Background: an optimization exercise with open tools, aiming at small area. Do not read the settings as production practice. The RTL was checked by simulation tests, not by an equivalence proof against the original design. The series may have gaps, and a smaller design here may also do less where the tests do not look. The clock port is modelled as an ideal driver; clocking choices that lean on that would not hold on a real chip. Power figures rest on the tool's default switching activity, not on a simulated workload.

--- design.v ---
module final_project(clk, rst, a_in, sw, HEX3, HEX2, HEX1, btn2, btn1, btn0, HEX0, led);
	input clk;
	input rst;
	input [3:0] a_in;
	input [5:0] sw;
	output reg [0:7] HEX3;
	output reg [0:7] HEX2;
	output reg [0:7] HEX1;
	output reg [0:7] HEX0;
	input btn2;
	input btn1;
	input btn0;
	output reg [9:0] led;
	reg [9:0] n;
	reg [3:0] i, j;
	reg c;
	localparam [0:7] SEG0 = 8'b00000011;
	localparam [0:7] SEG1 = 8'b10011111;
	localparam [0:7] SEG2 = 8'b00100101;
	localparam [0:7] SEG3 = 8'b00001101;
	localparam [0:7] SEG4 = 8'b10011001;
	localparam [0:7] SEG5 = 8'b01001001;
	localparam [0:7] SEG6 = 8'b01000001;
	localparam [0:7] SEG7 = 8'b00011011;
	localparam [0:7] SEG8 = 8'b00000001;
	localparam [0:7] SEG9 = 8'b00001001;
	localparam [0:7] answer0 = SEG4;
	localparam [0:7] answer1 = SEG3;
	localparam [0:7] answer2 = SEG2;
	localparam [0:7] answer3 = SEG1;
	function [0:7] num;
		input [3:0] k;
		case (k)
			4'd0: num = SEG0;
			4'd1: num = SEG1;
			4'd2: num = SEG2;
			4'd3: num = SEG3;
			4'd4: num = SEG4;
			4'd5: num = SEG5;
			4'd6: num = SEG6;
			4'd7: num = SEG7;
			4'd8: num = SEG8;
			4'd9: num = SEG9;
			default: num = 8'b00000000;
		endcase
	endfunction
	reg [0:7] h3, h2, h1, h0;
	reg [0:7] nh3, nh2, nh1, nh0;
	reg [9:0] nled, nn;
	reg [3:0] ni, nj;
	reg nc;
	reg guess;
	always @* begin
		h3 = HEX3; h2 = HEX2; h1 = HEX1; h0 = HEX0;
		nled = led; nn = n; ni = i; nj = j; nc = c;
		if (sw[4]) begin
			h3 = SEG0; h2 = SEG0; h1 = SEG0; h0 = SEG0;
			ni = 4'd0;
			nj = 4'd0;
			if (n < 10'd10) nled[n] = 1'b0;
			if (nled[0] == 1'b0) begin
				h3 = 8'b11100011;  
				h2 = 8'b00000011;  
				h1 = 8'b01001001;  
				h0 = 8'b01100001;  
			end
			nc = 1'b0;
		end else begin
			if (sw[3] && a_in <= 4'd9) h3 = num(a_in);
			if (sw[2]) h2 = num(a_in);
			if (sw[1]) h1 = num(a_in);
			if (sw[0]) h0 = num(a_in);
		end
		guess = sw[5] && !c;
		if (guess && h3 == answer3)
			nj = nj + 4'd1;
		else if (guess && (h3 == answer0 || h3 == answer1 || h3 == answer2) &&
		         h2 != answer2 && h1 != answer1 && h0 != answer0)
			ni = ni + 4'd1;
		if (guess && h2 == answer2)
			nj = nj + 4'd1;
		else if (guess && (h2 == answer0 || h2 == answer1 || h2 == answer3) &&
		         h3 != answer3 && h1 != answer1 && h0 != answer0)
			ni = ni + 4'd1;
		if (guess && h1 == answer1)
			nj = nj + 4'd1;
		else if (guess && (h1 == answer0 || h1 == answer2 || h1 == answer3) &&
		         h2 != answer2 && h3 != answer3 && h0 != answer0)
			ni = ni + 4'd1;
		if (guess && h0 == answer0)
			nj = nj + 4'd1;
		else if (guess && (h0 == answer1 || h0 == answer2 || h0 == answer3) &&
		         h2 != answer2 && h1 != answer1 && h3 != answer3)
			ni = ni + 4'd1;
		nh3 = h3; nh2 = h2; nh1 = h1; nh0 = h0;
		if (guess && nj == 4'd4) begin
			nh3 = 8'b01000001;  
			nh2 = 8'b11000101;  
			nh1 = 8'b11000101;  
			nh0 = 8'b10000101;  
		end else if (guess) begin
			nh3 = num(nj);
			nh2 = 8'b00010001;  
			nh1 = num(ni);
			nh0 = 8'b00000001;  
			nc = 1'b1;
			nn = n - 10'd1;
		end
	end
	always @(posedge clk) begin
		if (rst) begin
			HEX3 <= SEG0;
			HEX2 <= SEG0;
			HEX1 <= SEG0;
			HEX0 <= SEG0;
			led <= 10'b1111111111;
			n <= 10'd10;
			i <= 4'd0;
			j <= 4'd0;
			c <= 1'b0;
		end else begin
			HEX3 <= nh3;
			HEX2 <= nh2;
			HEX1 <= nh1;
			HEX0 <= nh0;
			led <= nled;
			n <= nn;
			i <= ni;
			j <= nj;
			c <= nc;
		end
	end
endmodule
--- run.sh ---
#!/bin/bash
# synth_recipe.tcl (not shown) runs the flow's synth.tcl, then flattens the netlist and writes it again
# the make line also repeats each setting of config.mk as NAME=value (left out here)
make -C /OpenROAD-flow-scripts/flow DESIGN_CONFIG=/design/flow/config.mk WORK_HOME=/design/flow/orfs CLKGATE_MAP_FILE= SYNTH_SCRIPT=/design/flow/synth_recipe.tcl finish
--- config.mk ---
export PLATFORM = sky130hd
export DESIGN_NAME = final_project
export DESIGN_NICKNAME = final_project
export VERILOG_FILES = /design/flow/design.v
export SDC_FILE = /design/flow/constraint.sdc
export NUM_CORES = 4
export LEC_CHECK = 0
export CAP_MARGIN = 20
export CORE_MARGIN = 2
export CORE_UTILIZATION = 40
export SLEW_MARGIN = 20
--- constraint.sdc ---
create_clock -name core_clock -period 8.0 [get_ports {clk}]
set_input_delay 1.6000 -clock core_clock [delete_from_list [all_inputs] [get_ports {clk}]]
set_output_delay 1.6000 -clock core_clock [all_outputs]
set_load 0.01 [all_outputs]
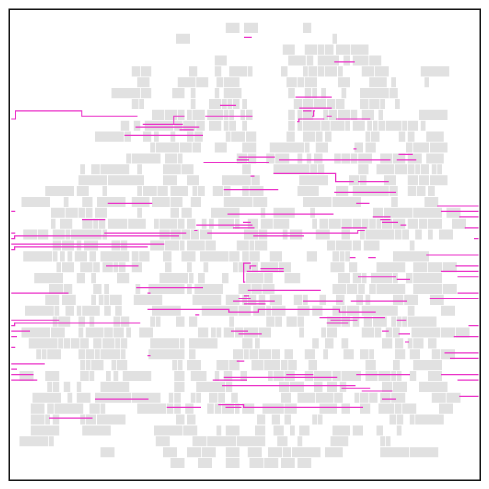
run_1/layer_met3.png
Drawn at 4 px/um. Cells faint in the background.
- longest straight run: 40.9 um
- main direction: horizontal

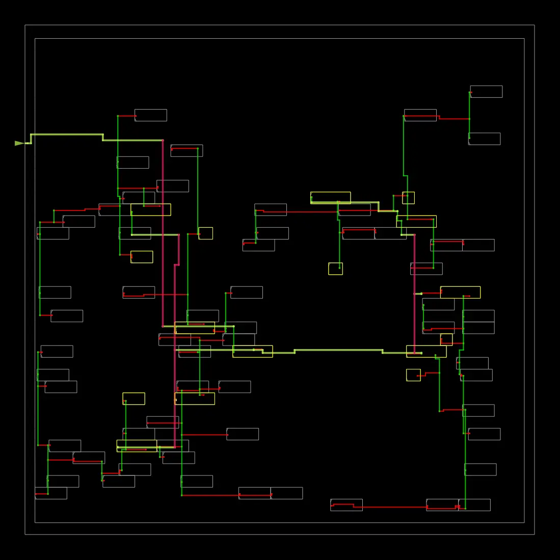
run_1/clocks.png
largest clock skew in the final design: 5.86 ps
number of buffers inserted during clock tree synthesis: 9
clock network power: 0.384 mW

==> summary.txt, run 1 <==
* Accumulated negative setup slack at 0 ps
* Logic pwr share at around 18%
* Avg Synthesized Cell Area at 7.73 um2
* Post-CTS setup buffers at 0
* Dominant kind of cell by area: multi-input gates
* # placed instances at between 800 and 900
* Post-synthesis instance area at 5140 um2
* Depth of the worst register-to-register path at 18
* Leakage at 2.36 nW
* Tap Count at 172
* Fraction of power consumed by the clock network at approximately 44%
* Met3 wire length at roughly 1.1 mm
* Endpoint arrival time on the critical path at ~7300 ps
* Most frequent cells in the layout: sky130_fd_sc_hd__nor2_1, sky130_fd_sc_hd__nand2_1, sky130_fd_sc_hd__dfxtp_1
* Post-layout min period at approximately 7100 ps
* Post-route met1 wirelength at 7.00 mm
* Critical Path RT at 8230 ps
* Largest net degree at the start of global routing at 31
* Overall power consumption at between 0.8 and 0.9 mW
* Clk buf depth at 2
* Critical path endpoint: n[3]
* CP Launch Type: input port
* Top Consumer: clock
* CTS Hold Bufs at 0
* Commonest cells in the netlist: sky130_fd_sc_hd__nor2_1, sky130_fd_sc_hd__nand2_1, sky130_fd_sc_hd__dfxtp_1
* Status: finished clean
* Number of detailed-route iterations in the first pass at 5
* Global-route layer with the greatest usage: met2
* Setup slack of the worst register-to-register path at 2660 ps
* Die outline width at 117 um
* Number of antenna violations at the first check in global routing at 0
* Number of cell rows at just over 40
* Cell with the most instances after synthesis: sky130_fd_sc_hd__nor2_1
* Net count after synthesis at 705
* Die outline area at about 14000 um2
* Crit Path Category: in2reg
* Mux contribution to synthesized area at 4.21%
* Ys Warns at 1
* Number of non-clock buffers at 70
* Worst-margin pin slew at slightly above 900 ps
* Final worst-path cycle share at 88.8%
* Area of placed instances at 5810 um2
* Flip-flop and latch count after synthesis at 61
* Cell-by-cell trace of the critical path: clkdlybuf4s50_1 > inv_1 > ha_1 > or3b_2 > a31o_2 > a22oi_2 > nand3_1 > nor2_1 > nand2_1 > o21ai_0 > ha_1 > nand2_1 > or4_1 > mux2i_1 > xor2_1 > xnor2_1 > o2111ai_1 > xnor2_2 > o21ai_1 > buf_4 > or3_1 > mux2i_1
* Utilization after layout at 48.5%
* Post-CTS sizing at 0
* Met3 GRT Util at slightly above 5%
* Adder-Cell Fraction of Synth Area at 6.09%
* Type of the tightest min-delay check: reg2reg
* Pwr Density at 142 nW/um2
* Highest metal used: met4
* Unique cell type count in the Yosys netlist at 89
* Wire per inst at 17.8 um
* Switch share at 30.2%
* Clock tree from TritonCTS: yes
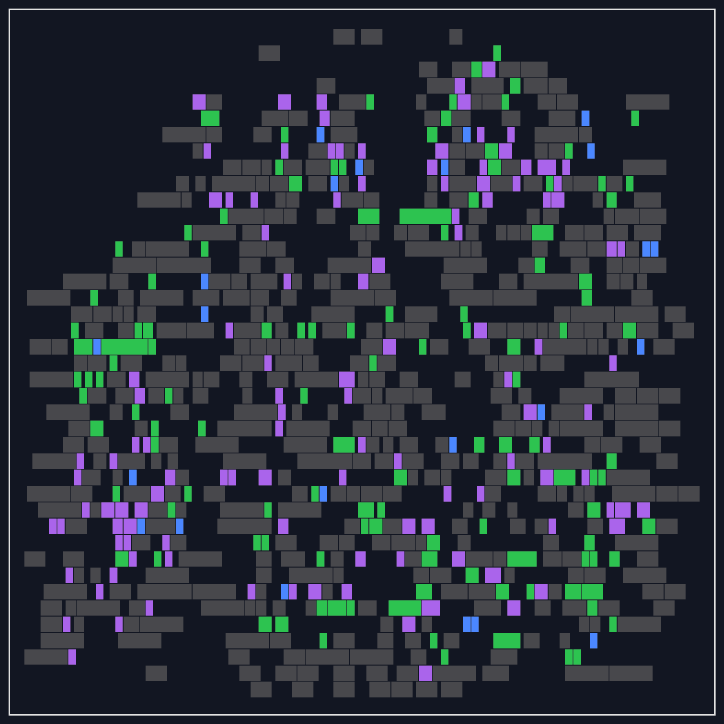
run_1/logic_types.png
Drawn at 6 px/um.
- nor cells: green (cells 121; most used nor2_1; where spread over the die)
- nand cells: purple (cells 117; most used nand2_1; where spread over the die)
- inv cells: blue (cells 23; most used inv_1; where spread over the die)
post-route non-filler standard cell count: 883
most frequent standard cell in the layout excluding fill and tap cells: sky130_fd_sc_hd__nor2_1
fraction of area in multi-input gates: 59.4%

run_1/metal_density.png
Drawn at 3 px/um. 23 x 23 tiles, from white (low) to dark blue (high), scaled to the fullest tile. Values are wire area over tile area, all layers added.
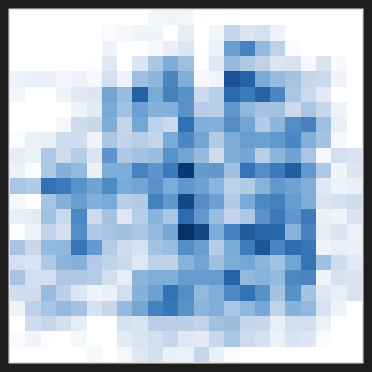

--- run 2 (changed files replaced; the others as in run 1) ---
removed: run.sh
==> design.v <==
module final_project(clk, rst, a_in, sw, HEX3, HEX2, HEX1, btn2, btn1, btn0, HEX0, led);
	input clk;
	input rst;
	input [3:0] a_in;
	input [5:0] sw;
	output reg [0:7] HEX3;
	output reg [0:7] HEX2;
	output reg [0:7] HEX1;
	output reg [0:7] HEX0;
	input btn2;
	input btn1;
	input btn0;
	output reg [9:0] led;
	reg [3:0] d3, d2, d1, d0;    
	reg [9:0] n;                 
	reg [3:0] i, j;              
	reg c;                       
	localparam [3:0] CL  = 4'b1011;  
	localparam [3:0] CA  = 4'b1011;  
	localparam [3:0] CE  = 4'b1011;  
	localparam [3:0] CO  = 4'b1111;  
	localparam [3:0] CD  = 4'b1111;  
	function [0:7] seg;
		input [3:0] k;
		seg = (k == 4'd0) ? 8'b00000011 :
		      (k == 4'd1) ? 8'b10011111 :
		      (k == 4'd2) ? 8'b00100101 :
		      (k == 4'd3) ? 8'b00001101 :
		      (k == 4'd4) ? 8'b10011001 :
		      (k == 4'd5) ? 8'b01001001 :
		      (k == 4'd6) ? 8'b01000001 :
		      (k == 4'd7) ? 8'b00011011 :
		      (k == 4'd8) ? 8'b00000001 :
		      (k == 4'd9) ? 8'b00001001 : 8'b00000000;
	endfunction
	function [3:0] fix;
		input [3:0] v;
		fix = {v[3:1], v[0] & ~(v[3] & (v[2] | v[1]))};
	endfunction
	always @* begin
		HEX3 = (d3 == CL) ? 8'b11100011 : seg(d3);
		HEX2 = (d2 == CA) ? 8'b00010001 : (d2 == CO) ? 8'b11000101 : seg(d2);
		HEX1 = (d1 == CO) ? 8'b11000101 : seg(d1);
		HEX0 = (d0 == CE) ? 8'b01100001 : (d0 == CD) ? 8'b10000101 : seg(d0);
	end
	wire big = a_in[3] & (a_in[2] | a_in[1]);
	wire ld3 = sw[3] & ~big;
	wire [3:0] fa = fix(a_in);
	wire [3:0] h3 = ld3   ? a_in : d3;
	wire [3:0] h2 = sw[2] ? fa : d2;
	wire [3:0] h1 = sw[1] ? fa : d1;
	wire [3:0] h0 = sw[0] ? fa : d0;
	wire guess = sw[5] & ~c;
	wire s = guess & ~sw[4];
	wire e3 = s & (h3 == 4'd1);
	wire e2 = s & (h2 == 4'd2);
	wire e1 = s & (h1 == 4'd3);
	wire e0 = s & (h0 == 4'd4);
	wire nob = ~(e3 | e2 | e1 | e0);
	wire c3 = s & nob & (h3 == 4'd2 || h3 == 4'd3 || h3 == 4'd4);
	wire c2 = s & nob & (h2 == 4'd1 || h2 == 4'd3 || h2 == 4'd4);
	wire c1 = s & nob & (h1 == 4'd1 || h1 == 4'd2 || h1 == 4'd4);
	wire c0 = s & nob & (h0 == 4'd1 || h0 == 4'd2 || h0 == 4'd3);
	wire [2:0] nb = {e3 & e2 & e1 & e0,
	                 (e3 & e2) ^ (e1 & e0) ^ ((e3 ^ e2) & (e1 ^ e0)),
	                 e3 ^ e2 ^ e1 ^ e0};
	wire [2:0] nw = {c3 & c2 & c1 & c0,
	                 (c3 & c2) ^ (c1 & c0) ^ ((c3 ^ c2) & (c1 ^ c0)),
	                 c3 ^ c2 ^ c1 ^ c0};
	wire [3:0] bj = sw[4] ? 4'd0 : j;
	wire [3:0] bi = sw[4] ? 4'd0 : i;
	wire [3:0] nj = bj + {1'b0, nb};
	wire [3:0] ni = bi + {1'b0, nw};
	wire good = guess & (nj == 4'd4);
	wire res = guess & ~good;
	wire [9:0] nn = n - 10'd1;
	wire lo = (n[9:4] == 6'd0);
	wire [9:0] hit;
	genvar k;
	generate for (k = 0; k < 10; k = k + 1) begin : g_hit
		assign hit[k] = lo & (n[3:0] == k);
	end endgenerate
	wire lose = ~led[0] | hit[0];
	always @(posedge clk) begin
		if (rst) begin
			d3 <= 4'd0;
			d2 <= 4'd0;
			d1 <= 4'd0;
			d0 <= 4'd0;
			led <= 10'b1111111111;
			n <= 10'd10;
			i <= 4'd0;
			j <= 4'd0;
			c <= 1'b0;
		end else begin
			if (good) begin
				d3 <= 4'd6; d2 <= CO; d1 <= CO; d0 <= CD;
			end else if (res) begin
				d3 <= fix(nj); d2 <= CA; d1 <= fix(ni); d0 <= 4'd8;
			end else if (sw[4]) begin
				d3 <= lose ? CL : 4'd0;
				d2 <= 4'd0;
				d1 <= lose ? 4'd5 : 4'd0;
				d0 <= lose ? CE : 4'd0;
			end else begin
				d3 <= h3; d2 <= h2; d1 <= h1; d0 <= h0;
			end
			if (sw[4]) led <= led & ~hit;
			if (res) n <= nn;
			i <= ni;
			j <= nj;
			c <= res | (c & ~sw[4]);
		end
	end
endmodule
==> flow/run.sh <==
#!/bin/bash
# The standard layout, except:
#  - ABC maps the logic with flow/abc.script (area-oriented) instead of ORFS's script,
#  - no adder extraction (ABC maps the adders with the rest of the logic),
#  - each port gets a sky130_fd_sc_hd__buf_1 as its port buffer.
set -euo pipefail
W=$PWD
export MY_ABC_SCRIPT=$W/flow/abc.script
cat flow/abc_override.tcl synth_recipe.tcl > my_synth.tcl
sed "s#SYNTH_SCRIPT=[^ ]*#SYNTH_SCRIPT=$W/my_synth.tcl#" standard.sh > my_standard.sh
export BUFFER_PORTS_ARGS="-buffer_cell sky130_fd_sc_hd__buf_1"
bash my_standard.sh ADDER_MAP_FILE= finish > make_finish.log 2>&1
==> flow/abc.script <==
strash
&get -n
&deepsyn -T 20
&put
dch
amap
==> flow/abc_override.tcl <==
# Run ABC on this flow's own script (flow/abc.script) in place of ORFS's.
proc abc {args} {
  set i [lsearch -exact $args -script]
  if { $i >= 0 } { lset args [expr { $i + 1 }] $::env(MY_ABC_SCRIPT) }
  puts "abc with $::env(MY_ABC_SCRIPT)"
  yosys abc {*}$args
}
==> standard.sh <==
#!/bin/bash
# synth_recipe.tcl (not shown) runs the flow's synth.tcl, then flattens the netlist and writes it again
# the make line also repeats each setting of config.mk as NAME=value (left out here)
make -C /OpenROAD-flow-scripts/flow DESIGN_CONFIG=/design/flow/config.mk WORK_HOME=/design/flow/orfs CLKGATE_MAP_FILE= SYNTH_SCRIPT=/design/flow/synth_recipe.tcl "${@:-finish}"
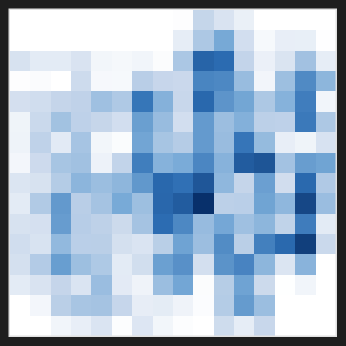
run_2/metal_density.png
Drawn at 4 px/um. 16 x 16 tiles, from white (low) to dark blue (high), scaled to the fullest tile. Values are wire area over tile area, all layers added.
- fullest tile: 0.47
- mean over tiles: 0.14
- nearly empty tiles: 16%
- emptiest ninth of the die: upper left
- tiles over half the peak: 21%
GRT Util Overall: 17.9%
detailed-route wire length: 5.77 mm
wire per inst: 12.0 um
vias after detailed routing: 2520

==> run 2 against run 1 <==
Compared with the run above: still clean on timing, DRC and antenna; die area is 52% lower; count of clock-buffer cells in the layout down 6; register-to-register slack improved by 190 ps; via count is 51% lower; power shrank 40%; sequential power shrank 26%; largest power group is now registers; highest routed layer unchanged.
==> summary.txt, run 2 <==
* Highest metal used: met4
* Status: finished clean
* # placed instances at 475 (-45%)
* Ys Warns at 1 (unchanged)
* Logic pwr share at 19.9% (+1.6 points)
* Avg Synthesized Cell Area at 6.92 um2 (-10%)
* Top Consumer: registers
* Global-route layer with the greatest usage: met2
* Pwr Density at 187 nW/um2 (+31%)
* Area of placed instances at 2700 um2 (-54%)
* Number of detailed-route iterations in the first pass at 4 (-1)
* Leakage at 1.01 nW (-57%)
* Die outline width at 81.4 um (-31%)
* Final worst-path cycle share at 75.1% (-14 points)
* Worst-margin pin slew at 599 ps (-314 ps)
* Post-layout min period at 6010 ps (-1090 ps)
* Flip-flop and latch count after synthesis at 45 (-26%)
* Post-CTS setup buffers at 0 (unchanged)
* Post-route non-filler standard cell count at 483 (-45%)
* Commonest cells in the netlist: sky130_fd_sc_hd__nor2_1, sky130_fd_sc_hd__dfxtp_1, sky130_fd_sc_hd__clkinv_1
* Die outline area at 6620 um2 (-52%)
* Adder-Cell Fraction of Synth Area at 0% (-6.1 points)
* Clk buf depth at 2 (unchanged)
* Mux contribution to synthesized area at 0% (-4.2 points)
* Number of buffers inserted during clock tree synthesis at 5 (-4)
* Endpoint arrival time on the critical path at 6190 ps (-1140 ps)
* Fraction of power consumed by the clock network at 34.0% (-10 points)
* Number of antenna violations at the first check in global routing at 0 (unchanged)
* Cell with the most instances after synthesis: sky130_fd_sc_hd__nor2_1
* Critical Path RT at 8180 ps (-50 ps)
* Depth of the worst register-to-register path at 32 (+14)
* Number of non-clock buffers at 54 (-23%)
* Crit Path Category: in2reg
* Tap Count at 75 (-56%)
* Clock network power at 0.178 mW (-54%)
* Accumulated negative setup slack at 0 ps (unchanged)
* Post-synthesis instance area at 2390 um2 (-53%)
* Largest clock skew in the final design at 18.1 ps (+12.3 ps)
* Number of cell rows at 28 (-32%)
* Unique cell type count in the Yosys netlist at 34 (-62%)
* Largest net degree at the start of global routing at 28 (-9.7%)
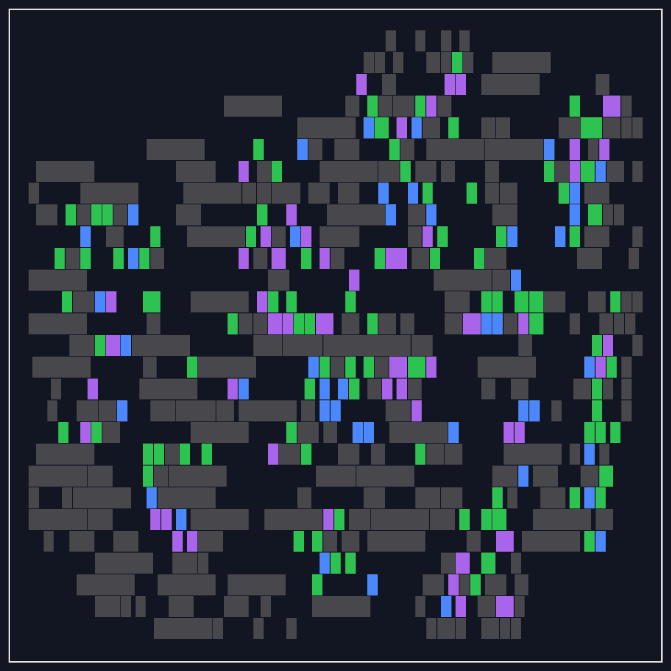
run_2/logic_types.png
Drawn at 8 px/um.
- nand cells: purple (cells 50; most used nand2_1; where spread over the die)
- nor cells: green (cells 90; most used nor2_1)
- inv cells: blue (cells 44; most used clkinv_1)

run_2/clocks.png
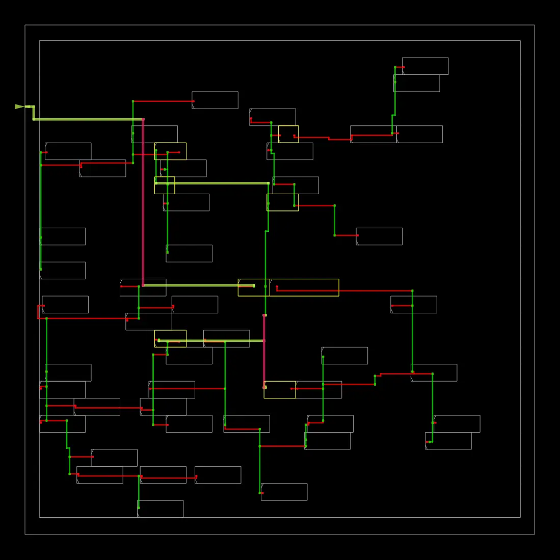

## Run 3: what changed since run 2
--- a/config.mk
+++ b/config.mk
@@ -9,3 +9,6 @@
 export CORE_MARGIN = 2
 export CORE_UTILIZATION = 40
+export CTS_BUF_LIST = sky130_fd_sc_hd__clkbuf_8
+export CTS_CLUSTER_DIAMETER = 200
+export CTS_CLUSTER_SIZE = 50
 export SLEW_MARGIN = 20
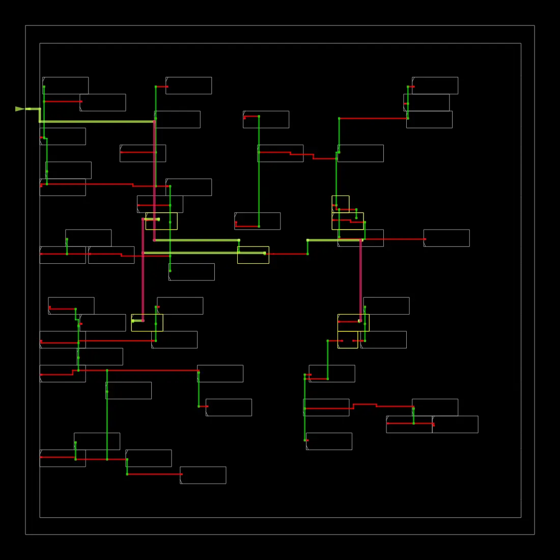
run_3/clocks.png
count of clock-net buffers in the final layout: 5
largest clock skew in the final design: 9.97 ps
Clock Sink Count: 45
number of buffers inserted during clock tree synthesis: 5
clock network power: 0.135 mW

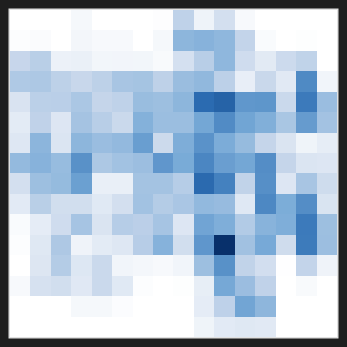
run_3/metal_density.png
Drawn at 4 px/um. 16 x 16 tiles, from white (low) to dark blue (high), scaled to the fullest tile. Values are wire area over tile area, all layers added.
- densest ninth of the die: center
- tiles over half the peak: 13%
- emptiest ninth of the die: lower left
- nearly empty tiles: 19%
- fullest tile: 0.56

==> run 3 against run 2 <==
Compared with the run above: still clean; count of clock-buffer cells in the layout stayed put; wire length increased by 1.9%; clock skew decreased by 8.2 ps; synthesized cell count up 1.2%; cell count is 0.62% higher; critical path type unchanged; critical endpoint unchanged; largest power group unchanged.
==> summary.txt, run 3 <==
* Accumulated negative setup slack at 0 ps (unchanged)
* Crit Path Category: in2reg
* GRT Util Overall at 18.2% (+0.26 points)
* Final worst-path cycle share at 78.9% (+3.9 points)
* Leakage at 0.952 nW (-5.8%)
* Highest metal used: met4
* Tap Count at 75 (unchanged)
* Number of antenna violations at the first check in global routing at 0 (unchanged)
* Number of cell rows at 28 (unchanged)
* Post-layout min period at 6320 ps (+308 ps)
* Endpoint arrival time on the critical path at 6500 ps (+310 ps)
* Die outline width at 81.7 um (+0.45%)
* Pwr Density at 169 nW/um2 (-9.2%)
* Critical Path RT at 8190 ps (about the same)
* Top Consumer: registers
* Adder-Cell Fraction of Synth Area at 0% (unchanged)
* Mux contribution to synthesized area at 0% (unchanged)
* Status: finished clean
* Flip-flop and latch count after synthesis at 45 (unchanged)
* Post-synthesis instance area at 2420 um2 (+0.94%)
* Worst-margin pin slew at 940 ps (+342 ps)
* Logic pwr share at 20.5% (+0.6 points)
* Detailed-route wire length at 5.88 mm (+1.9%)
* Number of detailed-route iterations in the first pass at 4 (unchanged)
* Avg Synthesized Cell Area at 6.91 um2 (-0.21%)
* Largest net degree at the start of global routing at 31 (+11%)
* Unique cell type count in the Yosys netlist at 33 (-2.9%)
* Commonest cells in the netlist: sky130_fd_sc_hd__nor2_1, sky130_fd_sc_hd__clkinv_1, sky130_fd_sc_hd__dfxtp_1
* Post-route non-filler standard cell count at 486 (+0.62%)
run_3/layer_met3.png
Drawn at 6 px/um. Cells faint in the background.
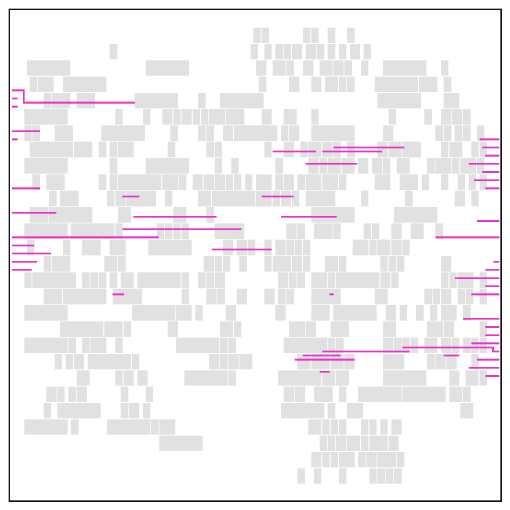

## Run 4: what changed since run 3
==> flow/run.sh (replaced) <==
#!/bin/bash
# The standard layout, except:
#  - ABC maps the logic with flow/abc.script (area-oriented) instead of ORFS's script,
#  - no adder extraction (ABC maps the adders with the rest of the logic),
#  - each port gets a sky130_fd_sc_hd__buf_1 as its port buffer,
#  - the clock tree is built without dummy loads, in clusters of up to 50 sinks.
set -euo pipefail
W=$PWD
export MY_ABC_SCRIPT=$W/flow/abc.script
cat flow/abc_override.tcl synth_recipe.tcl > my_synth.tcl
sed "s#SYNTH_SCRIPT=[^ ]*#SYNTH_SCRIPT=$W/my_synth.tcl#" standard.sh > my_standard.sh
export CTS_ARGS="-sink_clustering_enable -repair_clock_nets -sink_clustering_size 50 -sink_clustering_max_diameter 500 -buf_list sky130_fd_sc_hd__clkbuf_8 -root_buf sky130_fd_sc_hd__clkbuf_8 -dont_use_dummy_load"
export BUFFER_PORTS_ARGS="-buffer_cell sky130_fd_sc_hd__buf_1"
bash my_standard.sh ADDER_MAP_FILE= finish > make_finish.log 2>&1
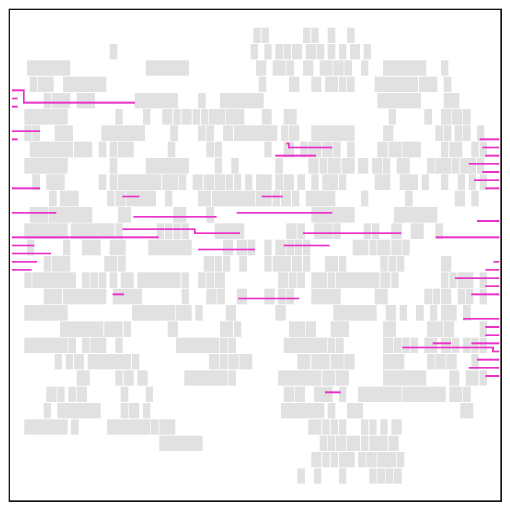
run_4/layer_met3.png
Drawn at 6 px/um. Cells faint in the background.
- main direction: horizontal
- share of all routed wire: 5.0%
vias after detailed routing: 2537
met3 GRT Util: 3.74%

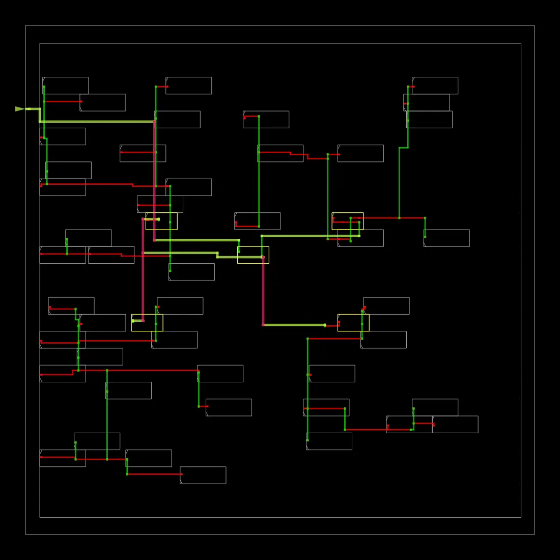
run_4/clocks.png
clock latency at the later pin of the worst-skew pair: 300 ps
seq_cells: 45
clock network power: 0.124 mW
largest clock skew in the final design: 22.6 ps

==> run 4 against run 3 <==
Compared with the run above: still clean; sequential power about the same; area after synthesis stayed put; clock skew is 13 ps higher; clock power shrank 8%; power down 2.3%; sequential share of layout area is 0.19 points higher; register-to-register slack is essentially flat; fmax about the same; setup slack worse by 2.4 ps; highest routed layer unchanged.
==> summary.txt, run 4 <==
* Status: finished clean
* Switching power of the nets at 0.142 mW
* Detailed-route wire length at 5.85 mm (-0.46%)
* Clk buf depth at 2
* Fraction of met2 tracks used by global routing at 31.2%
* Effective utilization at floorplan at 41.1%
* Count of clock-net buffers in the final layout at 5 (unchanged)
* Post-synth top flop: sky130_fd_sc_hd__dfxtp_1
* Number of detailed-route iterations in the first pass at 4 (unchanged)
* Mux contribution to synthesized area at 0% (unchanged)
* End point of the worst hold path: n[9]
* Number of cell rows at 28 (unchanged)
* Tap Count at 75 (unchanged)
* Post-route met1 wirelength at 2.84 mm
* Avg Synthesized Cell Area at 6.91 um2 (unchanged)
* Flip-flop and latch count after synthesis at 45 (unchanged)
* Ys Warns at 1
* Post-synthesis instance area at 2420 um2 (unchanged)
* Number of buffers inserted during clock tree synthesis at 5 (unchanged)
* GRT Util Overall at 18.1% (-0.069 points)
* Clock Sink Count at 45 (unchanged)
* Pwr Density at 166 nW/um2 (-1.8%)
* Die outline width at 81.7 um (unchanged)
* Number of antenna violations at the first check in global routing at 0 (unchanged)
* Endpoint arrival time on the critical path at 6510 ps (about the same)
* Critical Path RT at 8190 ps (about the same)
* Net count after synthesis at 365
* Post-CTS sizing at 0
* Post-layout min period at 6320 ps (+2.43 ps)
* Final worst-path cycle share at 79.0% (about the same)
* Leakage at 0.948 nW (-0.45%)
* Crit Path Category: in2reg
* CP Launch Type: input port
* Worst-margin pin slew at 940 ps (-0.822 ps)
* Power consumed by sequential cells at 0.242 mW
* Post-route non-filler standard cell count at 484 (-0.41%)
* Top Consumer: registers
* Logic pwr share at 20.9% (+0.4 points)
* Unique cell type count in the Yosys netlist at 33 (unchanged)
* Largest net degree at the start of global routing at 31 (unchanged)
* Internal power of the cells at approximately 0.32 mW
* Post-CTS setup buffers at 0
* Share of synthesized cell area in and, or, nand and nor gates at 28.4%
* Non-clock inverter total of the final layout at 47
* Seq area share at 32.3%
* Share of Yosys cell area claimed by the top area cell type at a little under two fifths
* Commonest cells in the netlist: sky130_fd_sc_hd__nor2_1, sky130_fd_sc_hd__clkinv_1, sky130_fd_sc_hd__dfxtp_1
* Final setup violating endpoints at 0
* ANT nets after route at 0
* Adder-Cell Fraction of Synth Area at 0% (unchanged)
* Utilization after layout at a little under half
* Highest metal used: met4
run_4/placement_by_type.png
Drawn at 6 px/um. Fill, decap, tap and diode cells in gray.
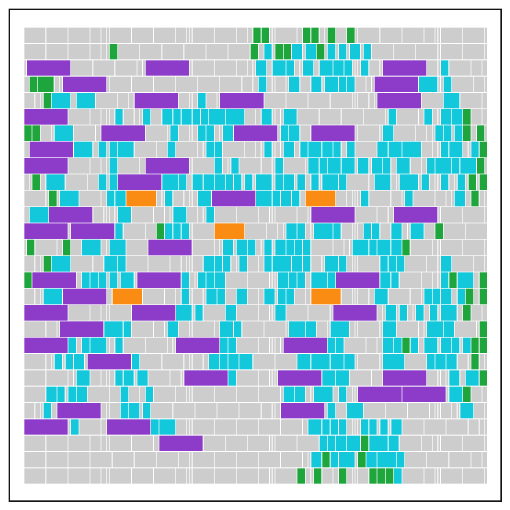

==> run 5: a larger rewrite; changed files in full <==
removed: flow/abc.script
==> design.v <==
module final_project(clk, rst, a_in, sw, HEX3, HEX2, HEX1, btn2, btn1, btn0, HEX0, led);
	input clk;
	input rst;
	input [3:0] a_in;
	input [5:0] sw;
	output reg [0:7] HEX3;
	output reg [0:7] HEX2;
	output reg [0:7] HEX1;
	output reg [0:7] HEX0;
	input btn2;
	input btn1;
	input btn0;
	output reg [9:0] led;
	reg [3:0] d3, d2, d1, d0;    
	reg [9:0] n;                 
	reg [3:0] i, j;              
	reg c;                       
	function [0:7] seg;
		input [3:0] k;
		seg = (k == 4'd0) ? 8'b00000011 :
		      (k == 4'd1) ? 8'b10011111 :
		      (k == 4'd2) ? 8'b00100101 :
		      (k == 4'd3) ? 8'b00001101 :
		      (k == 4'd4) ? 8'b10011001 :
		      (k == 4'd5) ? 8'b01001001 :
		      (k == 4'd6) ? 8'b01000001 :
		      (k == 4'd7) ? 8'b00011011 :
		      (k == 4'd8) ? 8'b00000001 :
		      (k == 4'd9) ? 8'b00001001 : 8'b00000000;
	endfunction
	function [3:0] fix;
		input [3:0] v;
		fix = {v[3:1], v[0] & ~(v[3] & (v[2] | v[1]))};
	endfunction
	always @* begin
		HEX3 = (d3 == 4'b1011) ? 8'b11100011 : seg(d3);                  
		HEX2 = (d2 == 4'b1011) ? 8'b00010001 :                           
		       (d2 == 4'b1111) ? 8'b11000101 : seg(d2);                  
		HEX1 = (d1 == 4'b1111) ? 8'b11000101 : seg(d1);                  
		HEX0 = (d0 == 4'b1011) ? 8'b01100001 :                           
		       (d0 == 4'b1111) ? 8'b10000101 : seg(d0);                  
	end
	wire big = a_in[3] & (a_in[2] | a_in[1]);
	wire ld3 = sw[3] & ~big;
	wire [3:0] fa = fix(a_in);
	wire [3:0] h3 = ld3   ? a_in : d3;
	wire [3:0] h2 = sw[2] ? fa : d2;
	wire [3:0] h1 = sw[1] ? fa : d1;
	wire [3:0] h0 = sw[0] ? fa : d0;
	wire guess = sw[5] & ~c;
	wire s = guess & ~sw[4];
	wire e3 = h3 == 4'd1;
	wire e2 = h2 == 4'd2;
	wire e1 = h1 == 4'd3;
	wire e0 = h0 == 4'd4;
	wire nob = ~(e3 | e2 | e1 | e0);
	wire c3 = nob & (h3 == 4'd2 || h3 == 4'd3 || h3 == 4'd4);
	wire c2 = nob & (h2 == 4'd1 || h2 == 4'd3 || h2 == 4'd4);
	wire c1 = nob & (h1 == 4'd1 || h1 == 4'd2 || h1 == 4'd4);
	wire c0 = nob & (h0 == 4'd1 || h0 == 4'd2 || h0 == 4'd3);
	wire [2:0] nb = s ? {2'b0, e3} + {2'b0, e2} + {2'b0, e1} + {2'b0, e0} : 3'd0;
	wire [2:0] nw = s ? {2'b0, c3} + {2'b0, c2} + {2'b0, c1} + {2'b0, c0} : 3'd0;
	wire clr = rst | sw[4];
	wire [3:0] nj = j + {1'b0, nb};
	wire [3:0] ni = i + {1'b0, nw};
	wire good = s & (nj == 4'd4);
	wire res = guess & ~good;
	wire lo = (n[9:4] == 6'd0);
	wire [9:0] hit;
	genvar k;
	generate for (k = 0; k < 10; k = k + 1) begin : g_hit
		assign hit[k] = lo & (n[3:0] == k);
	end endgenerate
	wire lose = ~led[0] | hit[0];
	wire [10:0] t;
	assign t[0] = res;
	generate for (k = 0; k < 10; k = k + 1) begin : g_dec
		assign t[k + 1] = t[k] & ~n[k];
	end endgenerate
	always @(posedge clk) begin
		if (rst) begin
			d3 <= 4'd0; d2 <= 4'd0; d1 <= 4'd0; d0 <= 4'd0;
		end else if (guess) begin
			d3 <= sw[4] ? 4'd0 : fix(nj) | {2'b0, good, 1'b0};  
			d2 <= {1'b1, good, 2'b11};                    
			d1 <= sw[4] ? 4'd0 : fix(ni) | {4{good}};     
			d0 <= {1'b1, good, good, good};               
		end else if (sw[4]) begin
			d3 <= lose ? 4'b1011 : 4'd0;                  
			d2 <= 4'd0;                                   
			d1 <= lose ? 4'd5 : 4'd0;                     
			d0 <= lose ? 4'b1011 : 4'd0;                  
		end else begin
			d3 <= h3; d2 <= h2; d1 <= h1; d0 <= h0;
		end
		if (clr) begin
			i <= 4'd0;
			j <= 4'd0;
		end else begin
			i <= ni;
			j <= nj;
		end
		if (rst) begin
			led <= 10'b1111111111;
			n <= 10'd10;
			c <= 1'b0;
		end else begin
			if (sw[4]) led <= led & ~hit;
			n <= n ^ t;
			c <= res | (c & ~sw[4]);
		end
	end
endmodule
==> flow/run.sh <==
#!/bin/bash
# The standard layout, except:
#  - ABC maps the logic with flow/abc.script.in (area-oriented) instead of ORFS's script,
#    once per seed, keeping the smallest result,
#  - no adder extraction (ABC maps the adders with the rest of the logic),
#  - each port gets a sky130_fd_sc_hd__buf_1 as its port buffer,
#  - the clock tree is built without dummy loads, in clusters of up to 50 sinks.
set -euo pipefail
W=$PWD
export MY_ABC_SCRIPT=$W/flow/abc.script.in
export MY_ABC_SEEDS="0 1 2 3 4 5 6 7 8 9 10 11"
export MY_ABC_DIR=$W
cat flow/abc_override.tcl synth_recipe.tcl > my_synth.tcl
sed "s#SYNTH_SCRIPT=[^ ]*#SYNTH_SCRIPT=$W/my_synth.tcl#" standard.sh > my_standard.sh
export CTS_ARGS="-sink_clustering_enable -repair_clock_nets -sink_clustering_size 50 -sink_clustering_max_diameter 500 -buf_list sky130_fd_sc_hd__clkbuf_8 -root_buf sky130_fd_sc_hd__clkbuf_8 -dont_use_dummy_load"
export BUFFER_PORTS_ARGS="-buffer_cell sky130_fd_sc_hd__buf_1"
bash my_standard.sh ADDER_MAP_FILE= finish > make_finish.log 2>&1
==> flow/abc.script.in <==
strash
&get -n
&deepsyn -T 10 -S @SEED@
&put
dch
amap
==> flow/abc_override.tcl <==
# Run ABC with this flow's area script (flow/abc.script.in) once per seed of its
# &deepsyn step, and keep the netlist with the smallest cell area.
proc abc {args} {
  set i [lsearch -exact $args -script]
  set libs {}
  foreach {k v} $args { if { $k eq "-liberty" } { lappend libs -liberty $v } }
  set tmpl [read [open $::env(MY_ABC_SCRIPT)]]
  yosys design -save my_pre_abc
  set best_area 1e30
  set best_seed -1
  foreach seed $::env(MY_ABC_SEEDS) {
    yosys design -load my_pre_abc
    set f [file join $::env(MY_ABC_DIR) abc_seed$seed.script]
    set fh [open $f w]
    puts $fh [string map [list @SEED@ $seed] $tmpl]
    close $fh
    set a $args
    lset a [expr { $i + 1 }] $f
    yosys abc {*}$a
    set st [yosys tee -q -s result.string stat {*}$libs]
    regexp {Chip area for module [^:]*:\s*([0-9.]+)} $st -> area
    puts "abc seed $seed: area $area"
    if { $area < $best_area } {
      set best_area $area
      set best_seed $seed
      yosys design -save my_best_abc
    }
  }
  puts "abc: kept seed $best_seed, area $best_area"
  yosys design -load my_best_abc
}
==> config.mk <==
export PLATFORM = sky130hd
export DESIGN_NAME = final_project
export DESIGN_NICKNAME = final_project
export VERILOG_FILES = /design/flow/design.v
export SDC_FILE = /design/flow/constraint.sdc
export NUM_CORES = 4
export LEC_CHECK = 0
export CAP_MARGIN = 20
export CORE_MARGIN = 2
export CORE_UTILIZATION = 40
export SLEW_MARGIN = 20
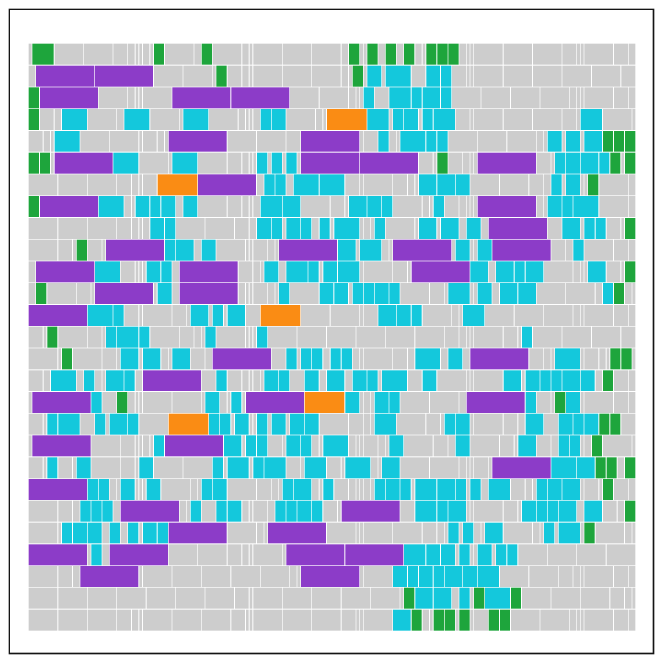
run_5/placement_by_type.png
Drawn at 8 px/um. Fill, decap, tap and diode cells in gray.
- combinational and other logic: cyan (cells 275)
- sequential cells: purple (cells 45)
- remaining buffers and delay cells: green (cells 54)
- clock drivers: orange (cells 5)

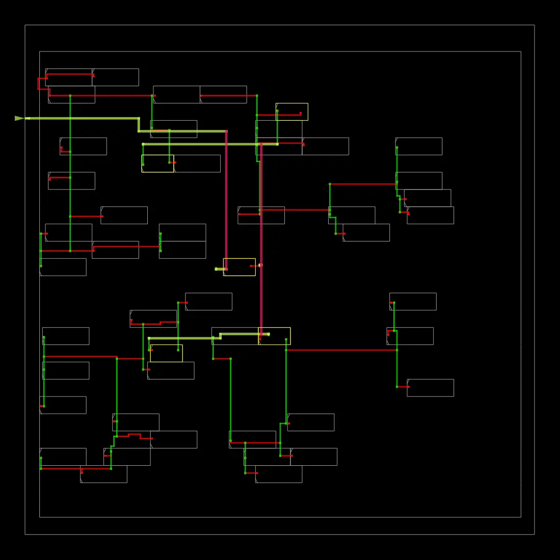
run_5/clocks.png
clock network power: 0.125 mW
largest clock skew in the final design: 14.9 ps

==> run 5 against run 4 <==
Compared with the run above: still clean; non-clock buffer count unchanged; synthesized cell count decreased by 8.6%; via count decreased by 4.7%; critical path depth increased by 8.
==> summary.txt, run 5 <==
* Status: finished clean
* Post-route met1 wirelength at 2.66 mm (-6.5%)
* Final worst-path cycle share at 83.8% (+4.8 points)
* Switching power of the nets at 0.143 mW (+0.87%)
* Non-clock inverter total of the final layout at 44 (-6.4%)
* Detailed-route wire length at 5.51 mm (-5.8%)
* Share of Yosys cell area claimed by the top area cell type at 38.6% (+1.4 points)
* Critical Path RT at 8220 ps (+30 ps)
* Flip-flop and latch count after synthesis at 45 (unchanged)
* Number of antenna violations at the first check in global routing at 0 (unchanged)
* Logic pwr share at 21.4% (+0.5 points)
* Avg Synthesized Cell Area at 7.28 um2 (+5.5%)
* Leakage at 0.897 nW (-5.4%)
* ANT nets after route at 0 (unchanged)
* Fraction of met2 tracks used by global routing at 30.6% (-0.64 points)
* Final setup violating endpoints at 0 (unchanged)
* Number of cell rows at 27 (-3.6%)
* Unique cell type count in the Yosys netlist at 33 (unchanged)
* Number of buffers inserted during clock tree synthesis at 5 (unchanged)
* Commonest cells in the netlist: sky130_fd_sc_hd__nor2_1, sky130_fd_sc_hd__dfxtp_1, sky130_fd_sc_hd__clkinv_1
* Post-CTS setup buffers at 0 (unchanged)
* Met3 GRT Util at 3.71% (-0.028 points)
* Mux contribution to synthesized area at 0% (unchanged)
* Clock Sink Count at 45 (unchanged)
* Endpoint arrival time on the critical path at 6930 ps (+420 ps)
* Utilization after layout at 48.4% (+1.0 points)
* Count of clock-net buffers in the final layout at 5 (unchanged)
run_5/metal_density.png
Drawn at 4 px/um. 16 x 16 tiles, from white (low) to dark blue (high), scaled to the fullest tile. Values are wire area over tile area, all layers added.
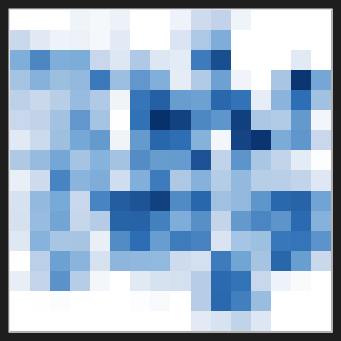

## Run 6: what changed since run 5
--- a/design.v
+++ b/design.v
@@ -31,13 +31,13 @@
 	function [3:0] fix;
 		input [3:0] v;
-		fix = {v[3:1], v[0] & ~(v[3] & (v[2] | v[1]))};
+		fix = {v[3:1], v[0] | (v[3] & (v[2] | v[1]))};
 	endfunction
 	always @* begin
-		HEX3 = (d3 == 4'b1011) ? 8'b11100011 : seg(d3);                  
-		HEX2 = (d2 == 4'b1011) ? 8'b00010001 :                           
-		       (d2 == 4'b1111) ? 8'b11000101 : seg(d2);                  
-		HEX1 = (d1 == 4'b1111) ? 8'b11000101 : seg(d1);                  
-		HEX0 = (d0 == 4'b1011) ? 8'b01100001 :                           
-		       (d0 == 4'b1111) ? 8'b10000101 : seg(d0);                  
+		HEX3 = (d3 == 4'b1010) ? 8'b11100011 : seg(d3);                  
+		HEX2 = (d2 == 4'b1010) ? 8'b00010001 :                           
+		       (d2 == 4'b1110) ? 8'b11000101 : seg(d2);                  
+		HEX1 = (d1 == 4'b1110) ? 8'b11000101 : seg(d1);                  
+		HEX0 = (d0 == 4'b1010) ? 8'b01100001 :                           
+		       (d0 == 4'b1110) ? 8'b10000101 : seg(d0);                  
 	end
 	wire big = a_in[3] & (a_in[2] | a_in[1]);
@@ -83,12 +83,12 @@
 		end else if (guess) begin
 			d3 <= sw[4] ? 4'd0 : fix(nj) | {2'b0, good, 1'b0};  
-			d2 <= {1'b1, good, 2'b11};                    
-			d1 <= sw[4] ? 4'd0 : fix(ni) | {4{good}};     
-			d0 <= {1'b1, good, good, good};               
+			d2 <= {1'b1, good, 2'b10};                    
+			d1 <= sw[4] ? 4'd0 : good ? 4'b1110 : fix(ni);     
+			d0 <= {1'b1, good, good, 1'b0};               
 		end else if (sw[4]) begin
-			d3 <= lose ? 4'b1011 : 4'd0;                  
+			d3 <= lose ? 4'b1010 : 4'd0;                  
 			d2 <= 4'd0;                                   
 			d1 <= lose ? 4'd5 : 4'd0;                     
-			d0 <= lose ? 4'b1011 : 4'd0;                  
+			d0 <= lose ? 4'b1010 : 4'd0;                  
 		end else begin
 			d3 <= h3; d2 <= h2; d1 <= h1; d0 <= h0;
==> flow/run.sh (replaced) <==
#!/bin/bash
# The standard layout, except:
#  - ABC maps the logic with flow/abc.script.in (area-oriented) instead of ORFS's script,
#    once per seed, keeping the smallest result,
#  - no adder extraction (ABC maps the adders with the rest of the logic),
#  - each port gets a sky130_fd_sc_hd__buf_1 as its port buffer,
#  - the clock tree is built without dummy loads, in clusters of up to 50 sinks,
#    and its buffers are then shrunk while the clock slew stays low (flow/resize_cts.tcl).
set -euo pipefail
W=$PWD
export MY_ABC_SCRIPT=$W/flow/abc.script.in
export MY_ABC_SEEDS="$(seq -s " " 0 23)"
export MY_ABC_DIR=$W
cat flow/abc_override.tcl synth_recipe.tcl > my_synth.tcl
sed "s#SYNTH_SCRIPT=[^ ]*#SYNTH_SCRIPT=$W/my_synth.tcl#" standard.sh > my_standard.sh
export CTS_ARGS="-sink_clustering_enable -repair_clock_nets -sink_clustering_size 50 -sink_clustering_max_diameter 500 -buf_list sky130_fd_sc_hd__clkbuf_8 -root_buf sky130_fd_sc_hd__clkbuf_8 -dont_use_dummy_load"
export POST_CTS_TCL=$W/flow/resize_cts.tcl
export BUFFER_PORTS_ARGS="-buffer_cell sky130_fd_sc_hd__buf_1"
bash my_standard.sh ADDER_MAP_FILE= finish > make_finish.log 2>&1
==> flow/resize_cts.tcl (new file) <==
# Shrink the clock buffers CTS placed: the root buffer only drives the other
# clock buffers, and each leaf buffer takes the smallest size that keeps its
# flip-flops' clock slew under a margin.
set block [ord::get_db_block]
set db [ord::get_db]
set slew_cap 0.110
proc out_net { inst } {
  foreach it [$inst getITerms] { if { [$it isOutputSignal] } { return [$it getNet] } }
  return ""
}
proc max_clk_slew { } {
  set mx 0
  foreach p [get_pins -hierarchical */CLK] {
    set s [get_property $p slew_max]
    if { $s > $mx } { set mx $s }
  }
  return $mx
}
set clkbufs {}
foreach inst [$block getInsts] {
  if { [string match "sky130_fd_sc_hd__clkbuf_*" [[$inst getMaster] getName]] } { lappend clkbufs $inst }
}
estimate_parasitics -placement
puts "clock slew before: [max_clk_slew]"
foreach inst $clkbufs {
  set orig [[$inst getMaster] getName]
  foreach size {1 2 4 8} {
    set m "sky130_fd_sc_hd__clkbuf_$size"
    if { $m eq $orig } { break }
    $inst swapMaster [$db findMaster $m]
    estimate_parasitics -placement
    if { [max_clk_slew] <= $slew_cap } {
      puts "[$inst getName]: $orig -> $m"
      set orig ""
      break
    }
    $inst swapMaster [$db findMaster $orig]
  }
}
estimate_parasitics -placement
puts "clock slew after: [max_clk_slew]"
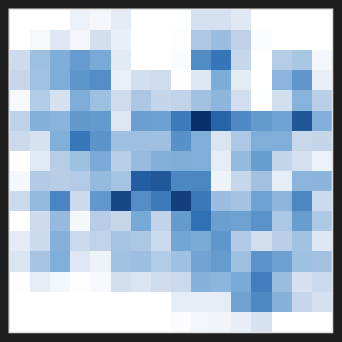
run_6/metal_density.png
Drawn at 4 px/um. 16 x 16 tiles, from white (low) to dark blue (high), scaled to the fullest tile. Values are wire area over tile area, all layers added.
- nearly empty tiles: 19%
- fullest tile: 0.47
- densest ninth of the die: center
- tiles over half the peak: 20%
- mean over tiles: 0.14
vias after detailed routing: 2458
GRT Util Overall: 17.7%
wire per inst: 12.0 um
detailed-route wire length: 5.60 mm

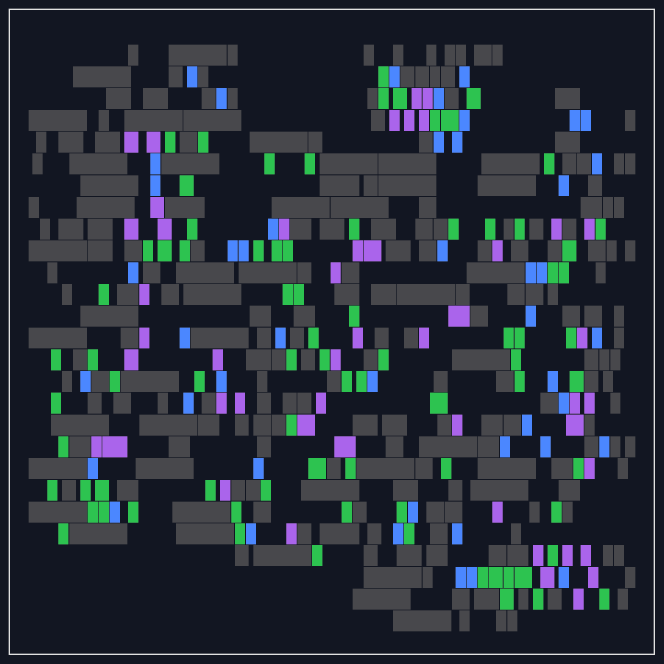
run_6/logic_types.png
Drawn at 8 px/um.
- nand cells: purple (cells 47; most used nand2_1; where spread over the die)
- inv cells: blue (cells 45; most used clkinv_1; where spread over the die)
- nor cells: green (cells 79; most used nor2_1; where spread over the die)

==> run 6 against run 5 <==
Compared with the run above: global-route usage shrank 0.085 points; power shrank 2.6%; worst hold slack lost 20 ps; clock power shrank 14%; setup slack gained 140 ps; core utilization shrank 0.31 points; count of clock-buffer cells in the layout is the same; register-to-register slack lost 150 ps; clock skew grew 8.5 ps; highest routed layer unchanged.
==> summary.txt, run 6 <==
* Status: finished clean
* Clock Sink Count at 45 (unchanged)
* Share of Yosys cell area claimed by the top area cell type at 38.5% (-0.10 points)
* Post-layout min period at 6560 ps
* Endpoint arrival time on the critical path at 6990 ps (+60 ps)
* Number of cell rows at 27 (unchanged)
* Post-route met1 wirelength at 2.63 mm (-0.98%)
* Unique cell type count in the Yosys netlist at 30 (-9.1%)
* Commonest cells in the netlist: sky130_fd_sc_hd__nor2_1, sky130_fd_sc_hd__clkinv_1, sky130_fd_sc_hd__dfxtp_1
* Switching power of the nets at 0.146 mW (+2.3%)
* Logic pwr share at 23.1% (+1.7 points)
* Detailed placer's ending HPWL at 4.35 mm
* Cell with the most instances after synthesis: sky130_fd_sc_hd__nor2_1
* Count of clock-net buffers in the final layout at 5 (unchanged)
* Number of max-cap violations at 0
* Largest clock skew in the final design at 23.3 ps (+8.46 ps)
* Mux contribution to synthesized area at 0% (unchanged)
* Final worst-path cycle share at 82.0% (-1.8 points)
* Post-synthesis instance area at 2340 um2
* Leakage at 0.938 nW (+4.5%)
* Critical Path RT at 8430 ps (+210 ps)
* Core region area at 5570 um2
* Utilization after layout at 48.1% (-0.31 points)
* Non-clock inverter total of the final layout at 45 (+2.3%)
* Final setup violating endpoints at 0 (unchanged)
* Seq area share at 33.6%
* ANT nets after route at 0 (unchanged)
* Avg Synthesized Cell Area at 6.98 um2 (-4.2%)
* Post-synth top flop: sky130_fd_sc_hd__dfxtp_1
* Flip-flop and latch count after synthesis at 45 (unchanged)
* Fraction of met2 tracks used by global routing at 30.3% (-0.25 points)
* Met3 GRT Util at 3.93% (+0.22 points)
* Clock tree from TritonCTS: yes
* Clock network power at 0.107 mW (-14%)
* Fillcell total at 589
* Sequential element share of the synthesized area at 38.5%
* Number of antenna violations at the first check in global routing at 0 (unchanged)
run_6/clocks.png
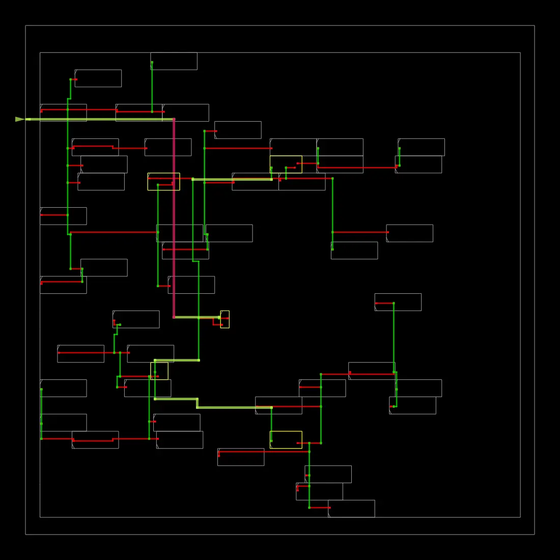

## Run 7: what changed since run 6
--- a/flow/run.sh
+++ b/flow/run.sh
@@ -1,6 +1,7 @@
 #!/bin/bash
 # The standard layout, except:
-#  - ABC maps the logic with flow/abc.script.in (area-oriented) instead of ORFS's script,
-#    once per seed, keeping the smallest result,
+#  - ABC maps the logic with flow/abc.script.in (area-oriented) instead of ORFS's script:
+#    101 seeds are tried stand-alone (flow/abc_try.sh), the best 4 rerun in yosys and the
+#    smallest result kept (flow/abc_override.tcl),
 #  - no adder extraction (ABC maps the adders with the rest of the logic),
 #  - each port gets a sky130_fd_sc_hd__buf_1 as its port buffer,
@@ -10,5 +11,6 @@
 W=$PWD
 export MY_ABC_SCRIPT=$W/flow/abc.script.in
-export MY_ABC_SEEDS="$(seq -s " " 0 23)"
+export MY_ABC_SEEDS="$(seq -s " " 0 100)"
+export MY_ABC_TRY=$W/flow/abc_try.sh
 export MY_ABC_DIR=$W
 cat flow/abc_override.tcl synth_recipe.tcl > my_synth.tcl
--- a/flow/abc_override.tcl
+++ b/flow/abc_override.tcl
@@ -1,15 +1,44 @@
-# Run ABC with this flow's area script (flow/abc.script.in) once per seed of its
-# &deepsyn step, and keep the netlist with the smallest cell area.
+# Run ABC with this flow's area script (flow/abc.script.in), trying many seeds
+# of its &deepsyn step: every seed is tried in a stand-alone ABC on the logic
+# yosys hands to ABC (in parallel), then yosys's abc runs the best few seeds
+# and the netlist with the smallest cell area is kept.
 proc abc {args} {
   set i [lsearch -exact $args -script]
   set libs {}
-  foreach {k v} $args { if { $k eq "-liberty" } { lappend libs -liberty $v } }
+  set rl "read_lib -w"
+  set lib_files {}
+  for { set k 0 } { $k < [llength $args] - 1 } { incr k } {
+    set v [lindex $args [expr { $k + 1 }]]
+    switch -- [lindex $args $k] {
+      -liberty { lappend libs -liberty $v; lappend lib_files $v }
+      -dont_use { append rl " -X $v" }
+    }
+  }
+  append rl " [join $lib_files { }]"
+  set abc_bin yosys-abc
+  if { [info exists ::env(YOSYS_EXE)] } {
+    set abc_bin [file join [file dirname $::env(YOSYS_EXE)] yosys-abc]
+  }
+  set dir $::env(MY_ABC_DIR)
   set tmpl [read [open $::env(MY_ABC_SCRIPT)]]
   yosys design -save my_pre_abc
+  # 1. the logic as ABC sees it, and the library as yosys gives it to ABC
+  set f [file join $dir abc_dump.script]
+  set fh [open $f w]
+  puts $fh "write_blif [file join $dir abc_in.blif]\nstrash\ndch\namap"
+  close $fh
+  set a $args
+  lset a [expr { $i + 1 }] $f
+  yosys abc {*}$a
+  # 2. try every seed stand-alone
+  set seeds [exec bash $::env(MY_ABC_TRY) $abc_bin [file join $dir abc_in.blif] $::env(MY_ABC_SCRIPT) $rl {*}$::env(MY_ABC_SEEDS)]
+  puts "abc seeds by stand-alone area: $seeds"
+  # 3. run the best few in yosys
+  yosys design -load my_pre_abc
   set best_area 1e30
   set best_seed -1
-  foreach seed $::env(MY_ABC_SEEDS) {
+  foreach seed [lrange $seeds 0 3] {
     yosys design -load my_pre_abc
-    set f [file join $::env(MY_ABC_DIR) abc_seed$seed.script]
+    set f [file join $dir abc_seed$seed.script]
     set fh [open $f w]
     puts $fh [string map [list @SEED@ $seed] $tmpl]
==> flow/abc_try.sh (new file) <==
#!/bin/bash
# usage: abc_try.sh ABC_BINARY IN.blif SCRIPT.in "READ_LIB_CMD" SEED...
# Runs SCRIPT.in (with @SEED@ replaced) on IN.blif for every seed, in parallel,
# and prints the seeds ordered by mapped cell area (smallest first).
abc=$1; blif=$2; tmpl=$3; rl=$4; shift 4
export abc blif tmpl rl
printf '%s\n' "$@" | xargs -P "${NUM_CORES:-4}" -I{} bash -c '
  s={}
  script=$(sed "s/@SEED@/$s/g" "$tmpl" | tr "\n" ";")
  a=$("$abc" -c "$rl; read_blif $blif; $script print_stats" 2>&1 | grep -o "area =[0-9.]*" | tail -1 | cut -d= -f2)
  echo "${a:-1e30} $s"
' | sort -g | awk '{print $2}' | tr '\n' ' '
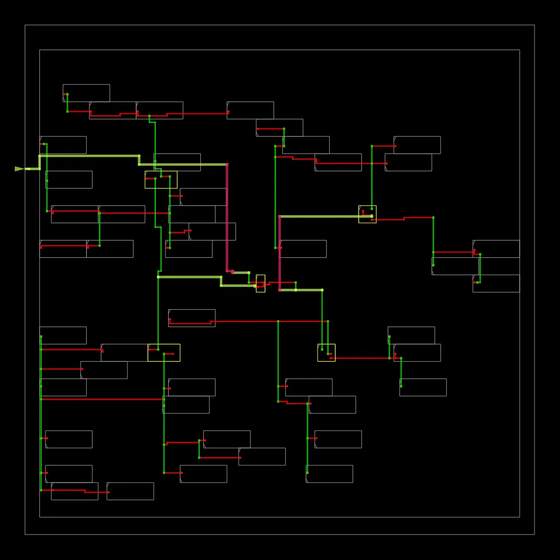
run_7/clocks.png
clock network power: 0.103 mW
clock latency at the later pin of the worst-skew pair: 520 ps
largest clock skew in the final design: 23.3 ps

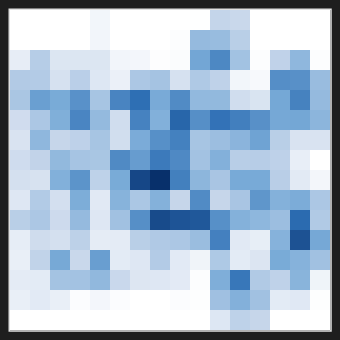
run_7/metal_density.png
Drawn at 4 px/um. 16 x 16 tiles, from white (low) to dark blue (high), scaled to the fullest tile. Values are wire area over tile area, all layers added.
- mean over tiles: 0.14
- densest ninth of the die: center
- fullest tile: 0.47
- tiles over half the peak: 18%
- nearly empty tiles: 20%
wire per inst: 11.9 um
detailed-route wire length: 5.51 mm
GRT Util Overall: 18.1%
vias after detailed routing: 2434

==> run 7 against run 6 <==
Compared with the run above: power increased by 3.4%; still clean on timing, DRC and antenna; cell count unchanged; register-to-register slack improved by 100 ps; design area decreased by 0.79%; critical endpoint unchanged; worst hold slack improved by 8.8 ps; count of clock-buffer cells in the layout unchanged; via count decreased by 0.98%; sequential cell count unchanged; core utilization decreased by 0.091 points; clock skew about the same.
==> summary.txt, run 7 <==
* Commonest cells in the netlist: sky130_fd_sc_hd__nor2_1, sky130_fd_sc_hd__clkinv_1, sky130_fd_sc_hd__dfxtp_1
* Logic pwr share at 26.3% (+3.2 points)
* Share of Yosys cell area claimed by the top area cell type at 38.9% (+0.38 points)
* Seq area share at 33.9% (+0.27 points)
* Fmax achieved at 161 MHz
* Detailed placer's ending HPWL at 4.29 mm (-1.3%)
* Switching power of the nets at 0.160 mW (+9.1%)
* Clock Sink Count at 45 (unchanged)
* Clock tree from TritonCTS: yes
* Final worst-path cycle share at 77.6% (-4.4 points)
* ANT nets after route at 0 (unchanged)
* Status: finished clean
* Post-layout min period at 6210 ps (-354 ps)
* Met3 GRT Util at 4.94% (+1.0 points)
* Final setup violating endpoints at 0 (unchanged)
* Leakage at 0.926 nW (-1.3%)
* Utilization after layout at 48.0% (-0.091 points)
* Core region area at 5540 um2 (-0.61%)
* Count of clock-net buffers in the final layout at 5 (unchanged)
* Avg Synthesized Cell Area at 6.93 um2 (-0.67%)
* Number of cell rows at 27 (unchanged)
* Number of antenna violations at the first check in global routing at 0 (unchanged)
* Post-route met1 wirelength at 2.55 mm (-3.0%)
* Mux contribution to synthesized area at 0% (unchanged)
* Post-synth top flop: sky130_fd_sc_hd__dfxtp_1
* Critical Path RT at 8410 ps (-20 ps)
* Fraction of met2 tracks used by global routing at 31.8% (+1.4 points)
* Non-clock inverter total of the final layout at 49 (+8.9%)
* Post-synthesis instance area at 2310 um2 (-0.96%)
* Flip-flop and latch count after synthesis at 45 (unchanged)
run_7/placement_by_type.png
Drawn at 8 px/um. Fill, decap, tap and diode cells in gray.
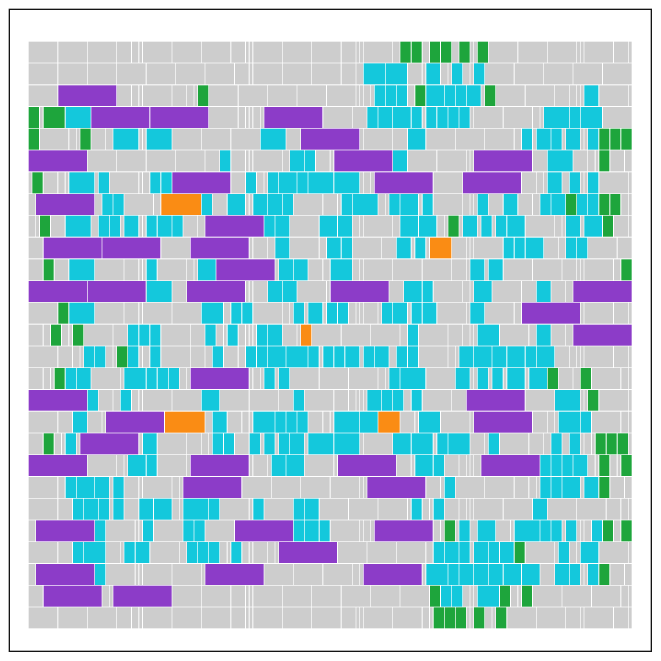

## Run 8: what changed since run 7
--- a/design.v
+++ b/design.v
@@ -4,8 +4,8 @@
 	input [3:0] a_in;
 	input [5:0] sw;
-	output reg [0:7] HEX3;
-	output reg [0:7] HEX2;
-	output reg [0:7] HEX1;
-	output reg [0:7] HEX0;
+	output [0:7] HEX3;
+	output [0:7] HEX2;
+	output [0:7] HEX1;
+	output [0:7] HEX0;
 	input btn2;
 	input btn1;
@@ -16,29 +16,44 @@
 	reg [3:0] i, j;              
 	reg c;                       
-	function [0:7] seg;
-		input [3:0] k;
-		seg = (k == 4'd0) ? 8'b00000011 :
-		      (k == 4'd1) ? 8'b10011111 :
-		      (k == 4'd2) ? 8'b00100101 :
-		      (k == 4'd3) ? 8'b00001101 :
-		      (k == 4'd4) ? 8'b10011001 :
-		      (k == 4'd5) ? 8'b01001001 :
-		      (k == 4'd6) ? 8'b01000001 :
-		      (k == 4'd7) ? 8'b00011011 :
-		      (k == 4'd8) ? 8'b00000001 :
-		      (k == 4'd9) ? 8'b00001001 : 8'b00000000;
-	endfunction
 	function [3:0] fix;
 		input [3:0] v;
-		fix = {v[3:1], v[0] | (v[3] & (v[2] | v[1]))};
+		reg big_;
+		begin
+			big_ = v[3] & (v[2] | v[1]);
+			fix = v | {3'b0, big_};
+		end
 	endfunction
-	always @* begin
-		HEX3 = (d3 == 4'b1010) ? 8'b11100011 : seg(d3);                  
-		HEX2 = (d2 == 4'b1010) ? 8'b00010001 :                           
-		       (d2 == 4'b1110) ? 8'b11000101 : seg(d2);                  
-		HEX1 = (d1 == 4'b1110) ? 8'b11000101 : seg(d1);                  
-		HEX0 = (d0 == 4'b1010) ? 8'b01100001 :                           
-		       (d0 == 4'b1110) ? 8'b10000101 : seg(d0);                  
-	end
+	assign HEX3[0] = (~d3[3] & ~d3[2] & ~d3[1] & d3[0]) | (d3[3] & d3[1] & ~d3[0]) | (d3[2] & ~d3[1] & ~d3[0]);
+	assign HEX3[1] = ~((d3[3] & d3[0]) | (~d3[3] & ~d3[2]) | (~d3[1] & ~d3[0]) | (d3[1] & d3[0]));
+	assign HEX3[2] = (~d3[2] & d3[1] & ~d3[0]);
+	assign HEX3[3] = (~d3[3] & ~d3[2] & ~d3[1] & d3[0]) | (~d3[3] & d3[2] & d3[1] & d3[0]) | (d3[2] & ~d3[1] & ~d3[0]);
+	assign HEX3[4] = (d3[2] & ~d3[1] & ~d3[0]) | (~d3[3] & d3[0]) | (~d3[2] & ~d3[1] & d3[0]);
+	assign HEX3[5] = ~((~d3[1] & ~d3[0]) | (d3[2]) | (d3[3]));
+	assign HEX3[6] = (~d3[3] & ~d3[2] & ~d3[1]) | (d3[3] & d3[1] & ~d3[0]) | (~d3[3] & d3[2] & d3[1] & d3[0]);
+	assign HEX3[7] = (~d3[3]) | (~d3[0]) | (~d3[2] & ~d3[1]);
+	assign HEX2[0] = ~((~d2[2] & ~d2[0]) | (d2[3] & d2[0]) | (d2[2] & d2[0]) | (~d2[3] & d2[1]));
+	assign HEX2[1] = (d2[2] & d2[1] & ~d2[0]) | (~d2[3] & d2[2] & ~d2[1] & d2[0]);
+	assign HEX2[2] = (~d2[3] & ~d2[2] & d2[1] & ~d2[0]);
+	assign HEX2[3] = (~d2[3] & ~d2[2] & ~d2[1] & d2[0]) | (~d2[3] & d2[2] & d2[1] & d2[0]) | (d2[3] & ~d2[2] & d2[1] & ~d2[0]) | (d2[2] & ~d2[1] & ~d2[0]);
+	assign HEX2[4] = (~d2[3] & d2[0]) | (~d2[2] & ~d2[1] & d2[0]) | (~d2[3] & d2[2] & ~d2[1]);
+	assign HEX2[5] = (d2[3] & d2[2] & ~d2[0]) | (~d2[3] & ~d2[2] & d2[0]) | (~d2[3] & ~d2[2] & d2[1]);
+	assign HEX2[6] = (~d2[3] & ~d2[2] & ~d2[1]) | (~d2[3] & d2[2] & d2[1] & d2[0]);
+	assign HEX2[7] = (~d2[3]) | (~d2[0]) | (~d2[2] & ~d2[1]);
+	assign HEX1[0] = ~((~d1[2] & ~d1[0]) | (d1[3] & d1[0]) | (d1[2] & d1[0]) | (~d1[3] & d1[1]));
+	assign HEX1[1] = (d1[2] & d1[1] & ~d1[0]) | (~d1[3] & d1[2] & ~d1[1] & d1[0]);
+	assign HEX1[2] = (~d1[2] & d1[1] & ~d1[0]);
+	assign HEX1[3] = (~d1[3] & ~d1[2] & ~d1[1] & d1[0]) | (~d1[3] & d1[2] & d1[1] & d1[0]) | (d1[2] & ~d1[1] & ~d1[0]);
+	assign HEX1[4] = (d1[2] & ~d1[1] & ~d1[0]) | (~d1[3] & d1[0]) | (~d1[2] & ~d1[1] & d1[0]);
+	assign HEX1[5] = ~((~d1[1] & ~d1[0]) | (~d1[3] & d1[2]) | (d1[3] & d1[0]));
+	assign HEX1[6] = (~d1[3] & ~d1[2] & ~d1[1]) | (~d1[3] & d1[2] & d1[1] & d1[0]);
+	assign HEX1[7] = (~d1[3]) | (~d1[0]) | (~d1[2] & ~d1[1]);
+	assign HEX0[0] = ~((~d0[2] & ~d0[0]) | (d0[3] & d0[0]) | (d0[2] & d0[0]) | (~d0[3] & d0[1]));
+	assign HEX0[1] = (d0[3] & ~d0[2] & d0[1] & ~d0[0]) | (~d0[3] & d0[2] & ~d0[1] & d0[0]) | (~d0[3] & d0[2] & d0[1] & ~d0[0]);
+	assign HEX0[2] = (~d0[2] & d0[1] & ~d0[0]);
+	assign HEX0[3] = (~d0[3] & ~d0[2] & ~d0[1] & d0[0]) | (~d0[3] & d0[2] & d0[1] & d0[0]) | (d0[2] & ~d0[1] & ~d0[0]);
+	assign HEX0[4] = (~d0[3] & d0[0]) | (~d0[2] & ~d0[1] & d0[0]) | (~d0[3] & d0[2] & ~d0[1]);
+	assign HEX0[5] = (d0[3] & d0[2] & ~d0[0]) | (~d0[3] & ~d0[2] & d0[0]) | (~d0[3] & ~d0[2] & d0[1]);
+	assign HEX0[6] = (~d0[3] & ~d0[2] & ~d0[1]) | (~d0[3] & d0[2] & d0[1] & d0[0]);
+	assign HEX0[7] = (~d0[3]) | (~d0[0]) | (~d0[2] & ~d0[1]);
 	wire big = a_in[3] & (a_in[2] | a_in[1]);
 	wire ld3 = sw[3] & ~big;
@@ -82,13 +97,13 @@
 			d3 <= 4'd0; d2 <= 4'd0; d1 <= 4'd0; d0 <= 4'd0;
 		end else if (guess) begin
-			d3 <= sw[4] ? 4'd0 : fix(nj) | {2'b0, good, 1'b0};  
-			d2 <= {1'b1, good, 2'b10};                    
-			d1 <= sw[4] ? 4'd0 : good ? 4'b1110 : fix(ni);     
-			d0 <= {1'b1, good, good, 1'b0};               
+			d3 <= sw[4] ? 4'd0 : good ? 4'd6 : fix(nj);      
+			d2 <= good ? 4'd14 : 4'd10;                         
+			d1 <= sw[4] ? 4'd0 : good ? 4'd14 : fix(ni);      
+			d0 <= good ? 4'd14 : 4'd8;                         
 		end else if (sw[4]) begin
-			d3 <= lose ? 4'b1010 : 4'd0;                  
+			d3 <= lose ? 4'd10 : 4'd0;                      
 			d2 <= 4'd0;                                   
 			d1 <= lose ? 4'd5 : 4'd0;                     
-			d0 <= lose ? 4'b1010 : 4'd0;                  
+			d0 <= lose ? 4'd10 : 4'd0;                      
 		end else begin
 			d3 <= h3; d2 <= h2; d1 <= h1; d0 <= h0;
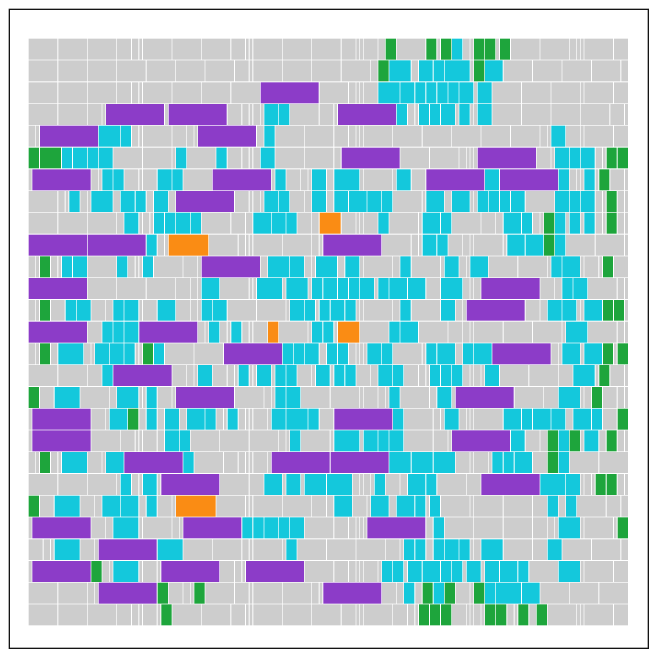
run_8/placement_by_type.png
Drawn at 8 px/um. Fill, decap, tap and diode cells in gray.
- clock drivers: orange (cells 5)
- sequential cells: purple (cells 45)
- combinational and other logic: cyan (cells 280)
- remaining buffers and delay cells: green (cells 54)
core region area: 5510 um2
Seq area share: 34.2%
utilization after layout: 47.9%
number of cell rows: 27
final standard cell area without fillers: 2640 um2

==> run 8 against run 7 <==
Compared with the run above: area after synthesis down 0.97%; core utilization fell by 0.11 points; setup slack got worse by 180 ps; sequential power fell by 2%; critical path depth did not move; global-route usage rose by 0.13 points; cell count down 1.9%; still clean on timing, DRC and antenna; clock power is essentially flat.
==> summary.txt, run 8 <==
* Number of antenna repair diodes at 0
* Fmax achieved at 157 MHz (-2.8%)
* Wire length of the first global-routing pass at just over 9 mm
* Switching power of the nets at 0.134 mW (-16%)
* Crit. End Element: register
* Cell with the most instances after synthesis: sky130_fd_sc_hd__nor2_1
* Clock tree from TritonCTS: yes
* Setup slack of the worst register-to-register path at between 3000 and 4000 ps
* Library cell with the largest summed area after synthesis: sky130_fd_sc_hd__dfxtp_1
* Largest clock skew in the final design at 28.6 ps (+5.32 ps)
* GRT Util Overall at 18.3% (+0.13 points)
* Most frequent cells in the layout: sky130_fd_sc_hd__nor2_1, sky130_fd_sc_hd__buf_1, sky130_fd_sc_hd__dfxtp_1
* Largest family of logic cells by synthesized area: compound AO/OA/AOI/OAI gates
* Cell types occupying the most area after synthesis: sky130_fd_sc_hd__dfxtp_1, sky130_fd_sc_hd__nor2_1, sky130_fd_sc_hd__o21ai_0
* Post-route met1 wirelength at 2.44 mm (-4.2%)
* Post-layout min period at 6390 ps (+180 ps)
* Share of Yosys cell area claimed by the top area cell type at 39.3% (+0.38 points)
* Clock network power at 0.102 mW (about the same)
* Critical Path RT at 8400 ps (about the same)
* ANT nets after route at 0 (unchanged)
* Placer Congestion at 0.828
* Post-synthesis instance area at 2290 um2 (-0.97%)
* Number of antenna violations at the first check in global routing at 0 (unchanged)
* Clock latency at the later pin of the worst-skew pair at 500 ps (-20 ps)
* Pwr Density at 165 nW/um2
* Status: finished clean
* Wire per inst at 11.6 um (-2.3%)
* Multi-input logic area at around 1300 um2
* Fraction of area in multi-input gates at ~48%
* Flip-flop and latch count after synthesis at 45 (unchanged)
* Grt met1 use at ~22%
* Tap Count at 72
* Avg Synthesized Cell Area at 7.05 um2 (+1.8%)
* Final setup violating endpoints at 0 (unchanged)
* Mux contribution to synthesized area at 0% (unchanged)
* Post-route non-filler standard cell count at between 400 and 500
* Leakage at 0.920 nW (-0.64%)
* Commonest cells in the netlist: sky130_fd_sc_hd__nor2_1, sky130_fd_sc_hd__dfxtp_1, sky130_fd_sc_hd__clkinv_1
* Beginning of the critical path: a_in[1]
* Logic pwr share at 21.1% (-5.2 points)
* Worst slew margin at 64.3%
* Non-clock inverter total of the final layout at 37 (-24%)
* Clock Sink Count at 45 (unchanged)
* Depth of the worst register-to-register path at 28
* Internal power of the cells at 0.300 mW
* Synthesized-area fraction occupied by ao, oa, aoi and oai cells at ~28%
* Fraction of met2 tracks used by global routing at 32.1% (+0.35 points)
* Ys Warns at 1
* Worst hold path stage count at 1
* Final worst-path cycle share at 79.8% (+2.2 points)
* Crit Path Category: in2reg
* Post-synth top flop: sky130_fd_sc_hd__dfxtp_1
* # DRC at 0
* Detailed placer's ending HPWL at 4.08 mm (-5.0%)
* Count of clock-net buffers in the final layout at 5 (unchanged)
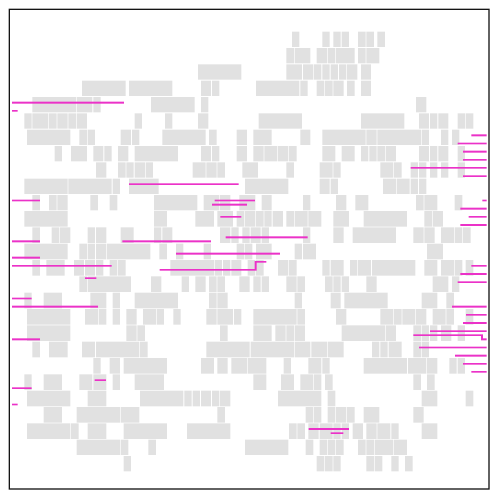
run_8/layer_met3.png
Drawn at 6 px/um. Cells faint in the background.
- main direction: horizontal
- longest straight run: 18.4 um
- nets with wire on the layer: 42
met3 GRT Util: 4.30%
detailed-route wire length: 5.28 mm
vias after detailed routing: 2375

run_8/clocks.png
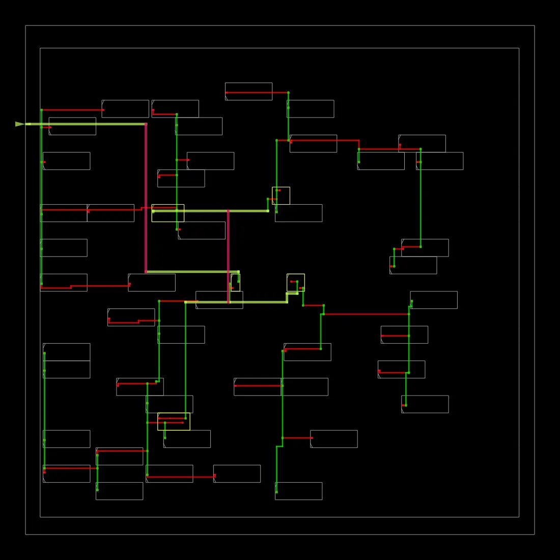

## Run 9: what changed since run 8
--- a/flow/run.sh
+++ b/flow/run.sh
@@ -1,7 +1,7 @@
 #!/bin/bash
 # The standard layout, except:
-#  - ABC maps the logic with flow/abc.script.in (area-oriented) instead of ORFS's script:
-#    101 seeds are tried stand-alone (flow/abc_try.sh), the best 4 rerun in yosys and the
-#    smallest result kept (flow/abc_override.tcl),
+#  - ABC maps the logic with flow/abc.script.in or flow/abc2.script.in (area-oriented)
+#    instead of ORFS's script: both with 101 seeds are tried stand-alone (flow/abc_try.sh),
+#    the best 4 rerun in yosys and the smallest result kept (flow/abc_override.tcl),
 #  - no adder extraction (ABC maps the adders with the rest of the logic),
 #  - each port gets a sky130_fd_sc_hd__buf_1 as its port buffer,
@@ -10,6 +10,6 @@
 set -euo pipefail
 W=$PWD
-export MY_ABC_SCRIPT=$W/flow/abc.script.in
-export MY_ABC_SEEDS="$(seq -s " " 0 100)"
+export MY_ABC_SCRIPTS="$W/flow/abc.script.in $W/flow/abc2.script.in"
+export MY_ABC_CANDIDATES="$(for k in 0 1; do for s in $(seq 0 100); do printf '%s:%s ' $k $s; done; done)"
 export MY_ABC_TRY=$W/flow/abc_try.sh
 export MY_ABC_DIR=$W
==> flow/abc2.script.in (new file) <==
strash
&get -n
&deepsyn -T 10 -S @SEED@
&put
dch -r
amap -m
--- a/flow/abc_override.tcl
+++ b/flow/abc_override.tcl
@@ -1,5 +1,5 @@
-# Run ABC with this flow's area script (flow/abc.script.in), trying many seeds
-# of its &deepsyn step: every seed is tried in a stand-alone ABC on the logic
-# yosys hands to ABC (in parallel), then yosys's abc runs the best few seeds
+# Run ABC with this flow's area scripts (flow/abc*.script.in), trying many seeds
+# of their &deepsyn step: every script and seed is tried in a stand-alone ABC on
+# the logic yosys hands to ABC (in parallel), then yosys's abc runs the best few
 # and the netlist with the smallest cell area is kept.
 proc abc {args} {
@@ -21,5 +21,5 @@
   }
   set dir $::env(MY_ABC_DIR)
-  set tmpl [read [open $::env(MY_ABC_SCRIPT)]]
+  set tmpls $::env(MY_ABC_SCRIPTS)
   yosys design -save my_pre_abc
   # 1. the logic as ABC sees it, and the library as yosys gives it to ABC
@@ -32,6 +32,6 @@
   yosys abc {*}$a
   # 2. try every seed stand-alone
-  set seeds [exec bash $::env(MY_ABC_TRY) $abc_bin [file join $dir abc_in.blif] $::env(MY_ABC_SCRIPT) $rl {*}$::env(MY_ABC_SEEDS)]
-  puts "abc seeds by stand-alone area: $seeds"
+  set seeds [exec bash $::env(MY_ABC_TRY) $abc_bin [file join $dir abc_in.blif] $rl $tmpls {*}$::env(MY_ABC_CANDIDATES)]
+  puts "abc candidates by stand-alone area: $seeds"
   # 3. run the best few in yosys
   yosys design -load my_pre_abc
@@ -40,7 +40,9 @@
   foreach seed [lrange $seeds 0 3] {
     yosys design -load my_pre_abc
-    set f [file join $dir abc_seed$seed.script]
+    lassign [split $seed :] k s
+    set tmpl [read [open [lindex $tmpls $k]]]
+    set f [file join $dir abc_${k}_$s.script]
     set fh [open $f w]
-    puts $fh [string map [list @SEED@ $seed] $tmpl]
+    puts $fh [string map [list @SEED@ $s] $tmpl]
     close $fh
     set a $args
==> flow/abc_try.sh (replaced) <==
#!/bin/bash
# usage: abc_try.sh ABC_BINARY IN.blif "READ_LIB_CMD" "SCRIPT0.in SCRIPT1.in ..." CANDIDATE...
# A candidate is K:S, script K with seed S (@SEED@ replaced). Runs every candidate
# on IN.blif in parallel and prints the candidates ordered by mapped cell area.
abc=$1; blif=$2; rl=$3; tmpls=$4; shift 4
export abc blif rl tmpls
printf '%s\n' "$@" | xargs -P "${NUM_CORES:-4}" -I{} bash -c '
  c={}
  k=${c%%:*}; s=${c##*:}
  read -r -a t <<< "$tmpls"
  script=$(sed "s/@SEED@/$s/g" "${t[$k]}" | tr "\n" ";")
  a=$("$abc" -c "$rl; read_blif $blif; $script print_stats" 2>&1 | grep -o "area =[0-9.]*" | tail -1 | cut -d= -f2)
  echo "${a:-1e30} $c"
' | sort -g | awk '{print $2}' | tr '\n' ' '
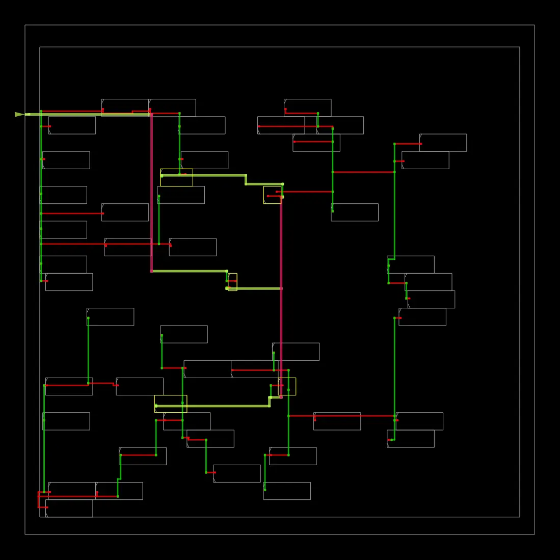
run_9/clocks.png
largest clock skew in the final design: 31.3 ps
clock network power: 0.102 mW
clock latency at the later pin of the worst-skew pair: 530 ps

==> run 9 against run 8 <==
Compared with the run above: still clean; design area shrank 0.24%; register-to-register slack lost 90 ps; setup slack gained 100 ps; count of clock-buffer cells in the layout is the same; area after synthesis shrank 0.27%.
==> summary.txt, run 9 <==
* Post-synth top flop: sky130_fd_sc_hd__dfxtp_1
* Fmax achieved at 159 MHz (+1.7%)
* Internal power of the cells at 0.300 mW (-0.18%)
* Worst slew margin at 63.8% (-0.49 points)
* Detailed placer's ending HPWL at 4.19 mm (+2.7%)
* Utilization after layout at 47.7% (-0.11 points)
* Terminus of the critical flop-to-flop path: n[9]
* Logic pwr share at 21.0% (about the same)
* Wire per inst at 12.0 um (+3.6%)
* Multi-input logic area at 1250 um2 (-0.20%)
* Number of antenna repair diodes at 0 (unchanged)
* Pwr Density at 165 nW/um2 (about the same)
* Cell with the most instances after synthesis: sky130_fd_sc_hd__nor2_1
* Crit Path Category: in2reg
* Final worst-path cycle share at 78.5% (-1.3 points)
* # placed instances at 450
* Fraction of met2 tracks used by global routing at 32.0% (-0.084 points)
* Count of clock-net buffers in the final layout at 5 (unchanged)
* GRT Util Overall at 18.2% (-0.048 points)
* Post-route met1 wirelength at 2.54 mm (+3.7%)
* Seq area share at 34.3% (+0.081 points)
* Number of cell rows at 27 (unchanged)
* Flip-flop and latch count after synthesis at 45 (unchanged)
* Ys Warns at 1 (unchanged)
* Most frequent cells in the layout: sky130_fd_sc_hd__nor2_1, sky130_fd_sc_hd__buf_1, sky130_fd_sc_hd__dfxtp_1
* Switching power of the nets at 0.134 mW (about the same)
* Fraction of area in multi-input gates at 47.5% (about the same)
* Largest family of logic cells by synthesized area: compound AO/OA/AOI/OAI gates
* ANT nets after route at 0 (unchanged)
* Setup slack of the worst register-to-register path at 3040 ps (-90 ps)
* Status: finished clean
* Clock tree from TritonCTS: yes
* Critical Path RT at 8420 ps (+20 ps)
* Detailed-route wire length at 5.46 mm (+3.4%)
* Worst hold path stage count at 2 (+1)
* Final standard cell area without fillers at 2630 um2 (-0.24%)
* Clock Sink Count at 45 (unchanged)
* Crit. End Element: register
* Core region area at 5510 um2 (unchanged)
* Wire length of the first global-routing pass at 9.28 mm (-0.23%)
* Placer Congestion at 0.853 (+3.1%)
* Mux contribution to synthesized area at 0% (unchanged)
* Synthesized-area fraction occupied by ao, oa, aoi and oai cells at 28.4% (+0.51 points)
* Vias after detailed routing at 2404 (+1.2%)
* Share of synthesized cell area in and, or, nand and nor gates at 25.9%
* Post-route non-filler standard cell count at 455 (-0.22%)
* Largest net degree at the start of global routing at 21
* Non-clock inverter total of the final layout at 36 (-2.7%)
* Avg Synthesized Cell Area at 7.06 um2 (about the same)
* Tap Count at 72 (unchanged)
* Met3 GRT Util at 4.19% (-0.11 points)
* Commonest cells in the netlist: sky130_fd_sc_hd__nor2_1, sky130_fd_sc_hd__dfxtp_1, sky130_fd_sc_hd__clkinv_1
* Post-synthesis instance area at 2290 um2 (-0.27%)
* Depth of the worst register-to-register path at 28 (unchanged)
* # DRC at 0 (unchanged)
* Global-route layer with the greatest usage: met2
* Leakage at 0.920 nW (about the same)
* Library cell with the largest summed area after synthesis: sky130_fd_sc_hd__dfxtp_1
* Post-layout min period at 6280 ps (-104 ps)
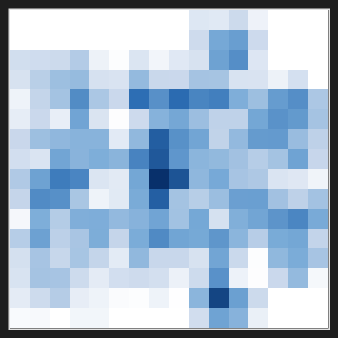
run_9/metal_density.png
Drawn at 4 px/um. 16 x 16 tiles, from white (low) to dark blue (high), scaled to the fullest tile. Values are wire area over tile area, all layers added.
- nearly empty tiles: 18%
- emptiest ninth of the die: upper left
- mean over tiles: 0.14
- densest ninth of the die: center
- tiles over half the peak: 22%
- fullest tile: 0.47

run_9/placement_by_type.png
Drawn at 8 px/um. Fill, decap, tap and diode cells in gray.
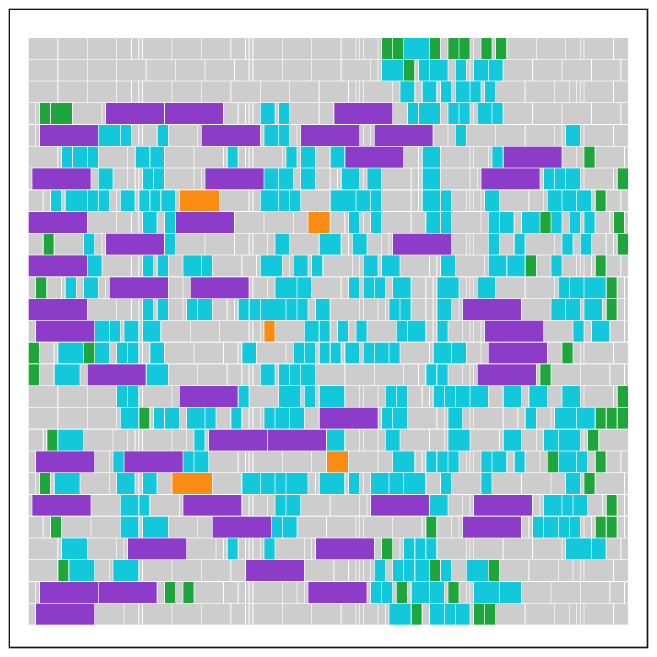

## Run 10: what changed since run 9
--- a/design.v
+++ b/design.v
@@ -65,13 +65,17 @@
 	wire guess = sw[5] & ~c;
 	wire s = guess & ~sw[4];
-	wire e3 = h3 == 4'd1;
-	wire e2 = h2 == 4'd2;
-	wire e1 = h1 == 4'd3;
-	wire e0 = h0 == 4'd4;
+	wire e3 = (~h3[3] & ~h3[2] & ~h3[1] & h3[0]);
+	wire e2 = (~h2[3] & ~h2[2] & h2[1] & ~h2[0]);
+	wire e1 = (~h1[3] & ~h1[2] & h1[1] & h1[0]);
+	wire e0 = (h0[2] & ~h0[1] & ~h0[0]);
+	wire x3 = (~h3[3] & ~h3[2] & h3[1]) | (h3[2] & ~h3[1] & ~h3[0]);
+	wire x2 = (~h2[3] & ~h2[2] & h2[0]) | (h2[2] & ~h2[1] & ~h2[0]);
+	wire x1 = (~h1[3] & ~h1[2] & h1[0]) | (~h1[3] & ~h1[2] & h1[1]) | (h1[2] & ~h1[1] & ~h1[0]);
+	wire x0 = (~h0[3] & ~h0[2] & h0[0]) | (~h0[3] & ~h0[2] & h0[1]);
 	wire nob = ~(e3 | e2 | e1 | e0);
-	wire c3 = nob & (h3 == 4'd2 || h3 == 4'd3 || h3 == 4'd4);
-	wire c2 = nob & (h2 == 4'd1 || h2 == 4'd3 || h2 == 4'd4);
-	wire c1 = nob & (h1 == 4'd1 || h1 == 4'd2 || h1 == 4'd4);
-	wire c0 = nob & (h0 == 4'd1 || h0 == 4'd2 || h0 == 4'd3);
+	wire c3 = nob & x3;
+	wire c2 = nob & x2;
+	wire c1 = nob & x1;
+	wire c0 = nob & x0;
 	wire [2:0] nb = s ? {2'b0, e3} + {2'b0, e2} + {2'b0, e1} + {2'b0, e0} : 3'd0;
 	wire [2:0] nw = s ? {2'b0, c3} + {2'b0, c2} + {2'b0, c1} + {2'b0, c0} : 3'd0;
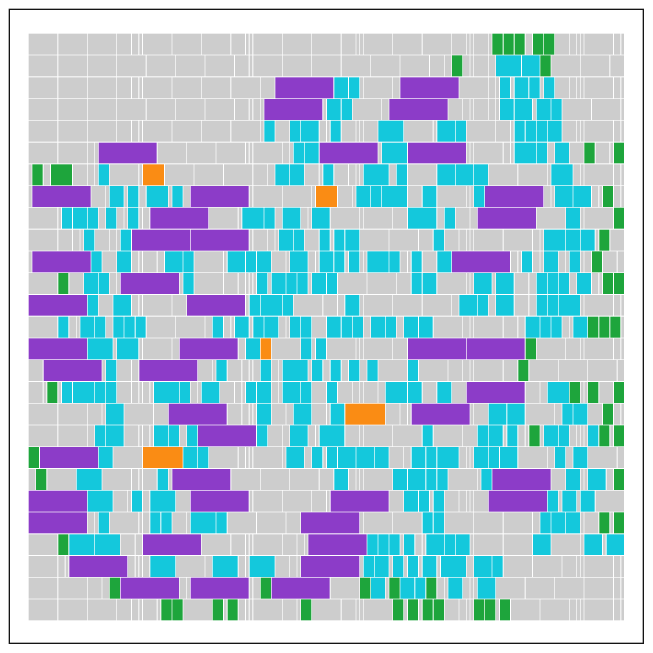
run_10/placement_by_type.png
Drawn at 8 px/um. Fill, decap, tap and diode cells in gray.
- sequential cells: purple (cells 45)
- combinational and other logic: cyan (cells 272)
- clock drivers: orange (cells 5)
- remaining buffers and delay cells: green (cells 54)

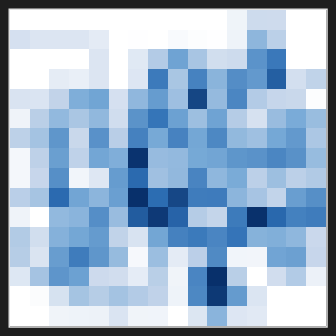
run_10/metal_density.png
Drawn at 4 px/um. 16 x 16 tiles, from white (low) to dark blue (high), scaled to the fullest tile. Values are wire area over tile area, all layers added.
- tiles over half the peak: 30%
- densest ninth of the die: center
- emptiest ninth of the die: upper left

==> run 10 against run 9 <==
Compared with the run above: area after synthesis shrank 1.4%; non-clock buffer count is the same; global-route usage shrank 1.2 points; sequential cell count is the same; sequential power is essentially flat; worst hold slack gained 6.2 ps; design area shrank 1.2%; via count shrank 3.7%; critical path depth grew 3; clock power is essentially flat; critical endpoint unchanged; largest power group unchanged; highest routed layer unchanged.
==> summary.txt, run 10 <==
* Post-synthesis instance area at 2250 um2 (-1.4%)
* Worst slew margin at 57.8% (-6.0 points)
* Avg Synthesized Cell Area at 7.11 um2 (+0.81%)
* Number of cell rows at 27 (unchanged)
* Largest net degree at the start of global routing at 26 (+24%)
* Non-clock inverter total of the final layout at 39 (+8.3%)
* Commonest cells in the netlist: sky130_fd_sc_hd__nor2_1, sky130_fd_sc_hd__dfxtp_1, sky130_fd_sc_hd__clkinv_1
* Global-route layer with the greatest usage: met2
* Depth of the worst register-to-register path at 31 (+11%)
* Synthesized-area fraction occupied by ao, oa, aoi and oai cells at 28.0% (-0.38 points)
* Met3 GRT Util at 4.09% (-0.095 points)
* Post-synth top flop: sky130_fd_sc_hd__dfxtp_1
* Post-layout min period at 5770 ps (-515 ps)
* Crit Path Category: in2reg
* Status: finished clean
* Count of clock-net buffers in the final layout at 5 (unchanged)
* Mux contribution to synthesized area at 0% (unchanged)
* Cell with the most instances after synthesis: sky130_fd_sc_hd__nor2_1
* Most frequent cells in the layout: sky130_fd_sc_hd__nor2_1, sky130_fd_sc_hd__buf_1, sky130_fd_sc_hd__dfxtp_1
* Clock Sink Count at 45 (unchanged)
* Fmax achieved at 173 MHz (+8.9%)
* Setup slack of the worst register-to-register path at 3400 ps (+360 ps)
* GRT Util Overall at 17.0% (-1.2 points)
* Final standard cell area without fillers at 2600 um2 (-1.2%)
* Largest family of logic cells by synthesized area: compound AO/OA/AOI/OAI gates
* Pwr Density at 174 nW/um2 (+5.4%)
* Clock latency at the later pin of the worst-skew pair at 510 ps (-20 ps)
* Fraction of met2 tracks used by global routing at 29.5% (-2.5 points)
* Wire length of the first global-routing pass at 8.61 mm (-7.2%)
* Flip-flop and latch count after synthesis at 45 (unchanged)
* Post-route met1 wirelength at 2.42 mm (-4.4%)
* Tap Count at 72 (unchanged)
* # placed instances at 443 (-1.6%)
* Seq area share at 34.7% (+0.41 points)
* Final worst-path cycle share at 72.1% (-6.4 points)
* Placer Congestion at 0.827 (-3.1%)
* Detailed placer's ending HPWL at 3.99 mm (-4.9%)
* Core region area at 5470 um2 (-0.61%)
* Detailed-route wire length at 5.07 mm (-7.2%)
* Wire per inst at 11.3 um (-5.7%)
* Fraction of area in multi-input gates at 46.5% (-1.1 points)
* Vias after detailed routing at 2315 (-3.7%)
* Logic pwr share at 24.0% (+3.0 points)
* ANT nets after route at 0 (unchanged)
* Number of antenna repair diodes at 0 (unchanged)
* Share of synthesized cell area in and, or, nand and nor gates at 25.6% (-0.36 points)
* Clock tree from TritonCTS: yes
* Crit. End Element: register
* Critical Path RT at 8440 ps (+20 ps)

==> screenshots <==
Signal wires on met3.
Drawn at 6 px/um. Cells faint in the background.
shot_01.png
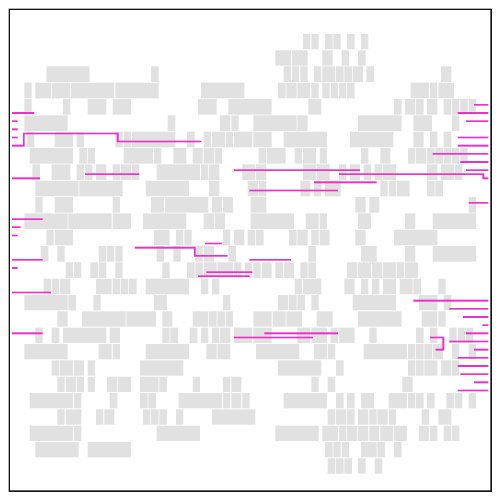
shot_02.png
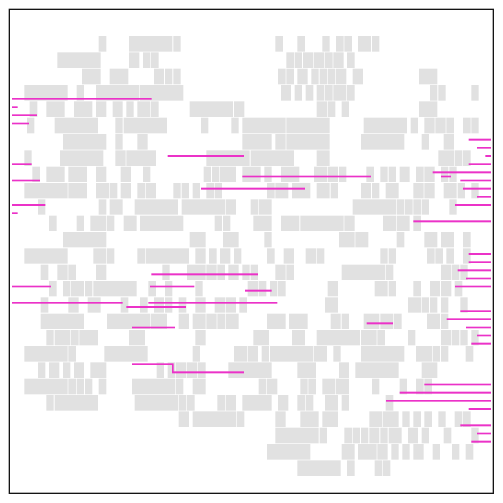
shot_03.png
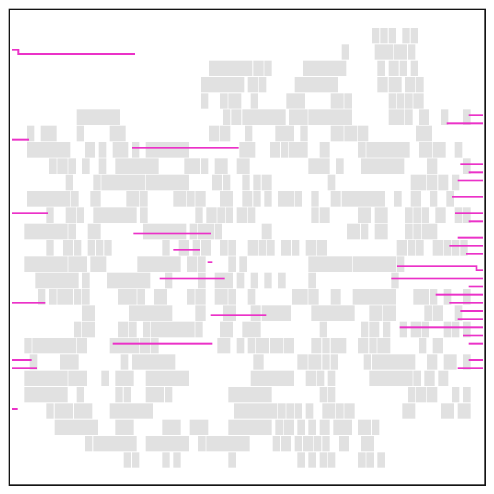
shot_04.png
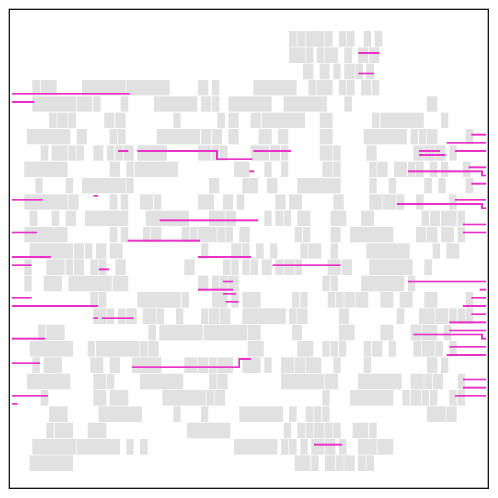
shot_05.png
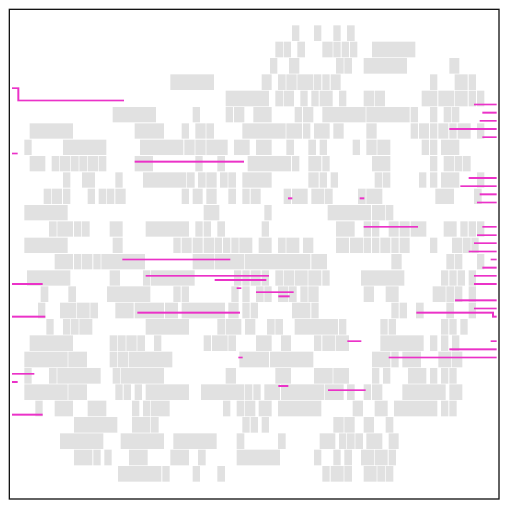
shot_04.png -> run 9
shot_01.png -> run 7
shot_02.png -> run 6
shot_03.png -> run 10
shot_05.png -> run 2

Key to shot_01.png:
- main direction: horizontal
- wire length on this layer: 314 um
- longest straight run: 23.9 um
- share of all routed wire: 5.7%

## separate check: timing with driven ports
The results above use ideal ports. As a check the final layouts listed here were re-extracted and re-timed, cells and wires unchanged. Step 1 sets driving cells, clkbuf_16 on the clock port and buf_2 on the other inputs (assumed; they add their load-dependent delay and slew). Step 2, shift: input delay + t, output delay - t, t = (earliest + latest rising clock arrival at the registers) / 2. This alone moves slack from input paths to output paths. Three values: ideal, step 1, step 2; two values: the first two.
run | shift t [ns] | setup slack, ns | hold slack, ns | latest minus earliest clock arrival (ns)
run 1 | 0.373 | 0.898 / 0.909 / 0.536 | 0.445 / 0.445 / 0.445 | 0.006 / 0.006
run 2 | 0.322 | 1.993 / 1.991 / 1.669 | 0.465 / 0.465 / 0.465 | 0.018 / 0.018
run 3 | 0.318 | 1.684 / 1.677 / 1.359 | 0.475 / 0.475 / 0.475 | 0.010 / 0.010
run 4 | 0.314 | 1.682 / 1.671 / 1.357 | 0.475 / 0.475 / 0.475 | 0.023 / 0.023
run 5 | 0.316 | 1.296 / 1.302 / 0.986 | 0.472 / 0.472 / 0.472 | 0.015 / 0.015
run 6 | 0.518 | 1.438 / 1.434 / 0.916 | 0.452 / 0.452 / 0.452 | 0.023 / 0.023
run 7 | 0.534 | 1.792 / 1.795 / 1.260 | 0.461 / 0.461 / 0.461 | 0.023 / 0.023
run 8 | 0.512 | 1.612 / 1.610 / 1.098 | 0.467 / 0.467 / 0.467 | 0.029 / 0.029
run 9 | 0.536 | 1.717 / 1.718 / 1.182 | 0.470 / 0.470 / 0.470 | 0.032 / 0.032
run 10 | 0.523 | 2.232 / 2.236 / 1.713 | 0.476 / 0.476 / 0.476 | 0.033 / 0.034
After both steps every run listed still meets setup and hold. For run 9, which loses most, drivers alone change the setup slack by +0.001 ns; drivers and shift together by -0.535 ns.
